What follows belongs to an exercise in optimizing a design on an open flow for a short achievable clock period and few clock cycles; a production flow would make more cautious choices. Where RTL was checked, it was by simulation tests only, not by an equivalence proof against the original. The series may have gaps, and a smaller design here may also do less where the tests do not look. Function not checked in runs 2, 6 and 7: the RTL went through the layout flow alone.

## design/flow/config.mk

```make
export PLATFORM = sky130hd
export DESIGN_NAME = cpu
export DESIGN_NICKNAME = cpu
export VERILOG_FILES = /design/flow/design.v
export SDC_FILE = /design/flow/constraint.sdc
export NUM_CORES = 4
export LEC_CHECK = 0
export CAP_MARGIN = 20
export CORE_MARGIN = 2
export CORE_UTILIZATION = 30
export SLEW_MARGIN = 20
```

## design/flow/constraint.sdc

```tcl
create_clock -name core_clock -period 10.0 [get_ports {clk}]
set_input_delay 2.0000 -clock core_clock [delete_from_list [all_inputs] [get_ports {clk}]]
set_output_delay 2.0000 -clock core_clock [all_outputs]
set_load 0.01 [all_outputs]
```

## design/flow/design.v

```verilog
module cpu (
	input clk,
	input reset,
	output [15:0] o_mem_addr,
	output o_mem_rd,
	output o_mem_wr,
	input  [15:0] i_mem_rddata,
	output [15:0] o_mem_wrdata
);
	logic [15:0] addr_q, wdata_q;
	logic        rd_q, wr_q;
	assign o_mem_addr   = addr_q;
	assign o_mem_rd     = rd_q;
	assign o_mem_wr     = wr_q;
	assign o_mem_wrdata = wdata_q;
	logic [15:0] nfa_q;      
	logic        pend_q;
	logic        fly_q;      
	logic        arv_q;      
	logic [15:0] arpc_q;     
	localparam int NC = 14;
	localparam int C_MV = 0, C_ADD = 1, C_SUB = 2, C_CMP = 3, C_LD = 4, C_ST = 5,
	               C_HI = 6, C_BR = 7, C_JZ = 8, C_JN = 9, C_CALL = 10, C_TIMM = 11,
	               C_NXT = 12, C_WR = 13;
	logic [2:0]         v_q;
	logic [2:0][15:0]   qw_q;
	logic [2:0][15:0]   qnpc_q;
	logic [2:0][15:0]   qtg_q;
	logic [2:0][7:0]    qxo_q;
	logic [2:0][7:0]    qyo_q;
	logic [2:0][7:0]    qtm_q;
	logic [2:0][NC-1:0] qc_q;
	logic               hz_q;    
	logic       ldb_q, lda_q;
	logic [7:0] ldbo_q, ldao_q;
	logic [7:0][15:0] r_q;
	logic             n_q, z_q;
	function automatic logic [15:0] rsel(input logic [7:0][15:0] r, input logic [7:0] o);
		rsel = '0;
		for (int i = 0; i < 8; i++) rsel = rsel | (r[i] & {16{o[i]}});
	endfunction
	logic [15:0]   iw;
	logic [NC-1:0] c;
	logic [7:0]    xo, yo;
	logic          ii;
	assign iw = qw_q[0];
	assign c  = qc_q[0];
	assign xo = qxo_q[0];
	assign yo = qyo_q[0];
	assign ii = iw[4];
	logic ex, setf;
	assign ex   = v_q[0] & ~hz_q;
	assign setf = ex & (c[C_ADD] | c[C_SUB]);
	logic [15:0] rx, ry, imm8, opb, sum, xtg;
	assign rx = rsel(r_q, xo);
	assign ry = rsel(r_q, yo);
	assign imm8 = {{8{iw[15]}}, iw[15:8]};
	assign opb  = ii ? imm8 : ry;
	logic [16:0] sum_c;
	assign sum_c = {rx, 1'b1} + {opb ^ {16{c[C_SUB]}}, c[C_SUB]};
	assign sum = sum_c[16:1];
	logic zf;
	assign zf = c[C_SUB] ? (rx == opb) : ((rx ^ opb) == {rx[14:0] | opb[14:0], 1'b0});
	logic taken, xred;
	assign taken = ~(c[C_JZ] | c[C_JN]) | (c[C_JZ] & z_q) | (c[C_JN] & n_q);
	assign xred  = ex & c[C_BR] & taken & ~c[C_NXT];
	assign xtg   = c[C_TIMM] ? qtg_q[0] : rx;
	logic        wex;
	logic [7:0]  wxo;
	logic [15:0] wxd, wxf;
	assign wex = ex & c[C_WR];
	assign wxo = c[C_CALL] ? 8'h80 : xo;
	assign wxf = c[C_MV] ? opb : (c[C_HI] ? {iw[15:8], rx[7:0]} : qnpc_q[0]);
	assign wxd = (c[C_ADD] | c[C_SUB]) ? sum : wxf;
	logic [15:0]   aw;
	logic [3:0]    aop;
	logic          aii;
	logic [NC-1:0] ac;
	logic [7:0]    axo, ayo, atm;
	logic [15:0]   aoff, anpc, atgi, arx, atg;
	assign aw  = i_mem_rddata;
	assign aop = aw[3:0];
	assign aii = aw[4];
	always_comb begin
		for (int i = 0; i < 8; i++) begin
			axo[i] = (aw[7:5] == i[2:0]);
			ayo[i] = (aw[10:8] == i[2:0]);
		end
	end
	assign aoff = aii ? {{4{aw[15]}}, aw[15:5], 1'b0} : 16'd0;
	assign anpc = arpc_q + 16'd2;
	assign atgi = anpc + aoff;
	logic a_br, a_j, a_jz, a_jn, a_call, a_nxt, a_safe, a_res, a_tk, ared;
	logic fwd, fwd_slow, a_usex, a_usey;
	assign a_j    = (aop == 4'h8);
	assign a_jz   = (aop == 4'h9);
	assign a_jn   = (aop == 4'hA);
	assign a_call = (aop == 4'hC);
	assign a_br   = a_j | a_jz | a_jn | a_call;
	assign a_nxt  = (aii & (aw[15:5] == 11'd0)) | (~aii & a_call & (aw[7:5] == 3'd7));
	assign a_usex = ~(a_br & aii);
	assign a_usey = ~aii & ~aop[3] & ~(aop[2] & aop[1]);
	assign atm    = (axo & {8{a_usex}}) | (ayo & {8{a_usey}}) | {a_call, 7'd0};
	assign fwd  = wex & |(wxo & axo);
	assign fwd_slow = fwd & (c[C_ADD] | c[C_SUB]);
	assign arx  = fwd ? wxf : rsel(r_q, axo);
	assign atg  = aii ? atgi : arx;
	assign a_safe = ((a_j | a_call) & aii) |
	                (~v_q[1] & (~v_q[0] | ex) &
	                 ~(~aii & ((ldb_q & |(ldbo_q & axo)) | (ex & c[C_LD] & |(xo & axo)) | fwd_slow)) &
	                 ~((a_jz | a_jn) & setf));
	assign a_res  = arv_q & ~xred & a_br & a_safe;
	assign a_tk   = a_j | a_call | (a_jz & z_q) | (a_jn & n_q);
	assign ared   = a_res & a_tk & ~a_nxt;
	always_comb begin
		ac = '0;
		ac[C_MV]  = (aop == 4'h0);
		ac[C_ADD] = (aop == 4'h1);
		ac[C_SUB] = (aop == 4'h2) | (aop == 4'h3);
		ac[C_CMP] = (aop == 4'h3);
		ac[C_LD]  = (aop == 4'h4);
		ac[C_ST]  = (aop == 4'h5);
		ac[C_HI]  = (aop == 4'h6);
		ac[C_BR]  = a_br & ~a_safe;    
		ac[C_JZ]  = a_jz;
		ac[C_JN]  = a_jn;
		ac[C_CALL] = a_call;
		ac[C_TIMM] = aii | (a_call & (aw[7:5] == 3'd7));
		ac[C_NXT]  = a_nxt;
		ac[C_WR]   = (aop == 4'h0) | (aop == 4'h1) | (aop == 4'h2) | (aop == 4'h6) | a_call;
	end
	logic       enq, memop, arv_n, can_fetch, issue, redir;
	logic [2:0] v_rm, v_n, wpos;
	logic [15:0] nxt;
	assign enq    = arv_q & ~xred & ~(a_res & ~a_call);
	assign v_rm   = ex ? {1'b0, v_q[2:1]} : v_q;
	assign wpos   = {v_rm[1] & ~v_rm[2], v_rm[0] & ~v_rm[1], ~v_rm[0]};
	assign v_n    = xred ? 3'd0 : (v_rm | (wpos & {3{enq}}));
	assign arv_n  = fly_q & ~xred & ~ared;
	assign memop  = ex & (c[C_LD] | c[C_ST]);
	assign can_fetch = ({2'b0, v_rm[0]} + {2'b0, v_rm[1]} + {2'b0, v_rm[2]} +
	                    {2'b0, arv_q} + {2'b0, fly_q & ~xred}) <= 3'd2;
	assign issue  = ~memop & (can_fetch | xred);
	assign redir  = xred | ared;
	assign nxt    = pend_q ? nfa_q : nfa_q + 16'd2;
	logic [7:0] ntm;
	logic       ldb_n, hz_n;
	assign ntm   = (ex | ~v_q[0]) ? (v_q[1] & ex ? qtm_q[1] : atm) : qtm_q[0];
	assign ldb_n = ex & c[C_LD];
	assign hz_n  = (ldb_n & |(ntm & xo)) | (ldb_q & |(ntm & ldbo_q));
	always_ff @(posedge clk or posedge reset) begin
		if (reset) begin
			addr_q <= 16'd0;
			wdata_q <= 16'd0;
			rd_q <= 1'b1;
			wr_q <= 1'b0;
			nfa_q <= 16'd0;
			pend_q <= 1'b0;
			fly_q <= 1'b1;
			arv_q <= 1'b0;
			arpc_q <= 16'd0;
			v_q <= 3'd0;
			qw_q <= '0;
			qnpc_q <= '0;
			qtg_q <= '0;
			qxo_q <= '0;
			qyo_q <= '0;
			qtm_q <= '0;
			qc_q <= '0;
			hz_q <= 1'b0;
			ldb_q <= 1'b0;
			lda_q <= 1'b0;
			ldbo_q <= 8'd0;
			ldao_q <= 8'd0;
			r_q <= '0;
			n_q <= 1'b0;
			z_q <= 1'b0;
		end else begin
			rd_q <= 1'b0;
			wr_q <= 1'b0;
			fly_q <= 1'b0;
			if (memop) begin
				rd_q <= c[C_LD];
				wr_q <= c[C_ST];
				wdata_q <= rx;
			end else if (issue) begin
				rd_q <= 1'b1;
				fly_q <= 1'b1;
			end
			if (ared & issue) addr_q <= atg;
			else if (memop)   addr_q <= ry;
			else if (xred)    addr_q <= xtg;
			else              addr_q <= nxt;
			if (ared)         nfa_q <= atg;
			else if (xred)    nfa_q <= xtg;
			else if (issue)   nfa_q <= nxt;
			if (issue)        pend_q <= 1'b0;
			else if (redir)   pend_q <= 1'b1;
			arv_q <= arv_n;
			arpc_q <= addr_q;
			v_q <= v_n;
			hz_q <= hz_n;
			if (ex) begin
				for (int i = 0; i < 2; i++) begin
					qw_q[i] <= qw_q[i+1];
					qnpc_q[i] <= qnpc_q[i+1];
					qtg_q[i] <= qtg_q[i+1];
					qxo_q[i] <= qxo_q[i+1];
					qyo_q[i] <= qyo_q[i+1];
					qtm_q[i] <= qtm_q[i+1];
					qc_q[i] <= qc_q[i+1];
				end
			end
			for (int i = 0; i < 3; i++) begin
				if (arv_q && wpos[i]) begin
					qw_q[i] <= aw;
					qnpc_q[i] <= anpc;
					qtg_q[i] <= atgi;
					qxo_q[i] <= axo;
					qyo_q[i] <= ayo;
					qtm_q[i] <= atm;
					qc_q[i] <= ac;
				end
			end
			ldb_q <= ldb_n;
			ldbo_q <= xo;
			lda_q <= ldb_q;
			ldao_q <= ldbo_q;
			for (int i = 0; i < 8; i++) begin
				if (lda_q && ldao_q[i]) r_q[i] <= i_mem_rddata;
				else if (wex && wxo[i]) r_q[i] <= wxd;
			end
			if (setf) begin
				n_q <= sum[15];
				z_q <= zf;
			end
		end
	end
endmodule
```

## design/flow/flow/run.sh

```bash
#!/bin/bash
set -euo pipefail
bash standard.sh SETUP_SLACK_MARGIN=7 finish > make_finish.log 2>&1
```

## design/flow/standard.sh

```bash
#!/bin/bash
# synth_recipe.tcl (not shown) runs the flow's synth.tcl, then flattens the netlist and writes it again
# the make line also repeats each setting of config.mk as NAME=value (left out here)
make -C /OpenROAD-flow-scripts/flow DESIGN_CONFIG=/design/flow/config.mk WORK_HOME=/design/flow/orfs CLKGATE_MAP_FILE= SYNTH_SCRIPT=/design/flow/synth_recipe.tcl "${@:-finish}"
```

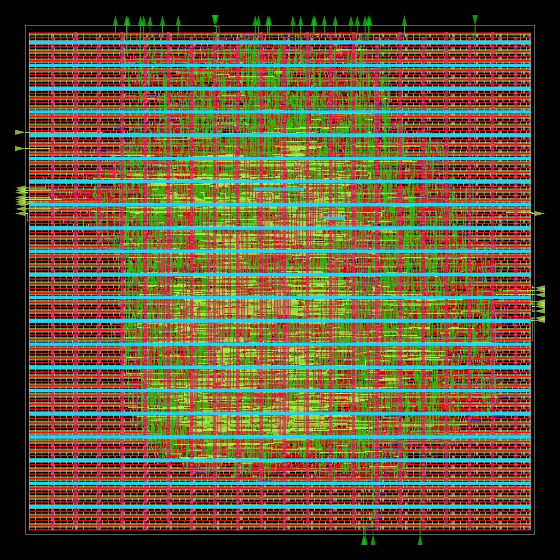
Figure 1: run 1, full-chip view from the flow's report step.
final core utilization: 0.406
Cell Rows: 107
Die H: 298 um
Ports: 52

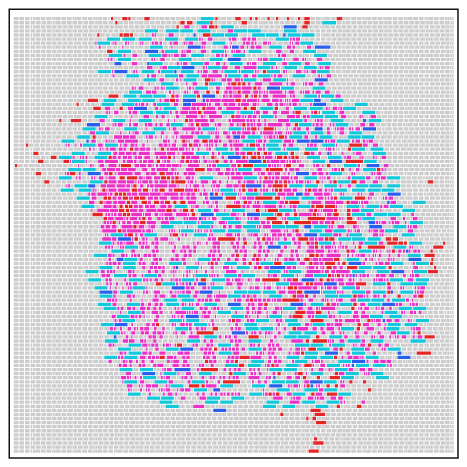
Figure 2: run 1, cell classes on the final placement.
Scale: 1.5 px per um. Fill, decap, tap and diode cells in grey.
Blue stands for clock drivers and dummy loads, cells 92, share of their area 5.2%. Red stands for other buffers and delay cells, cells 353, share of their area 12%. Magenta stands for all other logic, cells 2163, share of their area 49%. Cyan stands for flip-flops, cells 452, share of their area 34%.

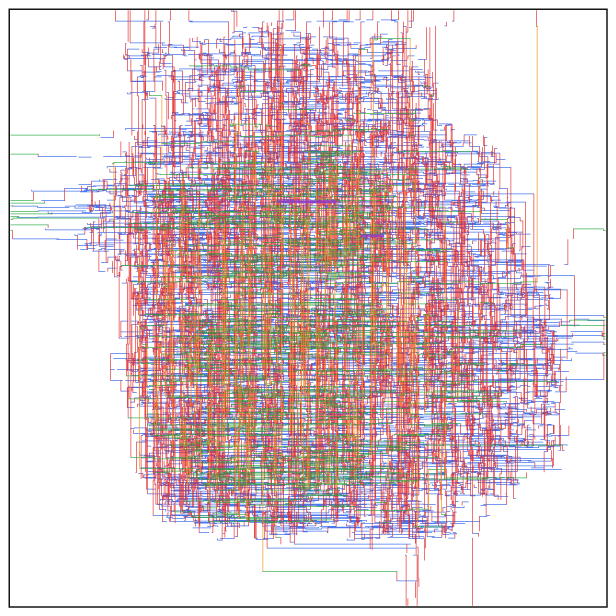
Figure 3: run 1, routed metal, one colour a layer.
Scale: 2 px per um.
Purple stands for met5, wire length 37.7 um. Green stands for met3, wire length 13200 um. Red stands for met2, wire length 46.9 mm. Orange stands for met4, wire length 7840 um. Blue stands for met1, wire length 43.4 mm.

==> results.yml, run 1 <==
clock_network:
  clk_latency_ps: 640
  clockRootBuffer: "clkbuf_16"
  cts.clk_slew.worst_paths_ps: 60
  clock_tree.htree_level_count: 2
routing:
  detail_route.drc_violations: 0
  drt_pass1_iterations: 9
  vias_per_cell: 5.94
critical_path:
  criticalPathCategory: "reg -> reg"
  timing.critical_path.buf_inv: 2
  crit_path_end_kind: "flip-flop"
  critical_path_arrival_ps: 4540
  path_max_fanout: 13
  worst_reg2reg_path_length_in_cells: 13
  required_ps: 10480
  crit_path_start_kind: "flip-flop"
  path_cells: "nand2b_2 > o21ai_1 > buf_4 > xnor2_1 > ha_2 > or2_2 > a21oi_1 > o31ai_4 > or3_4 > o22ai_4 > mux2i_4 > buf_12 > a31oi_1"
  crit_slowest_cell: "dfrtp_2"
cells_and_area:
  area_growth_syn_to_layout_pct: 33.4
  layout.cells.most_common: "dfrtp_1"
  fillCellCount: 8219
  layout.sequential_cells: 452
  dominant_cells: "multi-input gates"
  layout_top_registers: "r_q (128), qnpc_q (48), qtg_q (45)"
  sequential_cell_area_um2: 11300
  multi_input_gates: 2118
  final.clkbuf_count: 74
  n_all_buffers: 353
logic_synthesis:
  netlist_area_um2: 26000
  synthAdderAreaFrac: 0.0263
  synth_mux_area_frac: 0.110
  synthTopCellsByArea: "dfrtp_1 43%, mux2i_1 7.7%, o21ai_0 6.9%, a22oi_1 5.4%, nand2_1 5.4%"
  synth.top_cells.by_count: "450 x dfrtp_1, 371 x nand2_1, 357 x o21ai_0"
  synth-seq-area-share: 0.436
  synth.most_common_cell: "dfrtp_1"
  yosysTopAreaCellShare: 0.434
  synthXorXnorAreaFrac: 0.0277
min_path:
  hold_path_class: "reg -> reg"
  timing.hold.worst_path_depth: 0
sta:
  fmax_achieved_mhz: 247
  timing.slew.headroom: 0.158
  final_hold_viol_count: 0
  min_period_over_period: 0.406
  rsz0062_at_grt: "true"
  post_route_skew_ps: 40.5
  timing.final.max_slew_violations: 0
place:
  finalWeightedCongestion: 0.967
die:
  tap-cell-count: 1144
  dieArea_um2: 88900
status:
  status: "complete, no violations"
Testbench counts for the RTL of run 1, summed over its fixed seeds: cycles 44,815.
==> run 1: worst paths after layout <==
path / slack (ps) / to / startpoint
worst min register to register: 420 / ldao_q[0] / ldbo_q[0]
worst min-delay path: 420 / ldao_q[0] / ldbo_q[0]
worst max-delay path: 5940 / r_q[63] / qw_q[4]
min in group asynchronous: 1960 / qtm_q[17] / reset
max in group asynchronous: 7210 / fly_q / reset
worst max register to register: 5940 / r_q[63] / qw_q[4]
==> run 1: metal layers <==
layer | global-route usage | vias up | part of all wire
met5 | 0 | - | 0.00033
met4 | 0.139 | 4 | 0.070
met3 | 0.0694 | 413 | 0.12
met2 | 0.346 | 1638 | 0.42
met1 | 0.316 | 12300 | 0.39
li1 | - | 10700 | -
Figure 4. CTS result over the die (run 1).
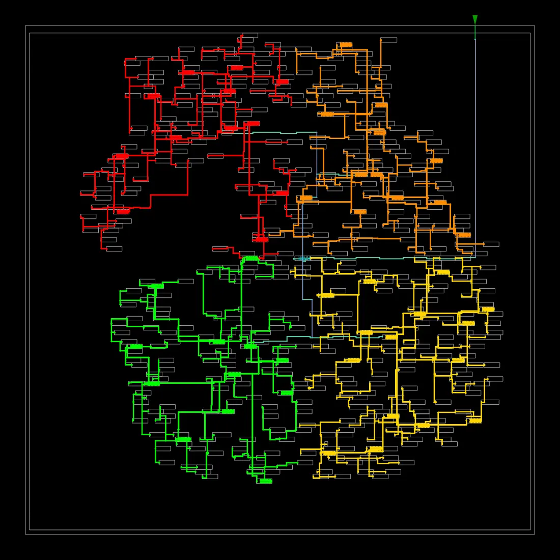

==> run 2, diff against run 1 <==
--- a/design/flow/design.v
+++ b/design/flow/design.v
@@ -30,6 +30,8 @@
 	logic [2:0][7:0]    qyo_q;
 	logic [2:0][7:0]    qtm_q;
 	logic [2:0][NC-1:0] qc_q;
+	logic [2:0][15:0]   qa_q;    
+	logic [2:0][15:0]   qb_q;    
 	logic               hz_q;    
 	logic       ldb_q, lda_q;
 	logic [7:0] ldbo_q, ldao_q;
@@ -51,14 +53,11 @@
 	logic ex, setf;
 	assign ex   = v_q[0] & ~hz_q;
 	assign setf = ex & (c[C_ADD] | c[C_SUB]);
-	logic [15:0] rx, ry, imm8, opb, sum, xtg;
-	assign rx = rsel(r_q, xo);
-	assign ry = rsel(r_q, yo);
-	assign imm8 = {{8{iw[15]}}, iw[15:8]};
-	assign opb  = ii ? imm8 : ry;
-	logic [16:0] sum_c;
-	assign sum_c = {rx, 1'b1} + {opb ^ {16{c[C_SUB]}}, c[C_SUB]};
-	assign sum = sum_c[16:1];
+	logic [15:0] rx, ry, opb, sum, xtg;
+	assign rx  = qa_q[0];
+	assign opb = qb_q[0];
+	assign ry  = qb_q[0];
+	cpu_add #(.W(16)) u_alu (.a(rx), .b(opb ^ {16{c[C_SUB]}}), .ci(c[C_SUB]), .s(sum), .co());
 	logic zf;
 	assign zf = c[C_SUB] ? (rx == opb) : ((rx ^ opb) == {rx[14:0] | opb[14:0], 1'b0});
 	logic taken, xred;
@@ -87,9 +86,16 @@
 			ayo[i] = (aw[10:8] == i[2:0]);
 		end
 	end
-	assign aoff = aii ? {{4{aw[15]}}, aw[15:5], 1'b0} : 16'd0;
-	assign anpc = arpc_q + 16'd2;
-	assign atgi = anpc + aoff;
+	logic [11:0] atlo;
+	logic [3:0]  ahi, ahi_p, ahi_m;
+	assign anpc  = arpc_q + 16'd2;
+	assign ahi   = anpc[15:12];
+	assign ahi_p = anpc[15:12] + 4'd1;
+	assign ahi_m = anpc[15:12] - 4'd1;
+	logic acy;
+	cpu_add #(.W(11)) u_atg (.a(anpc[11:1]), .b(aw[15:5]), .ci(1'b0), .s(atlo[11:1]), .co(acy));
+	assign atlo[0] = anpc[0];
+	assign atgi = {(acy == aw[15]) ? ahi : (acy ? ahi_p : ahi_m), atlo};
 	logic a_br, a_j, a_jz, a_jn, a_call, a_nxt, a_safe, a_res, a_tk, ared;
 	logic fwd, fwd_slow, a_usex, a_usey;
 	assign a_j    = (aop == 4'h8);
@@ -103,7 +109,12 @@
 	assign atm    = (axo & {8{a_usex}}) | (ayo & {8{a_usey}}) | {a_call, 7'd0};
 	assign fwd  = wex & |(wxo & axo);
 	assign fwd_slow = fwd & (c[C_ADD] | c[C_SUB]);
-	assign arx  = fwd ? wxf : rsel(r_q, axo);
+	logic [15:0] rfx, rfy, aqa, aqb;
+	assign rfx  = rsel(r_q, axo);
+	assign rfy  = rsel(r_q, ayo);
+	assign arx  = fwd ? wxf : rfx;
+	assign aqa  = fwd ? wxd : rfx;
+	assign aqb  = aii ? {{8{aw[15]}}, aw[15:8]} : ((wex & |(wxo & ayo)) ? wxd : rfy);
 	assign atg  = aii ? atgi : arx;
 	assign a_safe = ((a_j | a_call) & aii) |
 	                (~v_q[1] & (~v_q[0] | ex) &
@@ -148,6 +159,22 @@
 	assign ntm   = (ex | ~v_q[0]) ? (v_q[1] & ex ? qtm_q[1] : atm) : qtm_q[0];
 	assign ldb_n = ex & c[C_LD];
 	assign hz_n  = (ldb_n & |(ntm & xo)) | (ldb_q & |(ntm & ldbo_q));
+	logic [2:0][15:0] sna, snb;
+	for (genvar i = 0; i < 3; i++) begin : g_snoop
+		localparam int J = (i < 2) ? i + 1 : i;
+		logic [15:0] sa, sb;
+		logic [7:0]  so, sy;
+		logic        sbr;
+		assign sa  = ex ? qa_q[J] : qa_q[i];
+		assign sb  = ex ? qb_q[J] : qb_q[i];
+		assign so  = ex ? qxo_q[J] : qxo_q[i];
+		assign sy  = ex ? qyo_q[J] : qyo_q[i];
+		assign sbr = ex ? ~qw_q[J][4] : ~qw_q[i][4];
+		assign sna[i] = (wex & |(wxo & so)) ? wxd :
+		                (lda_q & |(ldao_q & so)) ? i_mem_rddata : sa;
+		assign snb[i] = (sbr & wex & |(wxo & sy)) ? wxd :
+		                (sbr & lda_q & |(ldao_q & sy)) ? i_mem_rddata : sb;
+	end
 	always_ff @(posedge clk or posedge reset) begin
 		if (reset) begin
 			addr_q <= 16'd0;
@@ -167,6 +194,8 @@
 			qyo_q <= '0;
 			qtm_q <= '0;
 			qc_q <= '0;
+			qa_q <= '0;
+			qb_q <= '0;
 			hz_q <= 1'b0;
 			ldb_q <= 1'b0;
 			lda_q <= 1'b0;
@@ -200,6 +229,15 @@
 			arpc_q <= addr_q;
 			v_q <= v_n;
 			hz_q <= hz_n;
+			for (int i = 0; i < 3; i++) begin
+				if (arv_q && wpos[i]) begin
+					qa_q[i] <= aqa;
+					qb_q[i] <= aqb;
+				end else begin
+					qa_q[i] <= sna[i];
+					qb_q[i] <= snb[i];
+				end
+			end
 			if (ex) begin
 				for (int i = 0; i < 2; i++) begin
 					qw_q[i] <= qw_q[i+1];
@@ -237,3 +275,31 @@
 		end
 	end
 endmodule
+module cpu_add #(parameter int W = 16) (
+	input  [W-1:0] a,
+	input  [W-1:0] b,
+	input          ci,
+	output [W-1:0] s,
+	output         co
+);
+	logic [W-1:0] g0, p0;
+	assign g0 = a & b;
+	assign p0 = a ^ b;
+	localparam int L = $clog2(W + 1);
+	logic [L:0][W:0] g, p;
+	assign g[0] = {g0, ci};
+	assign p[0] = {p0, 1'b0};
+	for (genvar l = 0; l < L; l++) begin : g_lvl
+		for (genvar i = 0; i <= W; i++) begin : g_bit
+			if (i >= (1 << l)) begin : g_m
+				assign g[l+1][i] = g[l][i] | (p[l][i] & g[l][i - (1 << l)]);
+				assign p[l+1][i] = p[l][i] & p[l][i - (1 << l)];
+			end else begin : g_p
+				assign g[l+1][i] = g[l][i];
+				assign p[l+1][i] = p[l][i];
+			end
+		end
+	end
+	assign s  = p0 ^ g[L][W-1:0];
+	assign co = g[L][W];
+endmodule
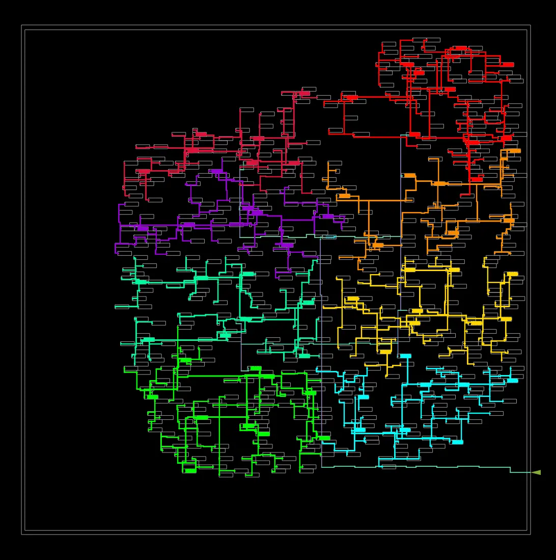
Figure 5: run 2, CTS result over the die.
clock root buffer master: clkbuf_16
number of flip-flops and latches: 548
number of clock sinks: 548
CTS buffer count: 67
number of H-tree levels: 3

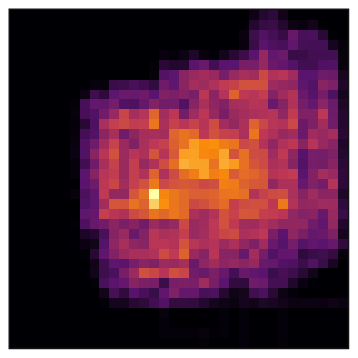
Figure 6: run 2, routed metal per tile.
Scale: 1 px per um. The die is cut into 34 by 34 equal tiles; black is low, pale yellow is high, scaled to the fullest tile. Values are wire area over tile area, all layers added.
The mean over all tiles is 0.23. The densest ninth of the die: centre. The fullest tile reaches 1.0. 14% of the tiles are over half the peak. 41% of the tiles are nearly empty.

==> results.yml, run 2 <==
global_routing:
  global_route.usage.met2: 0.363
  grt.busiest_layer: "met2"
  met1_usage: 0.313
  grt_use_met3: 0.0633
clock_network:
  cts.clk_slew.worst_paths_ps: 60
  clk_latency_ps: 640
routing:
  drt_pass1_iterations: 8
  detail_route.drc_violations: 0
  top_layer_used: "met5"
  met3_wirelength_mm: 18.1
  wl_met2_mm: 62.6
  met1Wirelength_mm: 55.7
critical_path:
  timing.critical_path.buf_inv: 4
  path_cells: "buf_12 > buf_12 > ha_4 > o211ai_1 > o211ai_1 > buf_4 > a2111oi_4 > nor2_2 > clkinv_2 > ha_4 > nand3b_1 > o311a_1 > or4_1 > o21ai_2 > xor2_2 > o21ai_1"
  criticalPathCategory: "in -> reg"
  crit_path_end_kind: "flip-flop"
  crit_path_start_kind: "input port"
  critical_path_arrival_ps: 5010
min_path:
  hold_path_class: "reg -> reg"
sta:
  rsz0062_at_grt: "true"
  min_period_over_period: 0.452
  post_route_skew_ps: 35.4
  timing.slew.headroom: 0.233
logic_synthesis:
  netlist_area_um2: 33400
  synth.most_common_cell: "nand2_1"
  synth-seq-area-share: 0.410
  synth.top_cells.by_count: "758 x nand2_1, 546 x dfrtp_1, 294 x o21ai_0"
die:
  rows: 122
  ios: 52
status:
  status: "complete, no violations"
cells_and_area:
  layout.cells.most_common: "nand2_1"
  finish.utilization: 0.394
place:
  finalWeightedCongestion: 0.935
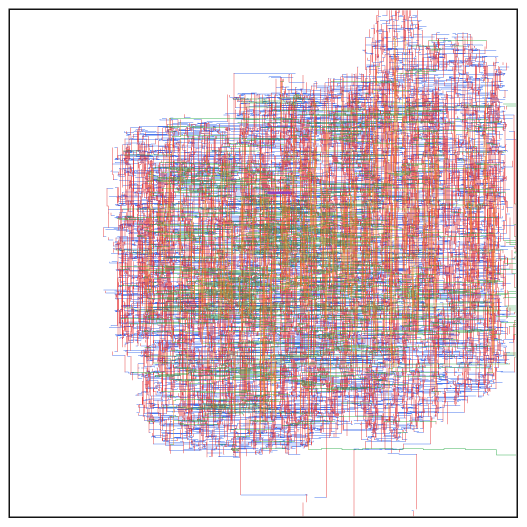
Figure 7: run 2, routed metal, one colour a layer.
Scale: 1.5 px per um.
Red stands for met2, wire length 62.6 mm. Blue stands for met1, wire length 55.7 mm. Purple stands for met5, wire length 13.8 um. Orange stands for met4, wire length 10300 um. Green stands for met3, wire length 18100 um.

==> run 2: cell type report <==
type,count,area (um^2)
Clock inverter,19,245
Multi-Input combinational cell,2934,20300
Tap cell,1488,1860
Clock buffer,101,1930
Timing Repair Buffer,439,5110
Antenna cell,5,12.5
Inverter,67,280
Fill cell,10700,67000
Sequential cell,548,13700
==> run 2: cell families after synthesis <==
kind of cell / synth area share
DFF: 0.410
AOI/OAI and AO/OA: 0.218
xor gates and xnor gates: 0.0210
adders and majority gates: 0.0210
muxes: 0.100
buffers and inverters: 0.0519
and+or+nand+nor: 0.177
==> run 2: path summary, 6_finish.rpt <==
| path | to | start | slack, ps |
|---|---|---|---|
| hold / removal | arpc_q[4] | addr_q[4] | 390 |
| setup reg to reg | qtg_q[47] | arpc_q[1] | 5580 |
| max in group asynchronous | qa_q[19] | reset | 7120 |
| min in group asynchronous | wr_q | reset | 1710 |
| hold reg to reg | arpc_q[4] | addr_q[4] | 390 |
| setup / recovery | qtg_q[47] | i_mem_rddata[9] | 5480 |
==> run 2: timing repair <==
action | CTS | global route
resized for setup | 507 | 292
cloned | 29 | 9
endpoints found under the setup margin | 801 | 303
setup buffers | 145 | 121
pin swaps | 89 | 128
Figure 8. Full-chip view from the flow's report step (run 2).
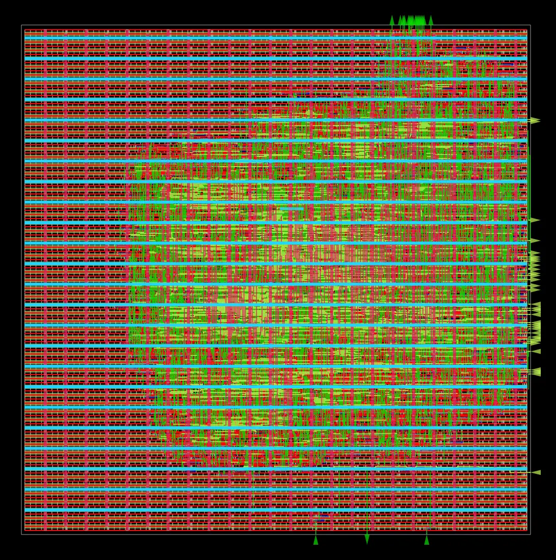

==> run 3, diff against run 2 <==
--- a/design/flow/design.v
+++ b/design/flow/design.v
@@ -86,16 +86,11 @@
 			ayo[i] = (aw[10:8] == i[2:0]);
 		end
 	end
-	logic [11:0] atlo;
-	logic [3:0]  ahi, ahi_p, ahi_m;
+	logic [3:0]  ahi_p, ahi_m;
 	assign anpc  = arpc_q + 16'd2;
-	assign ahi   = anpc[15:12];
 	assign ahi_p = anpc[15:12] + 4'd1;
 	assign ahi_m = anpc[15:12] - 4'd1;
-	logic acy;
-	cpu_add #(.W(11)) u_atg (.a(anpc[11:1]), .b(aw[15:5]), .ci(1'b0), .s(atlo[11:1]), .co(acy));
-	assign atlo[0] = anpc[0];
-	assign atgi = {(acy == aw[15]) ? ahi : (acy ? ahi_p : ahi_m), atlo};
+	cpu_atg u_atg (.npc(anpc), .hi_p(ahi_p), .hi_m(ahi_m), .imm(aw[15:5]), .t(atgi));
 	logic a_br, a_j, a_jz, a_jn, a_call, a_nxt, a_safe, a_res, a_tk, ared;
 	logic fwd, fwd_slow, a_usex, a_usey;
 	assign a_j    = (aop == 4'h8);
@@ -303,3 +298,15 @@
 	assign s  = p0 ^ g[L][W-1:0];
 	assign co = g[L][W];
 endmodule
+module cpu_atg (
+	input  [15:0] npc,
+	input  [3:0]  hi_p,
+	input  [3:0]  hi_m,
+	input  [10:0] imm,
+	output [15:0] t
+);
+	logic [10:0] lo;
+	logic        cy;
+	cpu_add #(.W(11)) u_add (.a(npc[11:1]), .b(imm), .ci(1'b0), .s(lo), .co(cy));
+	assign t = {(cy == imm[10]) ? npc[15:12] : (cy ? hi_p : hi_m), lo, npc[0]};
+endmodule
--- a/design/flow/config.mk
+++ b/design/flow/config.mk
@@ -9,3 +9,5 @@
 export CORE_MARGIN = 2
 export CORE_UTILIZATION = 30
 export SLEW_MARGIN = 20
+export SYNTH_HIERARCHICAL = 1
+export SYNTH_MINIMUM_KEEP_SIZE = 0
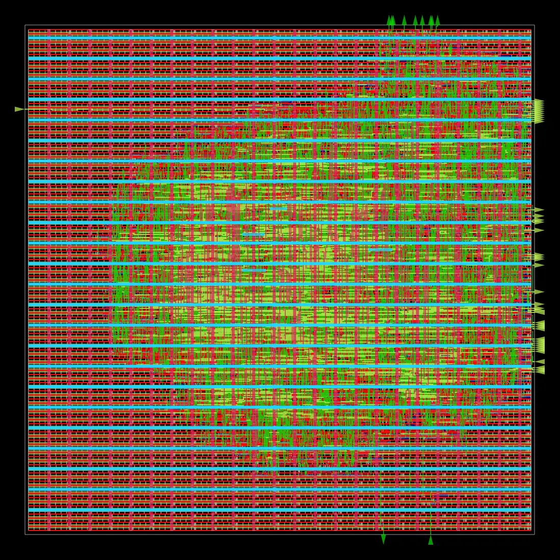
Figure 9: run 3, full-chip view from the flow's report step.
final core utilization: 0.406
die width: 338 um
Die H: 338 um
die area: 114000 um^2

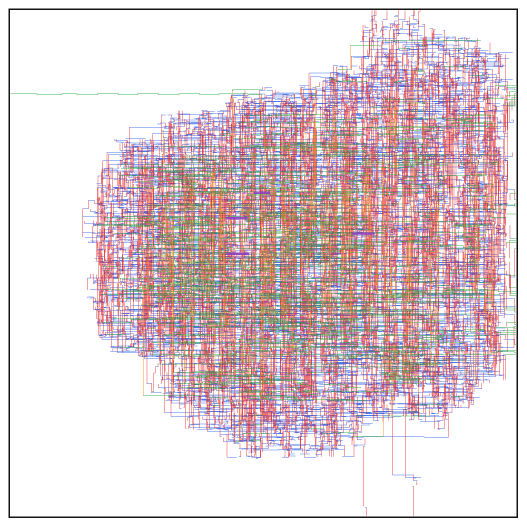
Figure 10: run 3, routed metal, one colour a layer.
Scale: 1.5 px per um.
Blue stands for met1, wire length 55.6 mm. Purple stands for met5, wire length 49.7 um. Orange stands for met4, wire length 8340 um. Red stands for met2, wire length 62.5 mm. Green stands for met3, wire length 17800 um.

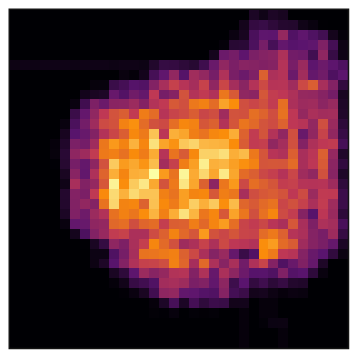
Figure 11: run 3, routed metal per tile.
Scale: 1 px per um. The die is cut into 34 by 34 equal tiles; black is low, pale yellow is high, scaled to the fullest tile. Values are wire area over tile area, all layers added.
The mean over all tiles is 0.22. The fullest tile reaches 0.81. The emptiest ninth of the die: lower left. The densest ninth of the die: centre. 39% of the tiles are nearly empty.

==> results.yml, run 3 <==
sta:
  min_period_over_period: 0.396
  timing.slew.headroom: 0.197
  post_route_skew_ps: 23.0
  rsz0062_at_grt: "true"
clock_network:
  clk_latency_ps: 620
  clock_tree.htree_level_count: 3
  clockRootBuffer: "clkbuf_16"
  cts.clk_slew.worst_paths_ps: 60
  post_cts.repair.setup_buffers: 158
  numCtsBuffers: 68
  ctsResizeCount: 676
min_path:
  hold_startpoint: "addr_q[6]"
  timing.hold.worst_endpoint: "arpc_q[6]"
  hold_path_class: "reg -> reg"
die:
  rows: 122
  ios: 52
critical_path:
  criticalPathCategory: "in -> reg"
  worstSetupStartpoint: "i_mem_rddata[5]"
  rrSetupSlack_ps: 6460
  reg2reg_to: "nfa_q[12]"
  setup.worst_path.end: "qa_q[39]"
  timing.critical_path.buf_inv: 4
  crit_path_start_kind: "input port"
  path_cells: "buf_16 > buf_4 > buf_12 > buf_16 > o2bb2ai_1 > a222oi_1 > o211ai_1 > o21ai_2 > o21ai_1 > mux2_4"
logic_synthesis:
  netlist_area_um2: 33400
status:
  status: "complete, no violations"
place:
  finalWeightedCongestion: 0.931
routing:
  drt_pass1_iterations: 7
  detail_route.drc_violations: 0
Testbench counts for the RTL of run 3, summed over its fixed seeds: cycles 44,815.
[run 3: final cells by class]
cell class | instances | area (um^2)
Fill cell | 10600 | 65700
Multi-Input combinational cell | 2908 | 21200
Sequential cell | 551 | 13800
Timing Repair Buffer | 444 | 5350
Clock buffer | 105 | 2080
Tap cell | 1488 | 1860
Inverter | 84 | 362
Clock inverter | 17 | 148
Antenna cell | 3 | 7.51
[run 3: per-stage QoR]
step / utilization / hold WS (ps)
4_1_cts: 0.381 / 410
6_report: 0.406 / 423
5_1_grt: 0.406 / 431
3_3_place_gp: 0.324 / 401
2_1_floorplan: - / 352
3_5_place_dp: 0.324 / 402
[run 3: metal layers]
metal / GRT usage / vias to the layer above / share of wire / wire length [um]
li1: - / 14300 / - / -
met1: 0.315 / 16400 / 0.39 / 55600
met2: 0.366 / 2172 / 0.43 / 62500
met3: 0.0732 / 519 / 0.12 / 17800
met4: 0.122 / 8 / 0.058 / 8340
met5: 0 / - / 0.00034 / 49
Figure 12. CTS result over the die (run 3).
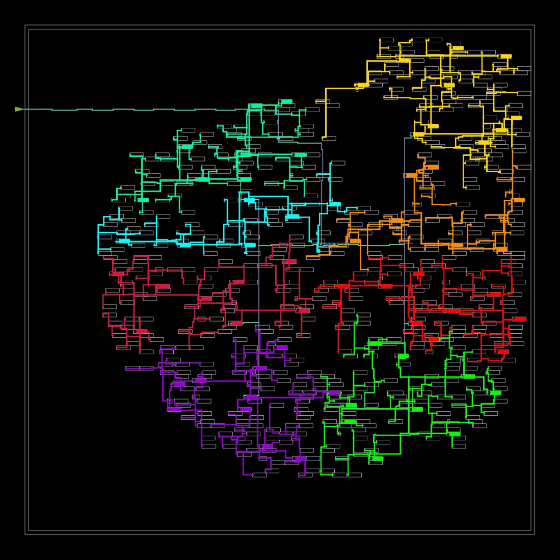

## Run 4: files that changed since run 3, shown whole
==> design/flow/design.v <==
module cpu (
	input clk,
	input reset,
	output [15:0] o_mem_addr,
	output o_mem_rd,
	output o_mem_wr,
	input  [15:0] i_mem_rddata,
	output [15:0] o_mem_wrdata
);
	logic [15:0] addr_q, wdata_q;
	logic        rd_q, wr_q;
	assign o_mem_addr   = addr_q;
	assign o_mem_rd     = rd_q;
	assign o_mem_wr     = wr_q;
	assign o_mem_wrdata = wdata_q;
	logic [15:0] nfa_q;      
	logic        pend_q;
	logic        fly_q;      
	logic        arv_q;      
	logic [15:0] arpc_q;     
	localparam int NC = 14;
	localparam int C_MV = 0, C_ADD = 1, C_SUB = 2, C_CMP = 3, C_LD = 4, C_ST = 5,
	               C_HI = 6, C_BR = 7, C_JZ = 8, C_JN = 9, C_CALL = 10, C_TIMM = 11,
	               C_NXT = 12, C_WR = 13;
	logic [2:0]         v_q;
	logic [2:0][15:0]   qw_q;
	logic [2:0][15:0]   qnpc_q;
	logic [2:0][7:0]    qxo_q;
	logic [2:0][7:0]    qyo_q;
	logic [2:0][7:0]    qtm_q;
	logic [2:0][NC-1:0] qc_q;
	logic [2:0][15:0]   qa_q;    
	logic [2:0][15:0]   qb_q;    
	logic [2:0]         qfa_q;   
	logic [2:0]         qfb_q;   
	logic [15:0]        wres_q;  
	logic               hz_q;    
	logic       ldb_q, lda_q;
	logic [7:0] ldbo_q, ldao_q;
	logic [7:0][15:0] r_q;
	logic             n_q, z_q;
	function automatic logic [15:0] rsel(input logic [7:0][15:0] r, input logic [7:0] o);
		rsel = '0;
		for (int i = 0; i < 8; i++) rsel = rsel | (r[i] & {16{o[i]}});
	endfunction
	logic [15:0]   iw;
	logic [NC-1:0] c;
	logic [7:0]    xo, yo;
	logic          ii;
	assign iw = qw_q[0];
	assign c  = qc_q[0];
	assign xo = qxo_q[0];
	assign yo = qyo_q[0];
	assign ii = iw[4];
	logic ex, setf;
	assign ex   = v_q[0] & ~hz_q;
	assign setf = ex & (c[C_ADD] | c[C_SUB]);
	logic [15:0] rx, ry, opb, sum, xtg;
	assign rx  = qfa_q[0] ? wres_q : qa_q[0];
	assign opb = qfb_q[0] ? wres_q : qb_q[0];
	assign ry  = opb;
	cpu_add #(.W(16)) u_alu (.a(rx), .b(opb ^ {16{c[C_SUB]}}), .ci(c[C_SUB]), .s(sum), .co());
	logic zf;
	assign zf = c[C_SUB] ? (rx == opb) : ((rx ^ opb) == {rx[14:0] | opb[14:0], 1'b0});
	logic taken, xred;
	assign taken = ~(c[C_JZ] | c[C_JN]) | (c[C_JZ] & z_q) | (c[C_JN] & n_q);
	assign xred  = ex & c[C_BR] & taken & ~c[C_NXT];
	logic [15:0] xoff, xtgi;
	assign xoff  = ii ? {{4{iw[15]}}, iw[15:5], 1'b0} : 16'd0;
	cpu_add #(.W(16)) u_xtg (.a(qnpc_q[0]), .b(xoff), .ci(1'b0), .s(xtgi), .co());
	assign xtg   = c[C_TIMM] ? xtgi : rx;
	logic        wex;
	logic [7:0]  wxo;
	logic [15:0] wxd, wxf;
	assign wex = ex & c[C_WR];
	assign wxo = c[C_CALL] ? 8'h80 : xo;
	assign wxf = c[C_MV] ? opb : (c[C_HI] ? {iw[15:8], rx[7:0]} : qnpc_q[0]);
	assign wxd = (c[C_ADD] | c[C_SUB]) ? sum : wxf;
	logic [15:0]   aw;
	logic [3:0]    aop;
	logic          aii;
	logic [NC-1:0] ac;
	logic [7:0]    axo, ayo, atm;
	logic [15:0]   anpc, atgi, arx, atg;
	assign aw  = i_mem_rddata;
	assign aop = aw[3:0];
	assign aii = aw[4];
	always_comb begin
		for (int i = 0; i < 8; i++) begin
			axo[i] = (aw[7:5] == i[2:0]);
			ayo[i] = (aw[10:8] == i[2:0]);
		end
	end
	logic [6:0]  ahi_p, ahi_m;
	logic        afit;
	assign anpc  = arpc_q + 16'd2;
	assign ahi_p = anpc[15:9] + 7'd1;
	assign ahi_m = anpc[15:9] - 7'd1;
	assign afit  = (aw[15:12] == 4'h0) | (aw[15:12] == 4'hF);
	cpu_atg u_atg (.npc(anpc), .hi_p(ahi_p), .hi_m(ahi_m), .imm(aw[12:5]), .t(atgi));
	logic a_br, a_j, a_jz, a_jn, a_call, a_nxt, a_safe, a_res, a_tk, ared;
	logic fwd, fwd_slow, a_usex, a_usey;
	assign a_j    = (aop == 4'h8);
	assign a_jz   = (aop == 4'h9);
	assign a_jn   = (aop == 4'hA);
	assign a_call = (aop == 4'hC);
	assign a_br   = a_j | a_jz | a_jn | a_call;
	assign a_nxt  = (aii & (aw[15:5] == 11'd0)) | (~aii & a_call & (aw[7:5] == 3'd7));
	assign a_usex = ~(a_br & aii);
	assign a_usey = ~aii & ~aop[3] & ~(aop[2] & aop[1]);
	assign atm    = (axo & {8{a_usex}}) | (ayo & {8{a_usey}}) | {a_call, 7'd0};
	assign fwd  = wex & |(wxo & axo);
	assign fwd_slow = fwd & (c[C_ADD] | c[C_SUB]);
	logic [15:0] rfx, rfy, aqa, aqb;
	logic        afa, afb;
	cpu_rmux u_rfx (.r(r_q), .i(aw[7:5]), .o(rfx));
	cpu_rmux u_rfy (.r(r_q), .i(aw[10:8]), .o(rfy));
	assign arx  = fwd ? wxf : rfx;
	assign aqa  = rfx;
	assign aqb  = aii ? {{8{aw[15]}}, aw[15:8]} : rfy;
	assign afa  = fwd;
	assign afb  = ~aii & wex & |(wxo & ayo);
	assign atg  = aii ? atgi : arx;
	assign a_safe = ((a_j | a_call) & aii & afit) |
	                (~v_q[1] & (~v_q[0] | ex) &
	                 ~(aii & ~afit) &
	                 ~(~aii & ((ldb_q & |(ldbo_q & axo)) | (ex & c[C_LD] & |(xo & axo)) | fwd_slow)) &
	                 ~(a_jn & setf));
	assign a_res  = arv_q & ~xred & a_br & a_safe;
	assign a_tk   = a_j | a_call | (a_jz & (setf ? zf : z_q)) | (a_jn & n_q);
	assign ared   = a_res & a_tk & ~a_nxt;
	always_comb begin
		ac = '0;
		ac[C_MV]  = (aop == 4'h0);
		ac[C_ADD] = (aop == 4'h1);
		ac[C_SUB] = (aop == 4'h2) | (aop == 4'h3);
		ac[C_CMP] = (aop == 4'h3);
		ac[C_LD]  = (aop == 4'h4);
		ac[C_ST]  = (aop == 4'h5);
		ac[C_HI]  = (aop == 4'h6);
		ac[C_BR]  = a_br & ~a_safe;    
		ac[C_JZ]  = a_jz;
		ac[C_JN]  = a_jn;
		ac[C_CALL] = a_call;
		ac[C_TIMM] = aii | (a_call & (aw[7:5] == 3'd7));
		ac[C_NXT]  = a_nxt;
		ac[C_WR]   = (aop == 4'h0) | (aop == 4'h1) | (aop == 4'h2) | (aop == 4'h6) | a_call;
	end
	logic       enq, memop, arv_n, can_fetch, issue, redir;
	logic [2:0] v_rm, v_n, wpos;
	logic [15:0] nxt;
	assign enq    = arv_q & ~xred & ~(a_res & ~a_call);
	assign v_rm   = ex ? {1'b0, v_q[2:1]} : v_q;
	assign wpos   = {v_rm[1] & ~v_rm[2], v_rm[0] & ~v_rm[1], ~v_rm[0]};
	assign v_n    = xred ? 3'd0 : (v_rm | (wpos & {3{enq}}));
	assign arv_n  = fly_q & ~xred & ~ared;
	assign memop  = ex & (c[C_LD] | c[C_ST]);
	assign can_fetch = ({2'b0, v_rm[0]} + {2'b0, v_rm[1]} + {2'b0, v_rm[2]} +
	                    {2'b0, arv_q} + {2'b0, fly_q & ~xred}) <= 3'd2;
	assign issue  = ~memop & (can_fetch | xred);
	assign redir  = xred | ared;
	assign nxt    = pend_q ? nfa_q : nfa_q + 16'd2;
	logic [7:0] ntm;
	logic       ldb_n, hz_n;
	assign ntm   = (ex | ~v_q[0]) ? (v_q[1] & ex ? qtm_q[1] : atm) : qtm_q[0];
	assign ldb_n = ex & c[C_LD];
	assign hz_n  = (ldb_n & |(ntm & xo)) | (ldb_q & |(ntm & ldbo_q));
	logic [2:0][15:0] sna, snb;
	logic [2:0]       snfa, snfb;
	for (genvar i = 0; i < 3; i++) begin : g_snoop
		localparam int J = (i < 2) ? i + 1 : i;
		logic [15:0] sa, sb;
		logic [7:0]  so, sy;
		logic        sbr, sfa, sfb;
		assign sfa = ex ? qfa_q[J] : qfa_q[i];
		assign sfb = ex ? qfb_q[J] : qfb_q[i];
		assign sa  = ex ? qa_q[J] : qa_q[i];
		assign sb  = ex ? qb_q[J] : qb_q[i];
		assign so  = ex ? qxo_q[J] : qxo_q[i];
		assign sy  = ex ? qyo_q[J] : qyo_q[i];
		assign sbr = ex ? ~qw_q[J][4] : ~qw_q[i][4];
		assign snfa[i] = wex & |(wxo & so);
		assign snfb[i] = sbr & wex & |(wxo & sy);
		assign sna[i]  = (lda_q & |(ldao_q & so)) ? i_mem_rddata : (sfa ? wres_q : sa);
		assign snb[i]  = (sbr & lda_q & |(ldao_q & sy)) ? i_mem_rddata : (sfb ? wres_q : sb);
	end
	always_ff @(posedge clk or posedge reset) begin
		if (reset) begin
			addr_q <= 16'd0;
			wdata_q <= 16'd0;
			rd_q <= 1'b1;
			wr_q <= 1'b0;
			nfa_q <= 16'd0;
			pend_q <= 1'b0;
			fly_q <= 1'b1;
			arv_q <= 1'b0;
			arpc_q <= 16'd0;
			v_q <= 3'd0;
			qw_q <= '0;
			qnpc_q <= '0;
			qxo_q <= '0;
			qyo_q <= '0;
			qtm_q <= '0;
			qc_q <= '0;
			qa_q <= '0;
			qb_q <= '0;
			qfa_q <= '0;
			qfb_q <= '0;
			wres_q <= '0;
			hz_q <= 1'b0;
			ldb_q <= 1'b0;
			lda_q <= 1'b0;
			ldbo_q <= 8'd0;
			ldao_q <= 8'd0;
			r_q <= '0;
			n_q <= 1'b0;
			z_q <= 1'b0;
		end else begin
			rd_q <= 1'b0;
			wr_q <= 1'b0;
			fly_q <= 1'b0;
			if (memop) begin
				rd_q <= c[C_LD];
				wr_q <= c[C_ST];
				wdata_q <= rx;
			end else if (issue) begin
				rd_q <= 1'b1;
				fly_q <= 1'b1;
			end
			if (ared & issue) addr_q <= atg;
			else if (memop)   addr_q <= ry;
			else if (xred)    addr_q <= xtg;
			else              addr_q <= nxt;
			if (ared)         nfa_q <= atg;
			else if (xred)    nfa_q <= xtg;
			else if (issue)   nfa_q <= nxt;
			if (issue)        pend_q <= 1'b0;
			else if (redir)   pend_q <= 1'b1;
			arv_q <= arv_n;
			arpc_q <= addr_q;
			v_q <= v_n;
			hz_q <= hz_n;
			for (int i = 0; i < 3; i++) begin
				if (arv_q && wpos[i]) begin
					qa_q[i] <= aqa;
					qb_q[i] <= aqb;
					qfa_q[i] <= afa;
					qfb_q[i] <= afb;
				end else begin
					qa_q[i] <= sna[i];
					qb_q[i] <= snb[i];
					qfa_q[i] <= snfa[i];
					qfb_q[i] <= snfb[i];
				end
			end
			wres_q <= wxd;
			if (ex) begin
				for (int i = 0; i < 2; i++) begin
					qw_q[i] <= qw_q[i+1];
					qnpc_q[i] <= qnpc_q[i+1];
					qxo_q[i] <= qxo_q[i+1];
					qyo_q[i] <= qyo_q[i+1];
					qtm_q[i] <= qtm_q[i+1];
					qc_q[i] <= qc_q[i+1];
				end
			end
			for (int i = 0; i < 3; i++) begin
				if (arv_q && wpos[i]) begin
					qw_q[i] <= aw;
					qnpc_q[i] <= anpc;
					qxo_q[i] <= axo;
					qyo_q[i] <= ayo;
					qtm_q[i] <= atm;
					qc_q[i] <= ac;
				end
			end
			ldb_q <= ldb_n;
			ldbo_q <= xo;
			lda_q <= ldb_q;
			ldao_q <= ldbo_q;
			for (int i = 0; i < 8; i++) begin
				if (lda_q && ldao_q[i]) r_q[i] <= i_mem_rddata;
				else if (wex && wxo[i]) r_q[i] <= wxd;
			end
			if (setf) begin
				n_q <= sum[15];
				z_q <= zf;
			end
		end
	end
endmodule
module cpu_add #(parameter int W = 16) (
	input  [W-1:0] a,
	input  [W-1:0] b,
	input          ci,
	output [W-1:0] s,
	output         co
);
	logic [W-1:0] g0, p0;
	assign g0 = a & b;
	assign p0 = a ^ b;
	localparam int L = $clog2(W + 1);
	logic [L:0][W:0] g, p;
	assign g[0] = {g0, ci};
	assign p[0] = {p0, 1'b0};
	for (genvar l = 0; l < L; l++) begin : g_lvl
		for (genvar i = 0; i <= W; i++) begin : g_bit
			if (i >= (1 << l)) begin : g_m
				assign g[l+1][i] = g[l][i] | (p[l][i] & g[l][i - (1 << l)]);
				assign p[l+1][i] = p[l][i] & p[l][i - (1 << l)];
			end else begin : g_p
				assign g[l+1][i] = g[l][i];
				assign p[l+1][i] = p[l][i];
			end
		end
	end
	assign s  = p0 ^ g[L][W-1:0];
	assign co = g[L][W];
endmodule
module cpu_atg (
	input  [15:0] npc,
	input  [6:0]  hi_p,
	input  [6:0]  hi_m,
	input  [7:0]  imm,
	output [15:0] t
);
	logic [7:0] lo;
	logic       cy;
	cpu_add #(.W(8)) u_add (.a(npc[8:1]), .b(imm), .ci(1'b0), .s(lo), .co(cy));
	assign t = {(cy == imm[7]) ? npc[15:9] : (cy ? hi_p : hi_m), lo, npc[0]};
endmodule
module cpu_rmux (
	input  [7:0][15:0] r,
	input  [2:0]       i,
	output [15:0]      o
);
	assign o = r[i];
endmodule
==> design/flow/config.mk <==
export PLATFORM = sky130hd
export DESIGN_NAME = cpu
export DESIGN_NICKNAME = cpu
export VERILOG_FILES = /design/flow/design.v
export SDC_FILE = /design/flow/constraint.sdc
export NUM_CORES = 4
export LEC_CHECK = 0
export ABC_AREA = 1
export CAP_MARGIN = 20
export CORE_MARGIN = 2
export CORE_UTILIZATION = 30
export SLEW_MARGIN = 20
export SYNTH_HIERARCHICAL = 1
export SYNTH_MINIMUM_KEEP_SIZE = 0
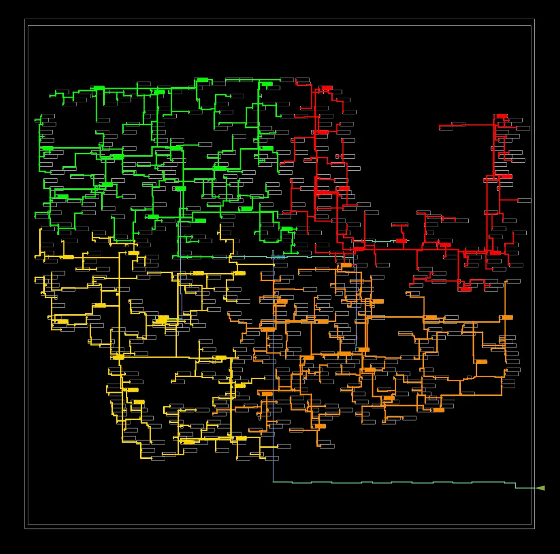
Figure 13: run 4, CTS result over the die.
number of H-tree levels: 2
number of clock sinks: 534
number of flip-flops and latches: 534

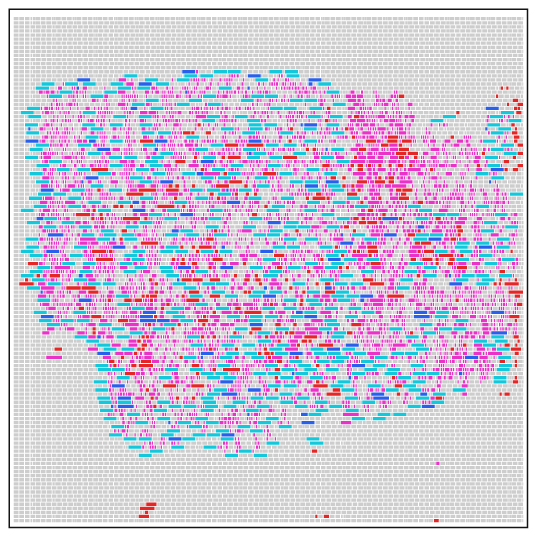
Figure 14: run 4, cell classes on the final placement.
Scale: 1.5 px per um. Fill, decap, tap and diode cells in grey.
Cyan stands for flip-flops, cells 534, share of their area 32%. Magenta stands for all other logic, cells 4302, share of their area 53%. Red stands for other buffers and delay cells, cells 358, share of their area 10%. Blue stands for clock drivers and dummy loads, cells 110, share of their area 4.9%.

==> results.yml, run 4 <==
critical_path:
  path_cells: "buf_12 > buf_16 > buf_12 > buf_8 > nand2_4 > inv_4 > nand2_2 > nand2_1 > nor2_1 > nand2_1 > nand2_1 > nand3_2 > nand2_2 > nand2_4 > nor2_8 > nand2_8 > buf_6 > nor2_4 > buf_6 > nand2_2 > nand2_1"
  reg2reg_to: "addr_q[10]"
  criticalPathCategory: "in -> reg"
  rrSetupSlack_ps: 6510
  crit_path_start_kind: "input port"
  timing.critical_path.buf_inv: 7
sta:
  min_period_over_period: 0.360
  worst_hold_slack_ps: 419
  finalSetupViolCount: 0
  fmax_achieved_mhz: 278
  timing.slew.headroom: 0.0864
  post_route_skew_ps: 39.6
  rsz0062_at_grt: "true"
  layout_setup_ws_ps: 6400
routing:
  top_layer_used: "met5"
  met1Wirelength_mm: 64.3
  wl_met2_mm: 66.8
  drt_pass1_iterations: 7
  met3_wirelength_mm: 22.7
  detail_route.drc_violations: 0
die:
  tap-cell-count: 1512
  rows: 124
  ios: 52
min_path:
  timing.hold.worst_endpoint: "ldbo_q[2]"
  hold_startpoint: "qxo_q[2]"
  hold_path_class: "reg -> reg"
global_routing:
  met1_usage: 0.345
  grt_start_max_net_pins: 90
  grt_use_met3: 0.0774
  grt.busiest_layer: "met2"
clock_network:
  clockRootBuffer: "clkbuf_16"
  cts.clk_slew.worst_paths_ps: 60
  numCtsBuffers: 59
  clk_latency_ps: 680
cells_and_area:
  signal_buffer_area_fraction: 0.0985
  n_all_buffers: 358
  multi_input_gates: 3621
  sh_seq_area: 0.302
  n_all_inverters: 681
  final.clkbuf_count: 81
  finish.utilization: 0.386
  dominant_cells: "multi-input gates"
  multi_input_area_share: 0.443
  insertedDiodeCount: 1
  area_share_clock_buf_inv: 0.0465
  multi_input_comb_area_um2: 19600
  fillCellCount: 11900
place:
  finalWeightedCongestion: 0.979
  place_ws_ps: 4340
status:
  status: "complete, no violations"
run:
  drv_cap: 0
Testbench counts for the RTL of run 4, summed over its fixed seeds: cycles 44,460.
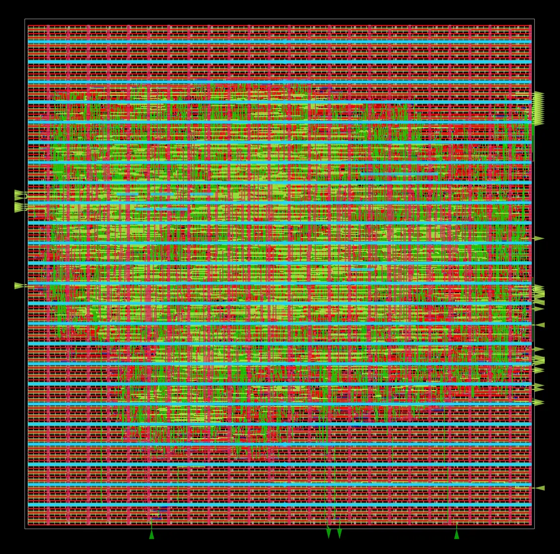
Figure 15: run 4, full-chip view from the flow's report step.
die area: 119000 um^2
Die H: 344 um
die width: 344 um

==> run 4: how the worst max path moves through the flow <==
| stage | cells past startpoint | endpoint | start | slack, ps |
|---|---|---|---|---|
| 2_1_floorplan | 1 | addr_q[0] | reset | 740 |
| 3_3_place_gp | 13 | addr_q[8] | i_mem_rddata[2] | 4350 |
| 3_5_place_dp | 13 | addr_q[5] | i_mem_rddata[2] | 4340 |
| 4_1_cts | 19 | nfa_q[10] | i_mem_rddata[7] | 6530 |
| 5_1_grt | 19 | nfa_q[10] | i_mem_rddata[7] | 6300 |
| 6_report | 21 | addr_q[10] | i_mem_rddata[7] | 6400 |
==> run 4: timing repair <==
item	CTS	global route
pin swaps	61	72
setup buffers	111	80
cloned	25	24
gates resized for setup	498	395
endpoints found under the setup margin	932	512
Figure 16. Routed metal, one colour a layer (run 4).
Scale: 1.5 px per um.
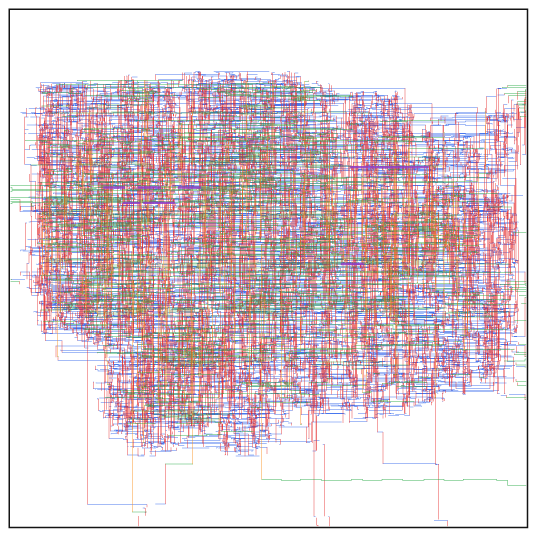

==> run 5, diff against run 4 <==
--- a/design/flow/design.v
+++ b/design/flow/design.v
@@ -18,6 +18,8 @@
 	logic        fly_q;      
 	logic        arv_q;      
 	logic [15:0] arpc_q;     
+	logic [15:0] arnpc_q;    
+	logic [6:0]  arhp_q, arhm_q;   
 	localparam int NC = 14;
 	localparam int C_MV = 0, C_ADD = 1, C_SUB = 2, C_CMP = 3, C_LD = 4, C_ST = 5,
 	               C_HI = 6, C_BR = 7, C_JZ = 8, C_JN = 9, C_CALL = 10, C_TIMM = 11,
@@ -93,9 +95,9 @@
 	end
 	logic [6:0]  ahi_p, ahi_m;
 	logic        afit;
-	assign anpc  = arpc_q + 16'd2;
-	assign ahi_p = anpc[15:9] + 7'd1;
-	assign ahi_m = anpc[15:9] - 7'd1;
+	assign anpc  = arnpc_q;
+	assign ahi_p = arhp_q;
+	assign ahi_m = arhm_q;
 	assign afit  = (aw[15:12] == 4'h0) | (aw[15:12] == 4'hF);
 	cpu_atg u_atg (.npc(anpc), .hi_p(ahi_p), .hi_m(ahi_m), .imm(aw[12:5]), .t(atgi));
 	logic a_br, a_j, a_jz, a_jn, a_call, a_nxt, a_safe, a_res, a_tk, ared;
@@ -109,8 +111,12 @@
 	assign a_usex = ~(a_br & aii);
 	assign a_usey = ~aii & ~aop[3] & ~(aop[2] & aop[1]);
 	assign atm    = (axo & {8{a_usex}}) | (ayo & {8{a_usey}}) | {a_call, 7'd0};
-	assign fwd  = wex & |(wxo & axo);
-	assign fwd_slow = fwd & (c[C_ADD] | c[C_SUB]);
+	logic [7:0] wmask, umask;
+	assign wmask = wxo & {8{wex}};
+	assign umask = (ldbo_q & {8{ldb_q}}) | (xo & {8{ex & c[C_LD]}}) |
+	               (wxo & {8{wex & (c[C_ADD] | c[C_SUB])}});
+	assign fwd  = wmask[aw[7:5]];
+	assign fwd_slow = umask[aw[7:5]];
 	logic [15:0] rfx, rfy, aqa, aqb;
 	logic        afa, afb;
 	cpu_rmux u_rfx (.r(r_q), .i(aw[7:5]), .o(rfx));
@@ -124,7 +130,7 @@
 	assign a_safe = ((a_j | a_call) & aii & afit) |
 	                (~v_q[1] & (~v_q[0] | ex) &
 	                 ~(aii & ~afit) &
-	                 ~(~aii & ((ldb_q & |(ldbo_q & axo)) | (ex & c[C_LD] & |(xo & axo)) | fwd_slow)) &
+	                 ~(~aii & fwd_slow) &
 	                 ~(a_jn & setf));
 	assign a_res  = arv_q & ~xred & a_br & a_safe;
 	assign a_tk   = a_j | a_call | (a_jz & (setf ? zf : z_q)) | (a_jn & n_q);
@@ -154,6 +160,8 @@
 	assign wpos   = {v_rm[1] & ~v_rm[2], v_rm[0] & ~v_rm[1], ~v_rm[0]};
 	assign v_n    = xred ? 3'd0 : (v_rm | (wpos & {3{enq}}));
 	assign arv_n  = fly_q & ~xred & ~ared;
+	logic [15:0] bus_npc;
+	assign bus_npc = addr_q + 16'd2;
 	assign memop  = ex & (c[C_LD] | c[C_ST]);
 	assign can_fetch = ({2'b0, v_rm[0]} + {2'b0, v_rm[1]} + {2'b0, v_rm[2]} +
 	                    {2'b0, arv_q} + {2'b0, fly_q & ~xred}) <= 3'd2;
@@ -195,6 +203,9 @@
 			fly_q <= 1'b1;
 			arv_q <= 1'b0;
 			arpc_q <= 16'd0;
+			arnpc_q <= 16'd0;
+			arhp_q <= 7'd0;
+			arhm_q <= 7'd0;
 			v_q <= 3'd0;
 			qw_q <= '0;
 			qnpc_q <= '0;
@@ -238,6 +249,9 @@
 			else if (redir)   pend_q <= 1'b1;
 			arv_q <= arv_n;
 			arpc_q <= addr_q;
+			arnpc_q <= bus_npc;
+			arhp_q <= bus_npc[15:9] + 7'd1;
+			arhm_q <= bus_npc[15:9] - 7'd1;
 			v_q <= v_n;
 			hz_q <= hz_n;
 			for (int i = 0; i < 3; i++) begin
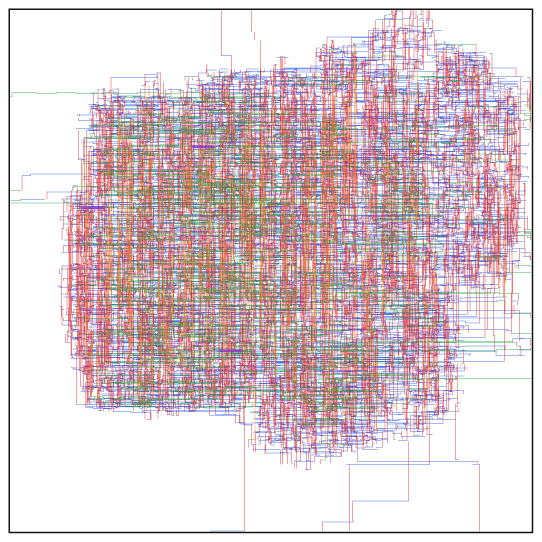
Figure 17: run 5, routed metal, one colour a layer.
Scale: 1.5 px per um.
Red stands for met2, wire length 70.1 mm. Purple stands for met5, wire length 41.4 um. Green stands for met3, wire length 21.3 mm. Orange stands for met4, wire length 10100 um. Blue stands for met1, wire length 64.5 mm.

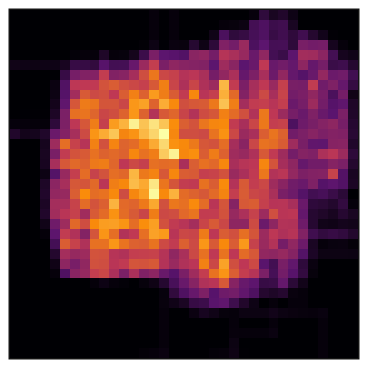
Figure 18: run 5, routed metal per tile.
Scale: 1 px per um. The die is cut into 35 by 35 equal tiles; black is low, pale yellow is high, scaled to the fullest tile. Values are wire area over tile area, all layers added.
34% of the tiles are nearly empty. The densest ninth of the die: centre. The fullest tile reaches 0.86. The mean over all tiles is 0.24. 28% of the tiles are over half the peak.

==> results.yml, run 5 <==
place:
  place_ws_ps: 4570
routing:
  met1Wirelength_mm: 64.5
clock_network:
  clock_tree.htree_level_count: 3
  clockRootBuffer: "clkbuf_16"
  numCtsBuffers: 67
  clkSinkCount: 547
sta:
  rsz0062_at_grt: "true"
  timing.slew.headroom: 0.137
  min_period_over_period: 0.338
  fmax_achieved_mhz: 296
  finalSetupViolCount: 0
  post_route_skew_ps: 39.1
die:
  rows: 126
  die_h_um: 348
  die_w_um: 348
critical_path:
  path_cells: "buf_12 > buf_12 > ha_4 > nand2_2 > nand3b_1 > nand2_1 > nand2_1 > nand2_2 > clkinv_4 > nand2_8 > nand2_8 > nand2_1 > nand2_1 > nand2_2 > nand2_2 > nand3_2 > nand2_1 > nand2_1 > nand2_1"
  path_depth: 19
status:
  status: "complete, no violations"
Testbench counts for the RTL of run 5, summed over its fixed seeds: cycles 44,460.
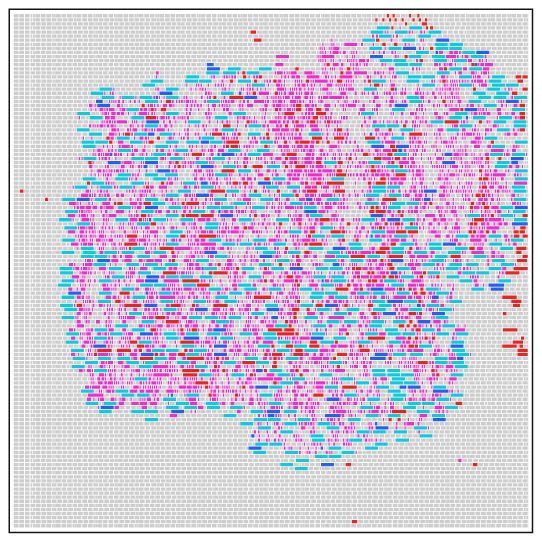
Figure 19: run 5, cell classes on the final placement.
Scale: 1.5 px per um. Fill, decap, tap and diode cells in grey.
Magenta stands for all other logic, cells 4335, share of their area 53%. Cyan stands for flip-flops, cells 547, share of their area 31%. Red stands for other buffers and delay cells, cells 394, share of their area 11%. Blue stands for clock drivers and dummy loads, cells 116, share of their area 5.1%.

## run 5: layout make-up
type / count / area, um^2
diodes: 1 / 2.50
clock buffers: 94 / 1970
clock inverters: 22 / 322
fillers: 11900 / 71000
inverters: 723 / 3030
multi-input cells: 3600 / 20600
flip-flops and latches: 547 / 13700
well taps: 1536 / 1920
repair buffers: 394 / 4790
repair inverters: 12 / 236
## run 5: what timing repair did
| action | 4_1_cts | 5_1_grt |
|---|---|---|
| pin swaps | 110 | 230 |
| buffers inserted | 141 | 85 |
| resized for setup | 594 | 594 |
| cloned | 28 | 32 |
| endpoints found under the setup margin | 1024 | 623 |
## run 5: path summary, 6_finish.rpt
check,startpoint,to,slack [ps]
min in group asynchronous,reset,qyo_q[16],1960
worst min-delay path,ldbo_q[4],ldao_q[4],440
worst min register to register,ldbo_q[4],ldao_q[4],440
max in group asynchronous,reset,qnpc_q[29],7180
worst max-delay path,i_mem_rddata[7],nfa_q[13],6620
worst max register to register,qfb_q[0],addr_q[14],6680
## run 5: routing by layer
layer | up-vias | global-route usage
met5 | - | 0
met4 | 6 | 0.128
met3 | 561 | 0.0592
met2 | 2551 | 0.376
met1 | 18700 | 0.341
li1 | 17000 | -
Figure 20. Full-chip view from the flow's report step (run 5).
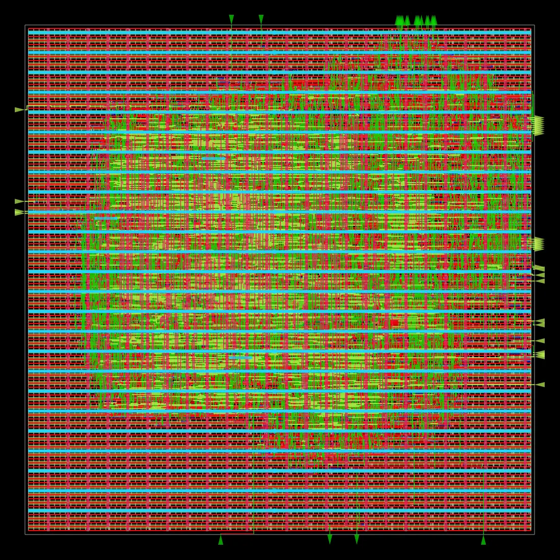

==> run 6: a larger rewrite; changed files in full <==
removed: design/flow/flow/run.sh
removed: design/flow/standard.sh
==> design/flow/design.v <==
module cpu (
	input clk,
	input reset,
	output [15:0] o_mem_addr,
	output o_mem_rd,
	output o_mem_wr,
	input  [15:0] i_mem_rddata,
	output [15:0] o_mem_wrdata
);
	logic [15:0] addr_q, wdata_q;
	logic        rd_q, wr_q;
	assign o_mem_addr   = addr_q;
	assign o_mem_rd     = rd_q;
	assign o_mem_wr     = wr_q;
	assign o_mem_wrdata = wdata_q;
	logic [15:0] lfa_q;      
	logic        fly_q;      
	logic        arv_q;      
	logic [15:0] arpc_q;     
	logic [1:0]  cnt_q;
	logic [15:0] qw_q [3];
	logic [15:0] qpc_q [3];
	logic       ldb_q, lda_q;
	logic [2:0] ldbd_q, ldad_q;
	logic [15:0] r_q [8];
	logic        n_q, z_q;
	logic [15:0] iw, ipc;
	assign iw  = qw_q[0];
	assign ipc = qpc_q[0];
	logic [3:0] op;
	logic       ii;
	logic [2:0] x, y;
	assign op = iw[3:0];
	assign ii = iw[4];
	assign x  = iw[7:5];
	assign y  = iw[10:8];
	logic [15:0] rx, ry, imm8, imm11, opb, sum, npc, target;
	assign rx = r_q[x];
	assign ry = r_q[y];
	assign imm8  = {{8{iw[15]}}, iw[15:8]};
	assign imm11 = {{5{iw[15]}}, iw[15:5]};
	assign opb = ii ? imm8 : ry;
	assign sum = (op[1]) ? rx - opb : rx + opb;
	assign npc = ipc + 16'd2;
	logic is_mv, is_alu, is_ld, is_st, is_hi, is_br, is_call;
	assign is_mv   = (op == 4'h0);
	assign is_alu  = (op == 4'h1) | (op == 4'h2) | (op == 4'h3);
	assign is_ld   = (op == 4'h4);
	assign is_st   = (op == 4'h5);
	assign is_hi   = (op == 4'h6);
	assign is_br   = (op == 4'h8) | (op == 4'h9) | (op == 4'hA) | (op == 4'hC);
	assign is_call = (op == 4'hC);
	logic use_x, use_y, hz;
	assign use_x = ~(op[3] & ii);
	assign use_y = ~ii & ~op[3] & ~op[2] | ~ii & (op == 4'h4 | op == 4'h5);
	logic hzb, hza;
	assign hzb = (use_x & (x == ldbd_q)) | (use_y & (y == ldbd_q)) | (is_call & (ldbd_q == 3'd7));
	assign hza = (use_x & (x == ldad_q)) | (use_y & (y == ldad_q)) | (is_call & (ldad_q == 3'd7));
	assign hz = (ldb_q & hzb) | (lda_q & hza);
	logic ex;    
	assign ex = (cnt_q != 2'd0) & ~hz;
	logic taken, redirect;
	assign taken = (op == 4'h8) | (op == 4'hC) | ((op == 4'h9) & z_q) | ((op == 4'hA) & n_q);
	assign target = ii ? npc + {imm11[14:0], 1'b0} : ((is_call & (x == 3'd7)) ? npc : rx);
	assign redirect = ex & is_br & taken & ~(ii & (iw[15:5] == 11'd0));
	logic        wex;
	logic [2:0]  wxi;
	logic [15:0] wxd;
	always_comb begin
		wex = ex & (is_mv | ((op == 4'h1) | (op == 4'h2)) | is_hi | is_call);
		wxi = is_call ? 3'd7 : x;
		if (is_mv)      wxd = ii ? imm8 : ry;
		else if (is_hi) wxd = {iw[15:8], rx[7:0]};
		else if (is_call) wxd = npc;
		else            wxd = sum;
	end
	logic [1:0] cnt_rm, cnt_n;
	logic       arv_n, memop, can_fetch;
	assign cnt_rm = cnt_q - {1'b0, ex};
	assign cnt_n  = redirect ? 2'd0 : cnt_rm + {1'b0, arv_q};
	assign arv_n  = fly_q & ~redirect;
	assign memop  = ex & (is_ld | is_st);
	assign can_fetch = ({1'b0, cnt_n} + {2'b0, arv_n}) <= 3'd2;
	always_ff @(posedge clk or posedge reset) begin
		if (reset) begin
			addr_q <= 16'd0;
			wdata_q <= 16'd0;
			rd_q <= 1'b1;
			wr_q <= 1'b0;
			lfa_q <= 16'd0;
			fly_q <= 1'b1;
			arv_q <= 1'b0;
			arpc_q <= 16'd0;
			cnt_q <= 2'd0;
			for (int i = 0; i < 3; i++) begin
				qw_q[i] <= 16'd0;
				qpc_q[i] <= 16'd0;
			end
			ldb_q <= 1'b0;
			lda_q <= 1'b0;
			ldbd_q <= 3'd0;
			ldad_q <= 3'd0;
			for (int i = 0; i < 8; i++) r_q[i] <= 16'd0;
			n_q <= 1'b0;
			z_q <= 1'b0;
		end else begin
			rd_q <= 1'b0;
			wr_q <= 1'b0;
			fly_q <= 1'b0;
			if (memop) begin
				addr_q <= ry;
				rd_q <= is_ld;
				wr_q <= is_st;
				wdata_q <= rx;
			end else if (redirect) begin
				addr_q <= target;
				lfa_q <= target;
				rd_q <= 1'b1;
				fly_q <= 1'b1;
			end else if (can_fetch) begin
				addr_q <= lfa_q + 16'd2;
				lfa_q <= lfa_q + 16'd2;
				rd_q <= 1'b1;
				fly_q <= 1'b1;
			end
			arv_q <= arv_n;
			arpc_q <= addr_q;
			cnt_q <= cnt_n;
			for (int i = 0; i < 3; i++) begin
				if (ex && i < 2) begin
					qw_q[i] <= qw_q[i+1];
					qpc_q[i] <= qpc_q[i+1];
				end
				if (arv_q && cnt_rm == i[1:0]) begin
					qw_q[i] <= i_mem_rddata;
					qpc_q[i] <= arpc_q;
				end
			end
			ldb_q <= ex & is_ld;
			ldbd_q <= x;
			lda_q <= ldb_q;
			ldad_q <= ldbd_q;
			for (int i = 0; i < 8; i++) begin
				if (lda_q && ldad_q == i[2:0]) r_q[i] <= i_mem_rddata;
				else if (wex && wxi == i[2:0]) r_q[i] <= wxd;
			end
			if (ex && is_alu) begin
				n_q <= sum[15];
				z_q <= (sum == 16'd0);
			end
		end
	end
endmodule
==> design/flow/run.sh <==
#!/bin/bash
# synth_recipe.tcl (not shown) runs the flow's synth.tcl, then flattens the netlist and writes it again
# the make line also repeats each setting of config.mk as NAME=value (left out here)
make -C /OpenROAD-flow-scripts/flow DESIGN_CONFIG=/design/flow/config.mk WORK_HOME=/design/flow/orfs CLKGATE_MAP_FILE= SYNTH_SCRIPT=/design/flow/synth_recipe.tcl finish
==> design/flow/config.mk <==
export PLATFORM = sky130hd
export DESIGN_NAME = cpu
export DESIGN_NICKNAME = cpu
export VERILOG_FILES = /design/flow/design.v
export SDC_FILE = /design/flow/constraint.sdc
export NUM_CORES = 4
export LEC_CHECK = 0
export CAP_MARGIN = 20
export CORE_MARGIN = 2
export CORE_UTILIZATION = 30
export SLEW_MARGIN = 20
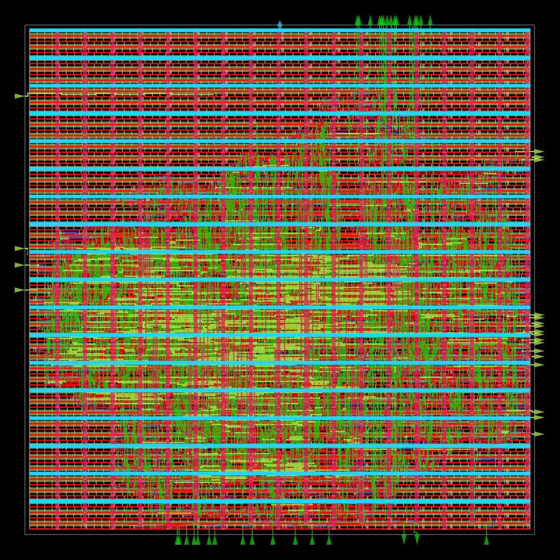
Figure 21: run 6, full-chip view from the flow's report step.
Die H: 250 um
count of placed standard cells in the final layout, fillers left out: 2757
final instance area: 20700 um^2
die width: 250 um

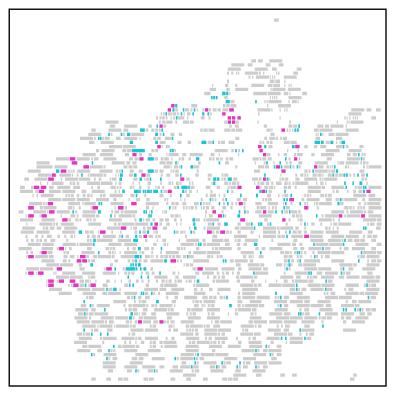
Figure 22: run 6, gate families picked out.
Scale: 1.5 px per um.
Magenta stands for AND-OR and OR-AND gates, cells 87, most used o221a_2. Cyan stands for NOR gates, cells 285, most used nor2_1.

==> results.yml, run 6 <==
global_routing:
  global_route.usage.met2: 0.340
  grt.busiest_layer: "met2"
  met1_usage: 0.302
  grtUsageTotal: 0.226
  grt_use_met3: 0.0587
sta:
  timing.slew.headroom: 0.139
  fmax_achieved_mhz: 143
  min_period_over_period: 0.702
  tns_ps: 0
  post_route_skew_ps: 27.5
  finalSetupViolCount: 0
cells_and_area:
  layout_top_registers: "r_q (128), qpc_q (48), qw_q (48)"
  finish.utilization: 0.345
  largest-register: "r_q"
clock_network:
  clock_tree.htree_level_count: 2
  clkSinkCount: 304
  numCtsBuffers: 35
  clockRootBuffer: "clkbuf_16"
  ctsResizeCount: 0
  cts_hold_repair.buffers: 0
  post_cts.repair.setup_buffers: 0
status:
  status: "complete, no violations"
critical_path:
  worst_r2r_startpoint: "qw_q[0][10]"
  critical-path-max-stage-delay_ps: 890
  setup.worst_path.end: "r_q[7][15]"
  reg2reg_to: "r_q[7][15]"
  rrSetupSlack_ps: 2980
  worstSetupStartpoint: "qw_q[0][10]"
  path_cells: "buf_4 > inv_1 > a32o_1 > o32ai_1 > o21ai_0 > nor4_2 > and2_1 > nor2_1 > xnor2_1 > ha_1 > o21a_1 > o211ai_1 > a21oi_1 > o41ai_1 > xnor2_1 > and2_1 > a211oi_2 > o31ai_1"
routing:
  met1Wirelength_mm: 29.5
place:
  place_ws_ps: 3160
min_path:
  timing.hold.worst_endpoint: "lda_q"
  hold_startpoint: "ldb_q"
logic_synthesis:
  synth.top_cells.by_count: "302 x dfrtp_1, 211 x nor2_1, 171 x a21oi_1"
  synth-main-ff-cell: "dfrtp_1"
die:
  rows: 90
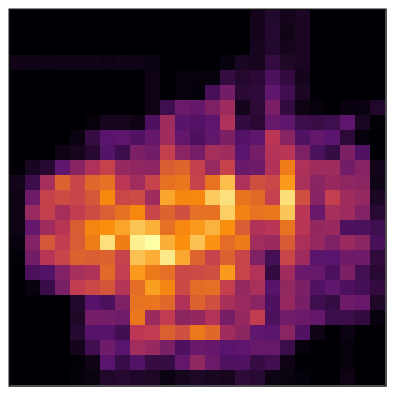
Figure 23: run 6, routed metal per tile.
Scale: 1.5 px per um. The die is cut into 25 by 25 equal tiles; black is low, pale yellow is high, scaled to the fullest tile. Values are wire area over tile area, all layers added.
30% of the tiles are nearly empty. The mean over all tiles is 0.20. The densest ninth of the die: centre. 21% of the tiles are over half the peak.

-- run 6: changes by cell type in the layout (fill, tap and decap cells not counted), sizes merged, moves of 50 or more --
cell / delta
buf: -335
mux2i: +105
dfrtp: -243
o221ai: -194
clkdlybuf4s50: +50
a21oi: +57
nand2: -1744
nand3: -414
clkbuf: -61
inv: -661
a22oi: +50
o21ai: -239
-- run 6: final cells by class --
cell class / count / area [um^2]
clock inverters: 12 / 205
clock buffers: 50 / 1020
multi-input cells: 1479 / 9970
well taps: 782 / 978
inverters: 45 / 173
repair buffers: 83 / 758
fillers: 6015 / 39400
diodes: 2 / 5.00
flip-flops and latches: 304 / 7620
-- run 6: cell families (layout without fill, tap and decap cells) --
logic type                 after synthesis  count (layout)  synth area share
xor gates and xnor gates                75              75            0.0369
AOI/OAI and AO/OA                      619             619             0.224
adders and majority gates               40              40            0.0284
other                                    0               2                 0
DFF                                    304             304             0.419
muxes                                  169             169             0.108
and+or+nand+nor                        576             576             0.147
buffers and inverters                  169             190            0.0366
Figure 24. Cell classes on the final placement (run 6).
Scale: 2 px per um. Fill, decap, tap and diode cells in grey.
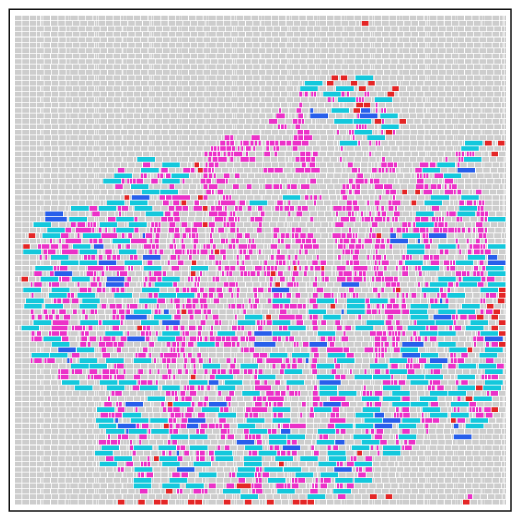

==> run 7, diff against run 6 <==
--- a/design/flow/config.mk
+++ b/design/flow/config.mk
@@ -8,4 +8,5 @@
 export CAP_MARGIN = 20
 export CORE_MARGIN = 2
 export CORE_UTILIZATION = 30
+export SETUP_SLACK_MARGIN = 5
 export SLEW_MARGIN = 20
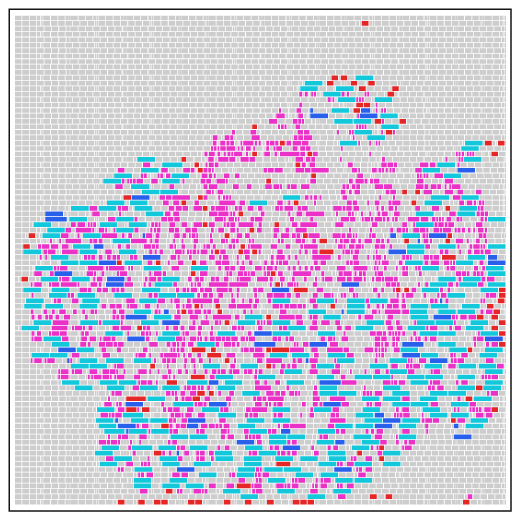
Figure 25: run 7, cell classes on the final placement.
Scale: 2 px per um. Fill, decap, tap and diode cells in grey.
Blue stands for clock drivers and dummy loads, cells 62, share of their area 5.9%. Magenta stands for all other logic, cells 1525, share of their area 52%. Cyan stands for flip-flops, cells 304, share of their area 37%. Red stands for other buffers and delay cells, cells 128, share of their area 6.1%.

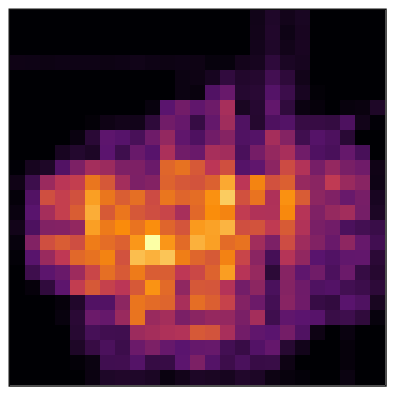
Figure 26: run 7, routed metal per tile.
Scale: 1.5 px per um. The die is cut into 25 by 25 equal tiles; black is low, pale yellow is high, scaled to the fullest tile. Values are wire area over tile area, all layers added.
The emptiest ninth of the die: upper left. The fullest tile reaches 0.86. 18% of the tiles are over half the peak. The mean over all tiles is 0.20. The densest ninth of the die: centre.

==> results.yml, run 7 <==
status:
  status: "complete, no violations"
cells_and_area:
  insertedDiodeCount: 0
  multi_input_comb_area_um2: 10600
  sequential_cell_area_um2: 7640
  layout.cell_area.non_filler_um2: 21900
  fillCellCount: 5934
  largest-register: "r_q"
  final_cells: 2801
  layout_top_registers: "r_q (128), qpc_q (48), qw_q (48)"
sta:
  min_period_over_period: 0.493
  post_route_skew_ps: 27.1
  timing.slew.headroom: 0.158
  timing_worst_slew_pin_value_ps: 1260
  finalSetupViolCount: 0
  fmax_achieved_mhz: 203
global_routing:
  grt_use_met3: 0.0648
  met1_usage: 0.305
  grt.busiest_layer: "met2"
  global_route.usage.met2: 0.347
  grtUsageTotal: 0.230
logic_synthesis:
  synthAdderAreaFrac: 0.0284
  synth.top_cells.by_count: "302 x dfrtp_1, 211 x nor2_1, 171 x a21oi_1"
  post_synth_and_or_nand_nor_area_fraction: 0.147
  combinational_family_with_the_most_area_after_synthesis: "compound AO/OA/AOI/OAI gates"
  ys_seq_elements: 304
  synth-main-ff-cell: "dfrtp_1"
  synth_mux_area_frac: 0.108
  synth_compound_gate_area_share: 0.224
  synthXorXnorAreaFrac: 0.0369
critical_path:
  crit_path_start_kind: "flip-flop"
  reg2reg_to: "r_q[6][15]"
  crit_path_end_kind: "flip-flop"
  rrSetupSlack_ps: 5070
  setup.worst_path.end: "r_q[6][15]"
  worstSetupStartpoint: "qw_q[0][9]"
  worst_r2r_startpoint: "qw_q[0][9]"
clock_network:
  post_cts.repair.setup_buffers: 20
  clock_tree.htree_level_count: 2
  cts_hold_repair.buffers: 0
  ctsResizeCount: 68
  clockRootBuffer: "clkbuf_16"
  clkSinkCount: 304
routing:
  final_antenna_net_count: 0
  met1Wirelength_mm: 29.9
die:
  die_h_um: 250
  die_w_um: 250
  rows: 90
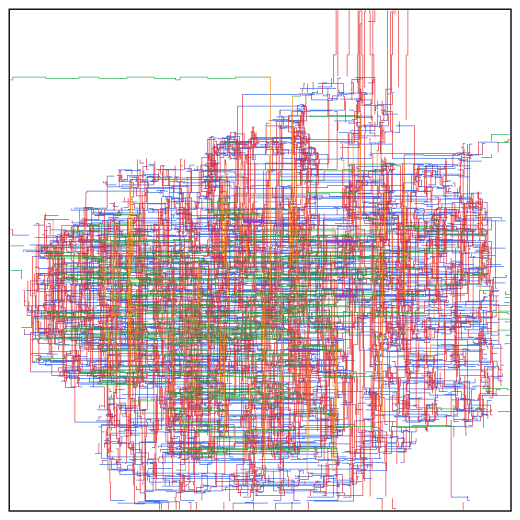
Figure 27: run 7, routed metal, one colour a layer.
Scale: 2 px per um.
Green stands for met3, wire length 8230 um. Purple stands for met5, wire length 46.0 um. Orange stands for met4, wire length 3700 um. Blue stands for met1, wire length 29.9 mm. Red stands for met2, wire length 32.3 mm.

[run 7: cell counts after synthesis]
Identical to the previous run, type by type.
[run 7: area by class of cell]
| type | instances | area share |
|---|---|---|
| Tap cell | 782 | 0.0447 |
| Multi-Input combinational cell | 1480 | 0.484 |
| Sequential cell | 304 | 0.349 |
| Inverter | 45 | 0.00852 |
| Clock inverter | 12 | 0.00938 |
| Clock buffer | 50 | 0.0468 |
| Timing Repair Buffer | 128 | 0.0579 |
[run 7: critical path, stage by stage (launching register included)]
cell,delay (ps)
dfrtp_2,410
buf_12,200
nor2b_2,250
a221oi_1,560
o22ai_4,240
o21ai_1,470
nor2_1,120
a31oi_1,220
xor2_1,190
ha_1,300
and3_4,210
o211ai_1,130
a21oi_2,70
o41ai_4,420
xnor2_2,180
nor4b_4,340
a211oi_4,70
buf_6,170
o31ai_2,240
[run 7: how the worst min path moves through the flow]
stage               endpoint  start  cells after the start
floorplan              lda_q  ldb_q                      0
global placement       lda_q  ldb_q                      0
detailed placement     lda_q  ldb_q                      0
CTS                    lda_q  ldb_q                      0
global route           lda_q  ldb_q                      0
finish                 lda_q  ldb_q                      0

==> screenshots <==
CTS result over the die.
picture 1
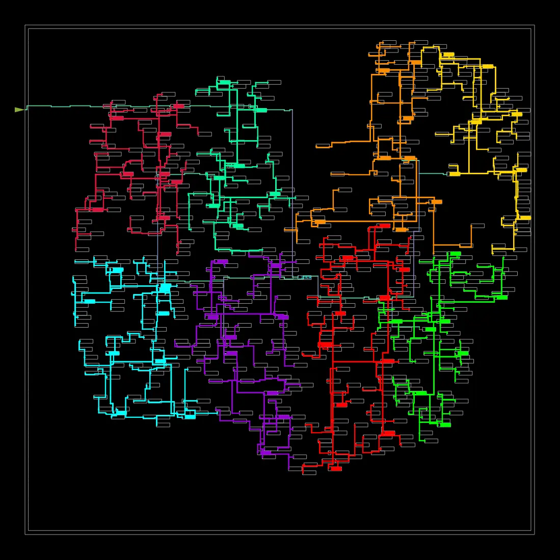
picture 2
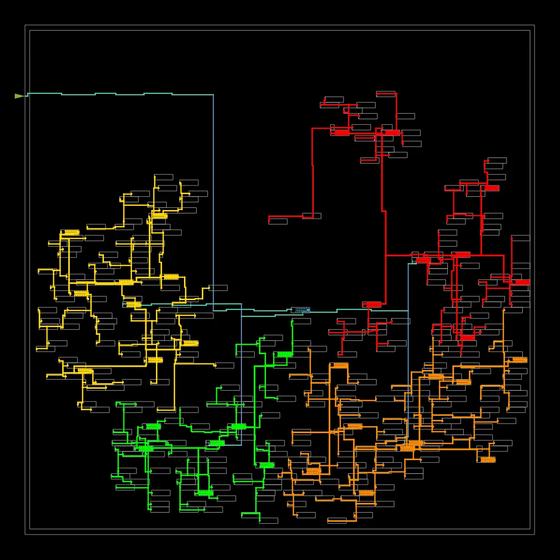
run 6 -> picture 2
run 5 -> picture 1
Of these, most sequential cells: picture 1

==> re-timing with driven ports <==
In the flow no input, the clock included, has a driving cell. The finished layouts below were timed again as built, in two steps. Step 1 sets driving cells, clkbuf_16 on the clock port and buf_2 on the other inputs (assumed; they add their load-dependent delay and slew). Step 2 moves the port delays by t, midway between the first and last clock arrival at a register: inputs arrive t later, outputs are due t later. That takes back most of the time a late clock gives input paths. Three values: ideal ports, drivers, drivers and shift; two values: the first two.
| run | shift t [ns] | setup WS [ns] | hold slack, ns | clock arrival spread, ns |
|---|---|---|---|---|
| run 1 | 0.679 | 5.944 / 5.944 / 5.268 | 0.425 / 0.425 / 0.425 | 0.040 / 0.040 |
| run 2 | 0.695 | 5.483 / 5.506 / 4.811 | 0.393 / 0.393 / 0.393 | 0.036 / 0.036 |
| run 3 | 0.675 | 6.041 / 6.015 / 5.340 | 0.423 / 0.423 / 0.423 | 0.024 / 0.025 |
| run 4 | 0.732 | 6.398 / 6.190 / 5.458 | 0.419 / 0.419 / 0.419 | 0.039 / 0.039 |
| run 5 | 0.718 | 6.621 / 6.502 / 5.785 | 0.444 / 0.444 / 0.444 | 0.039 / 0.039 |
| run 6 | 0.611 | 2.984 / 2.984 / 2.984 | 0.388 / 0.388 / 0.388 | 0.028 / 0.028 |
| run 7 | 0.609 | 5.065 / 5.065 / 5.065 | 0.396 / 0.396 / 0.396 | 0.027 / 0.027 |
After both steps setup and hold are still met in every run listed. For run 4, which loses most, drivers alone change the setup slack by -0.208 ns; drivers and shift together by -0.940 ns.
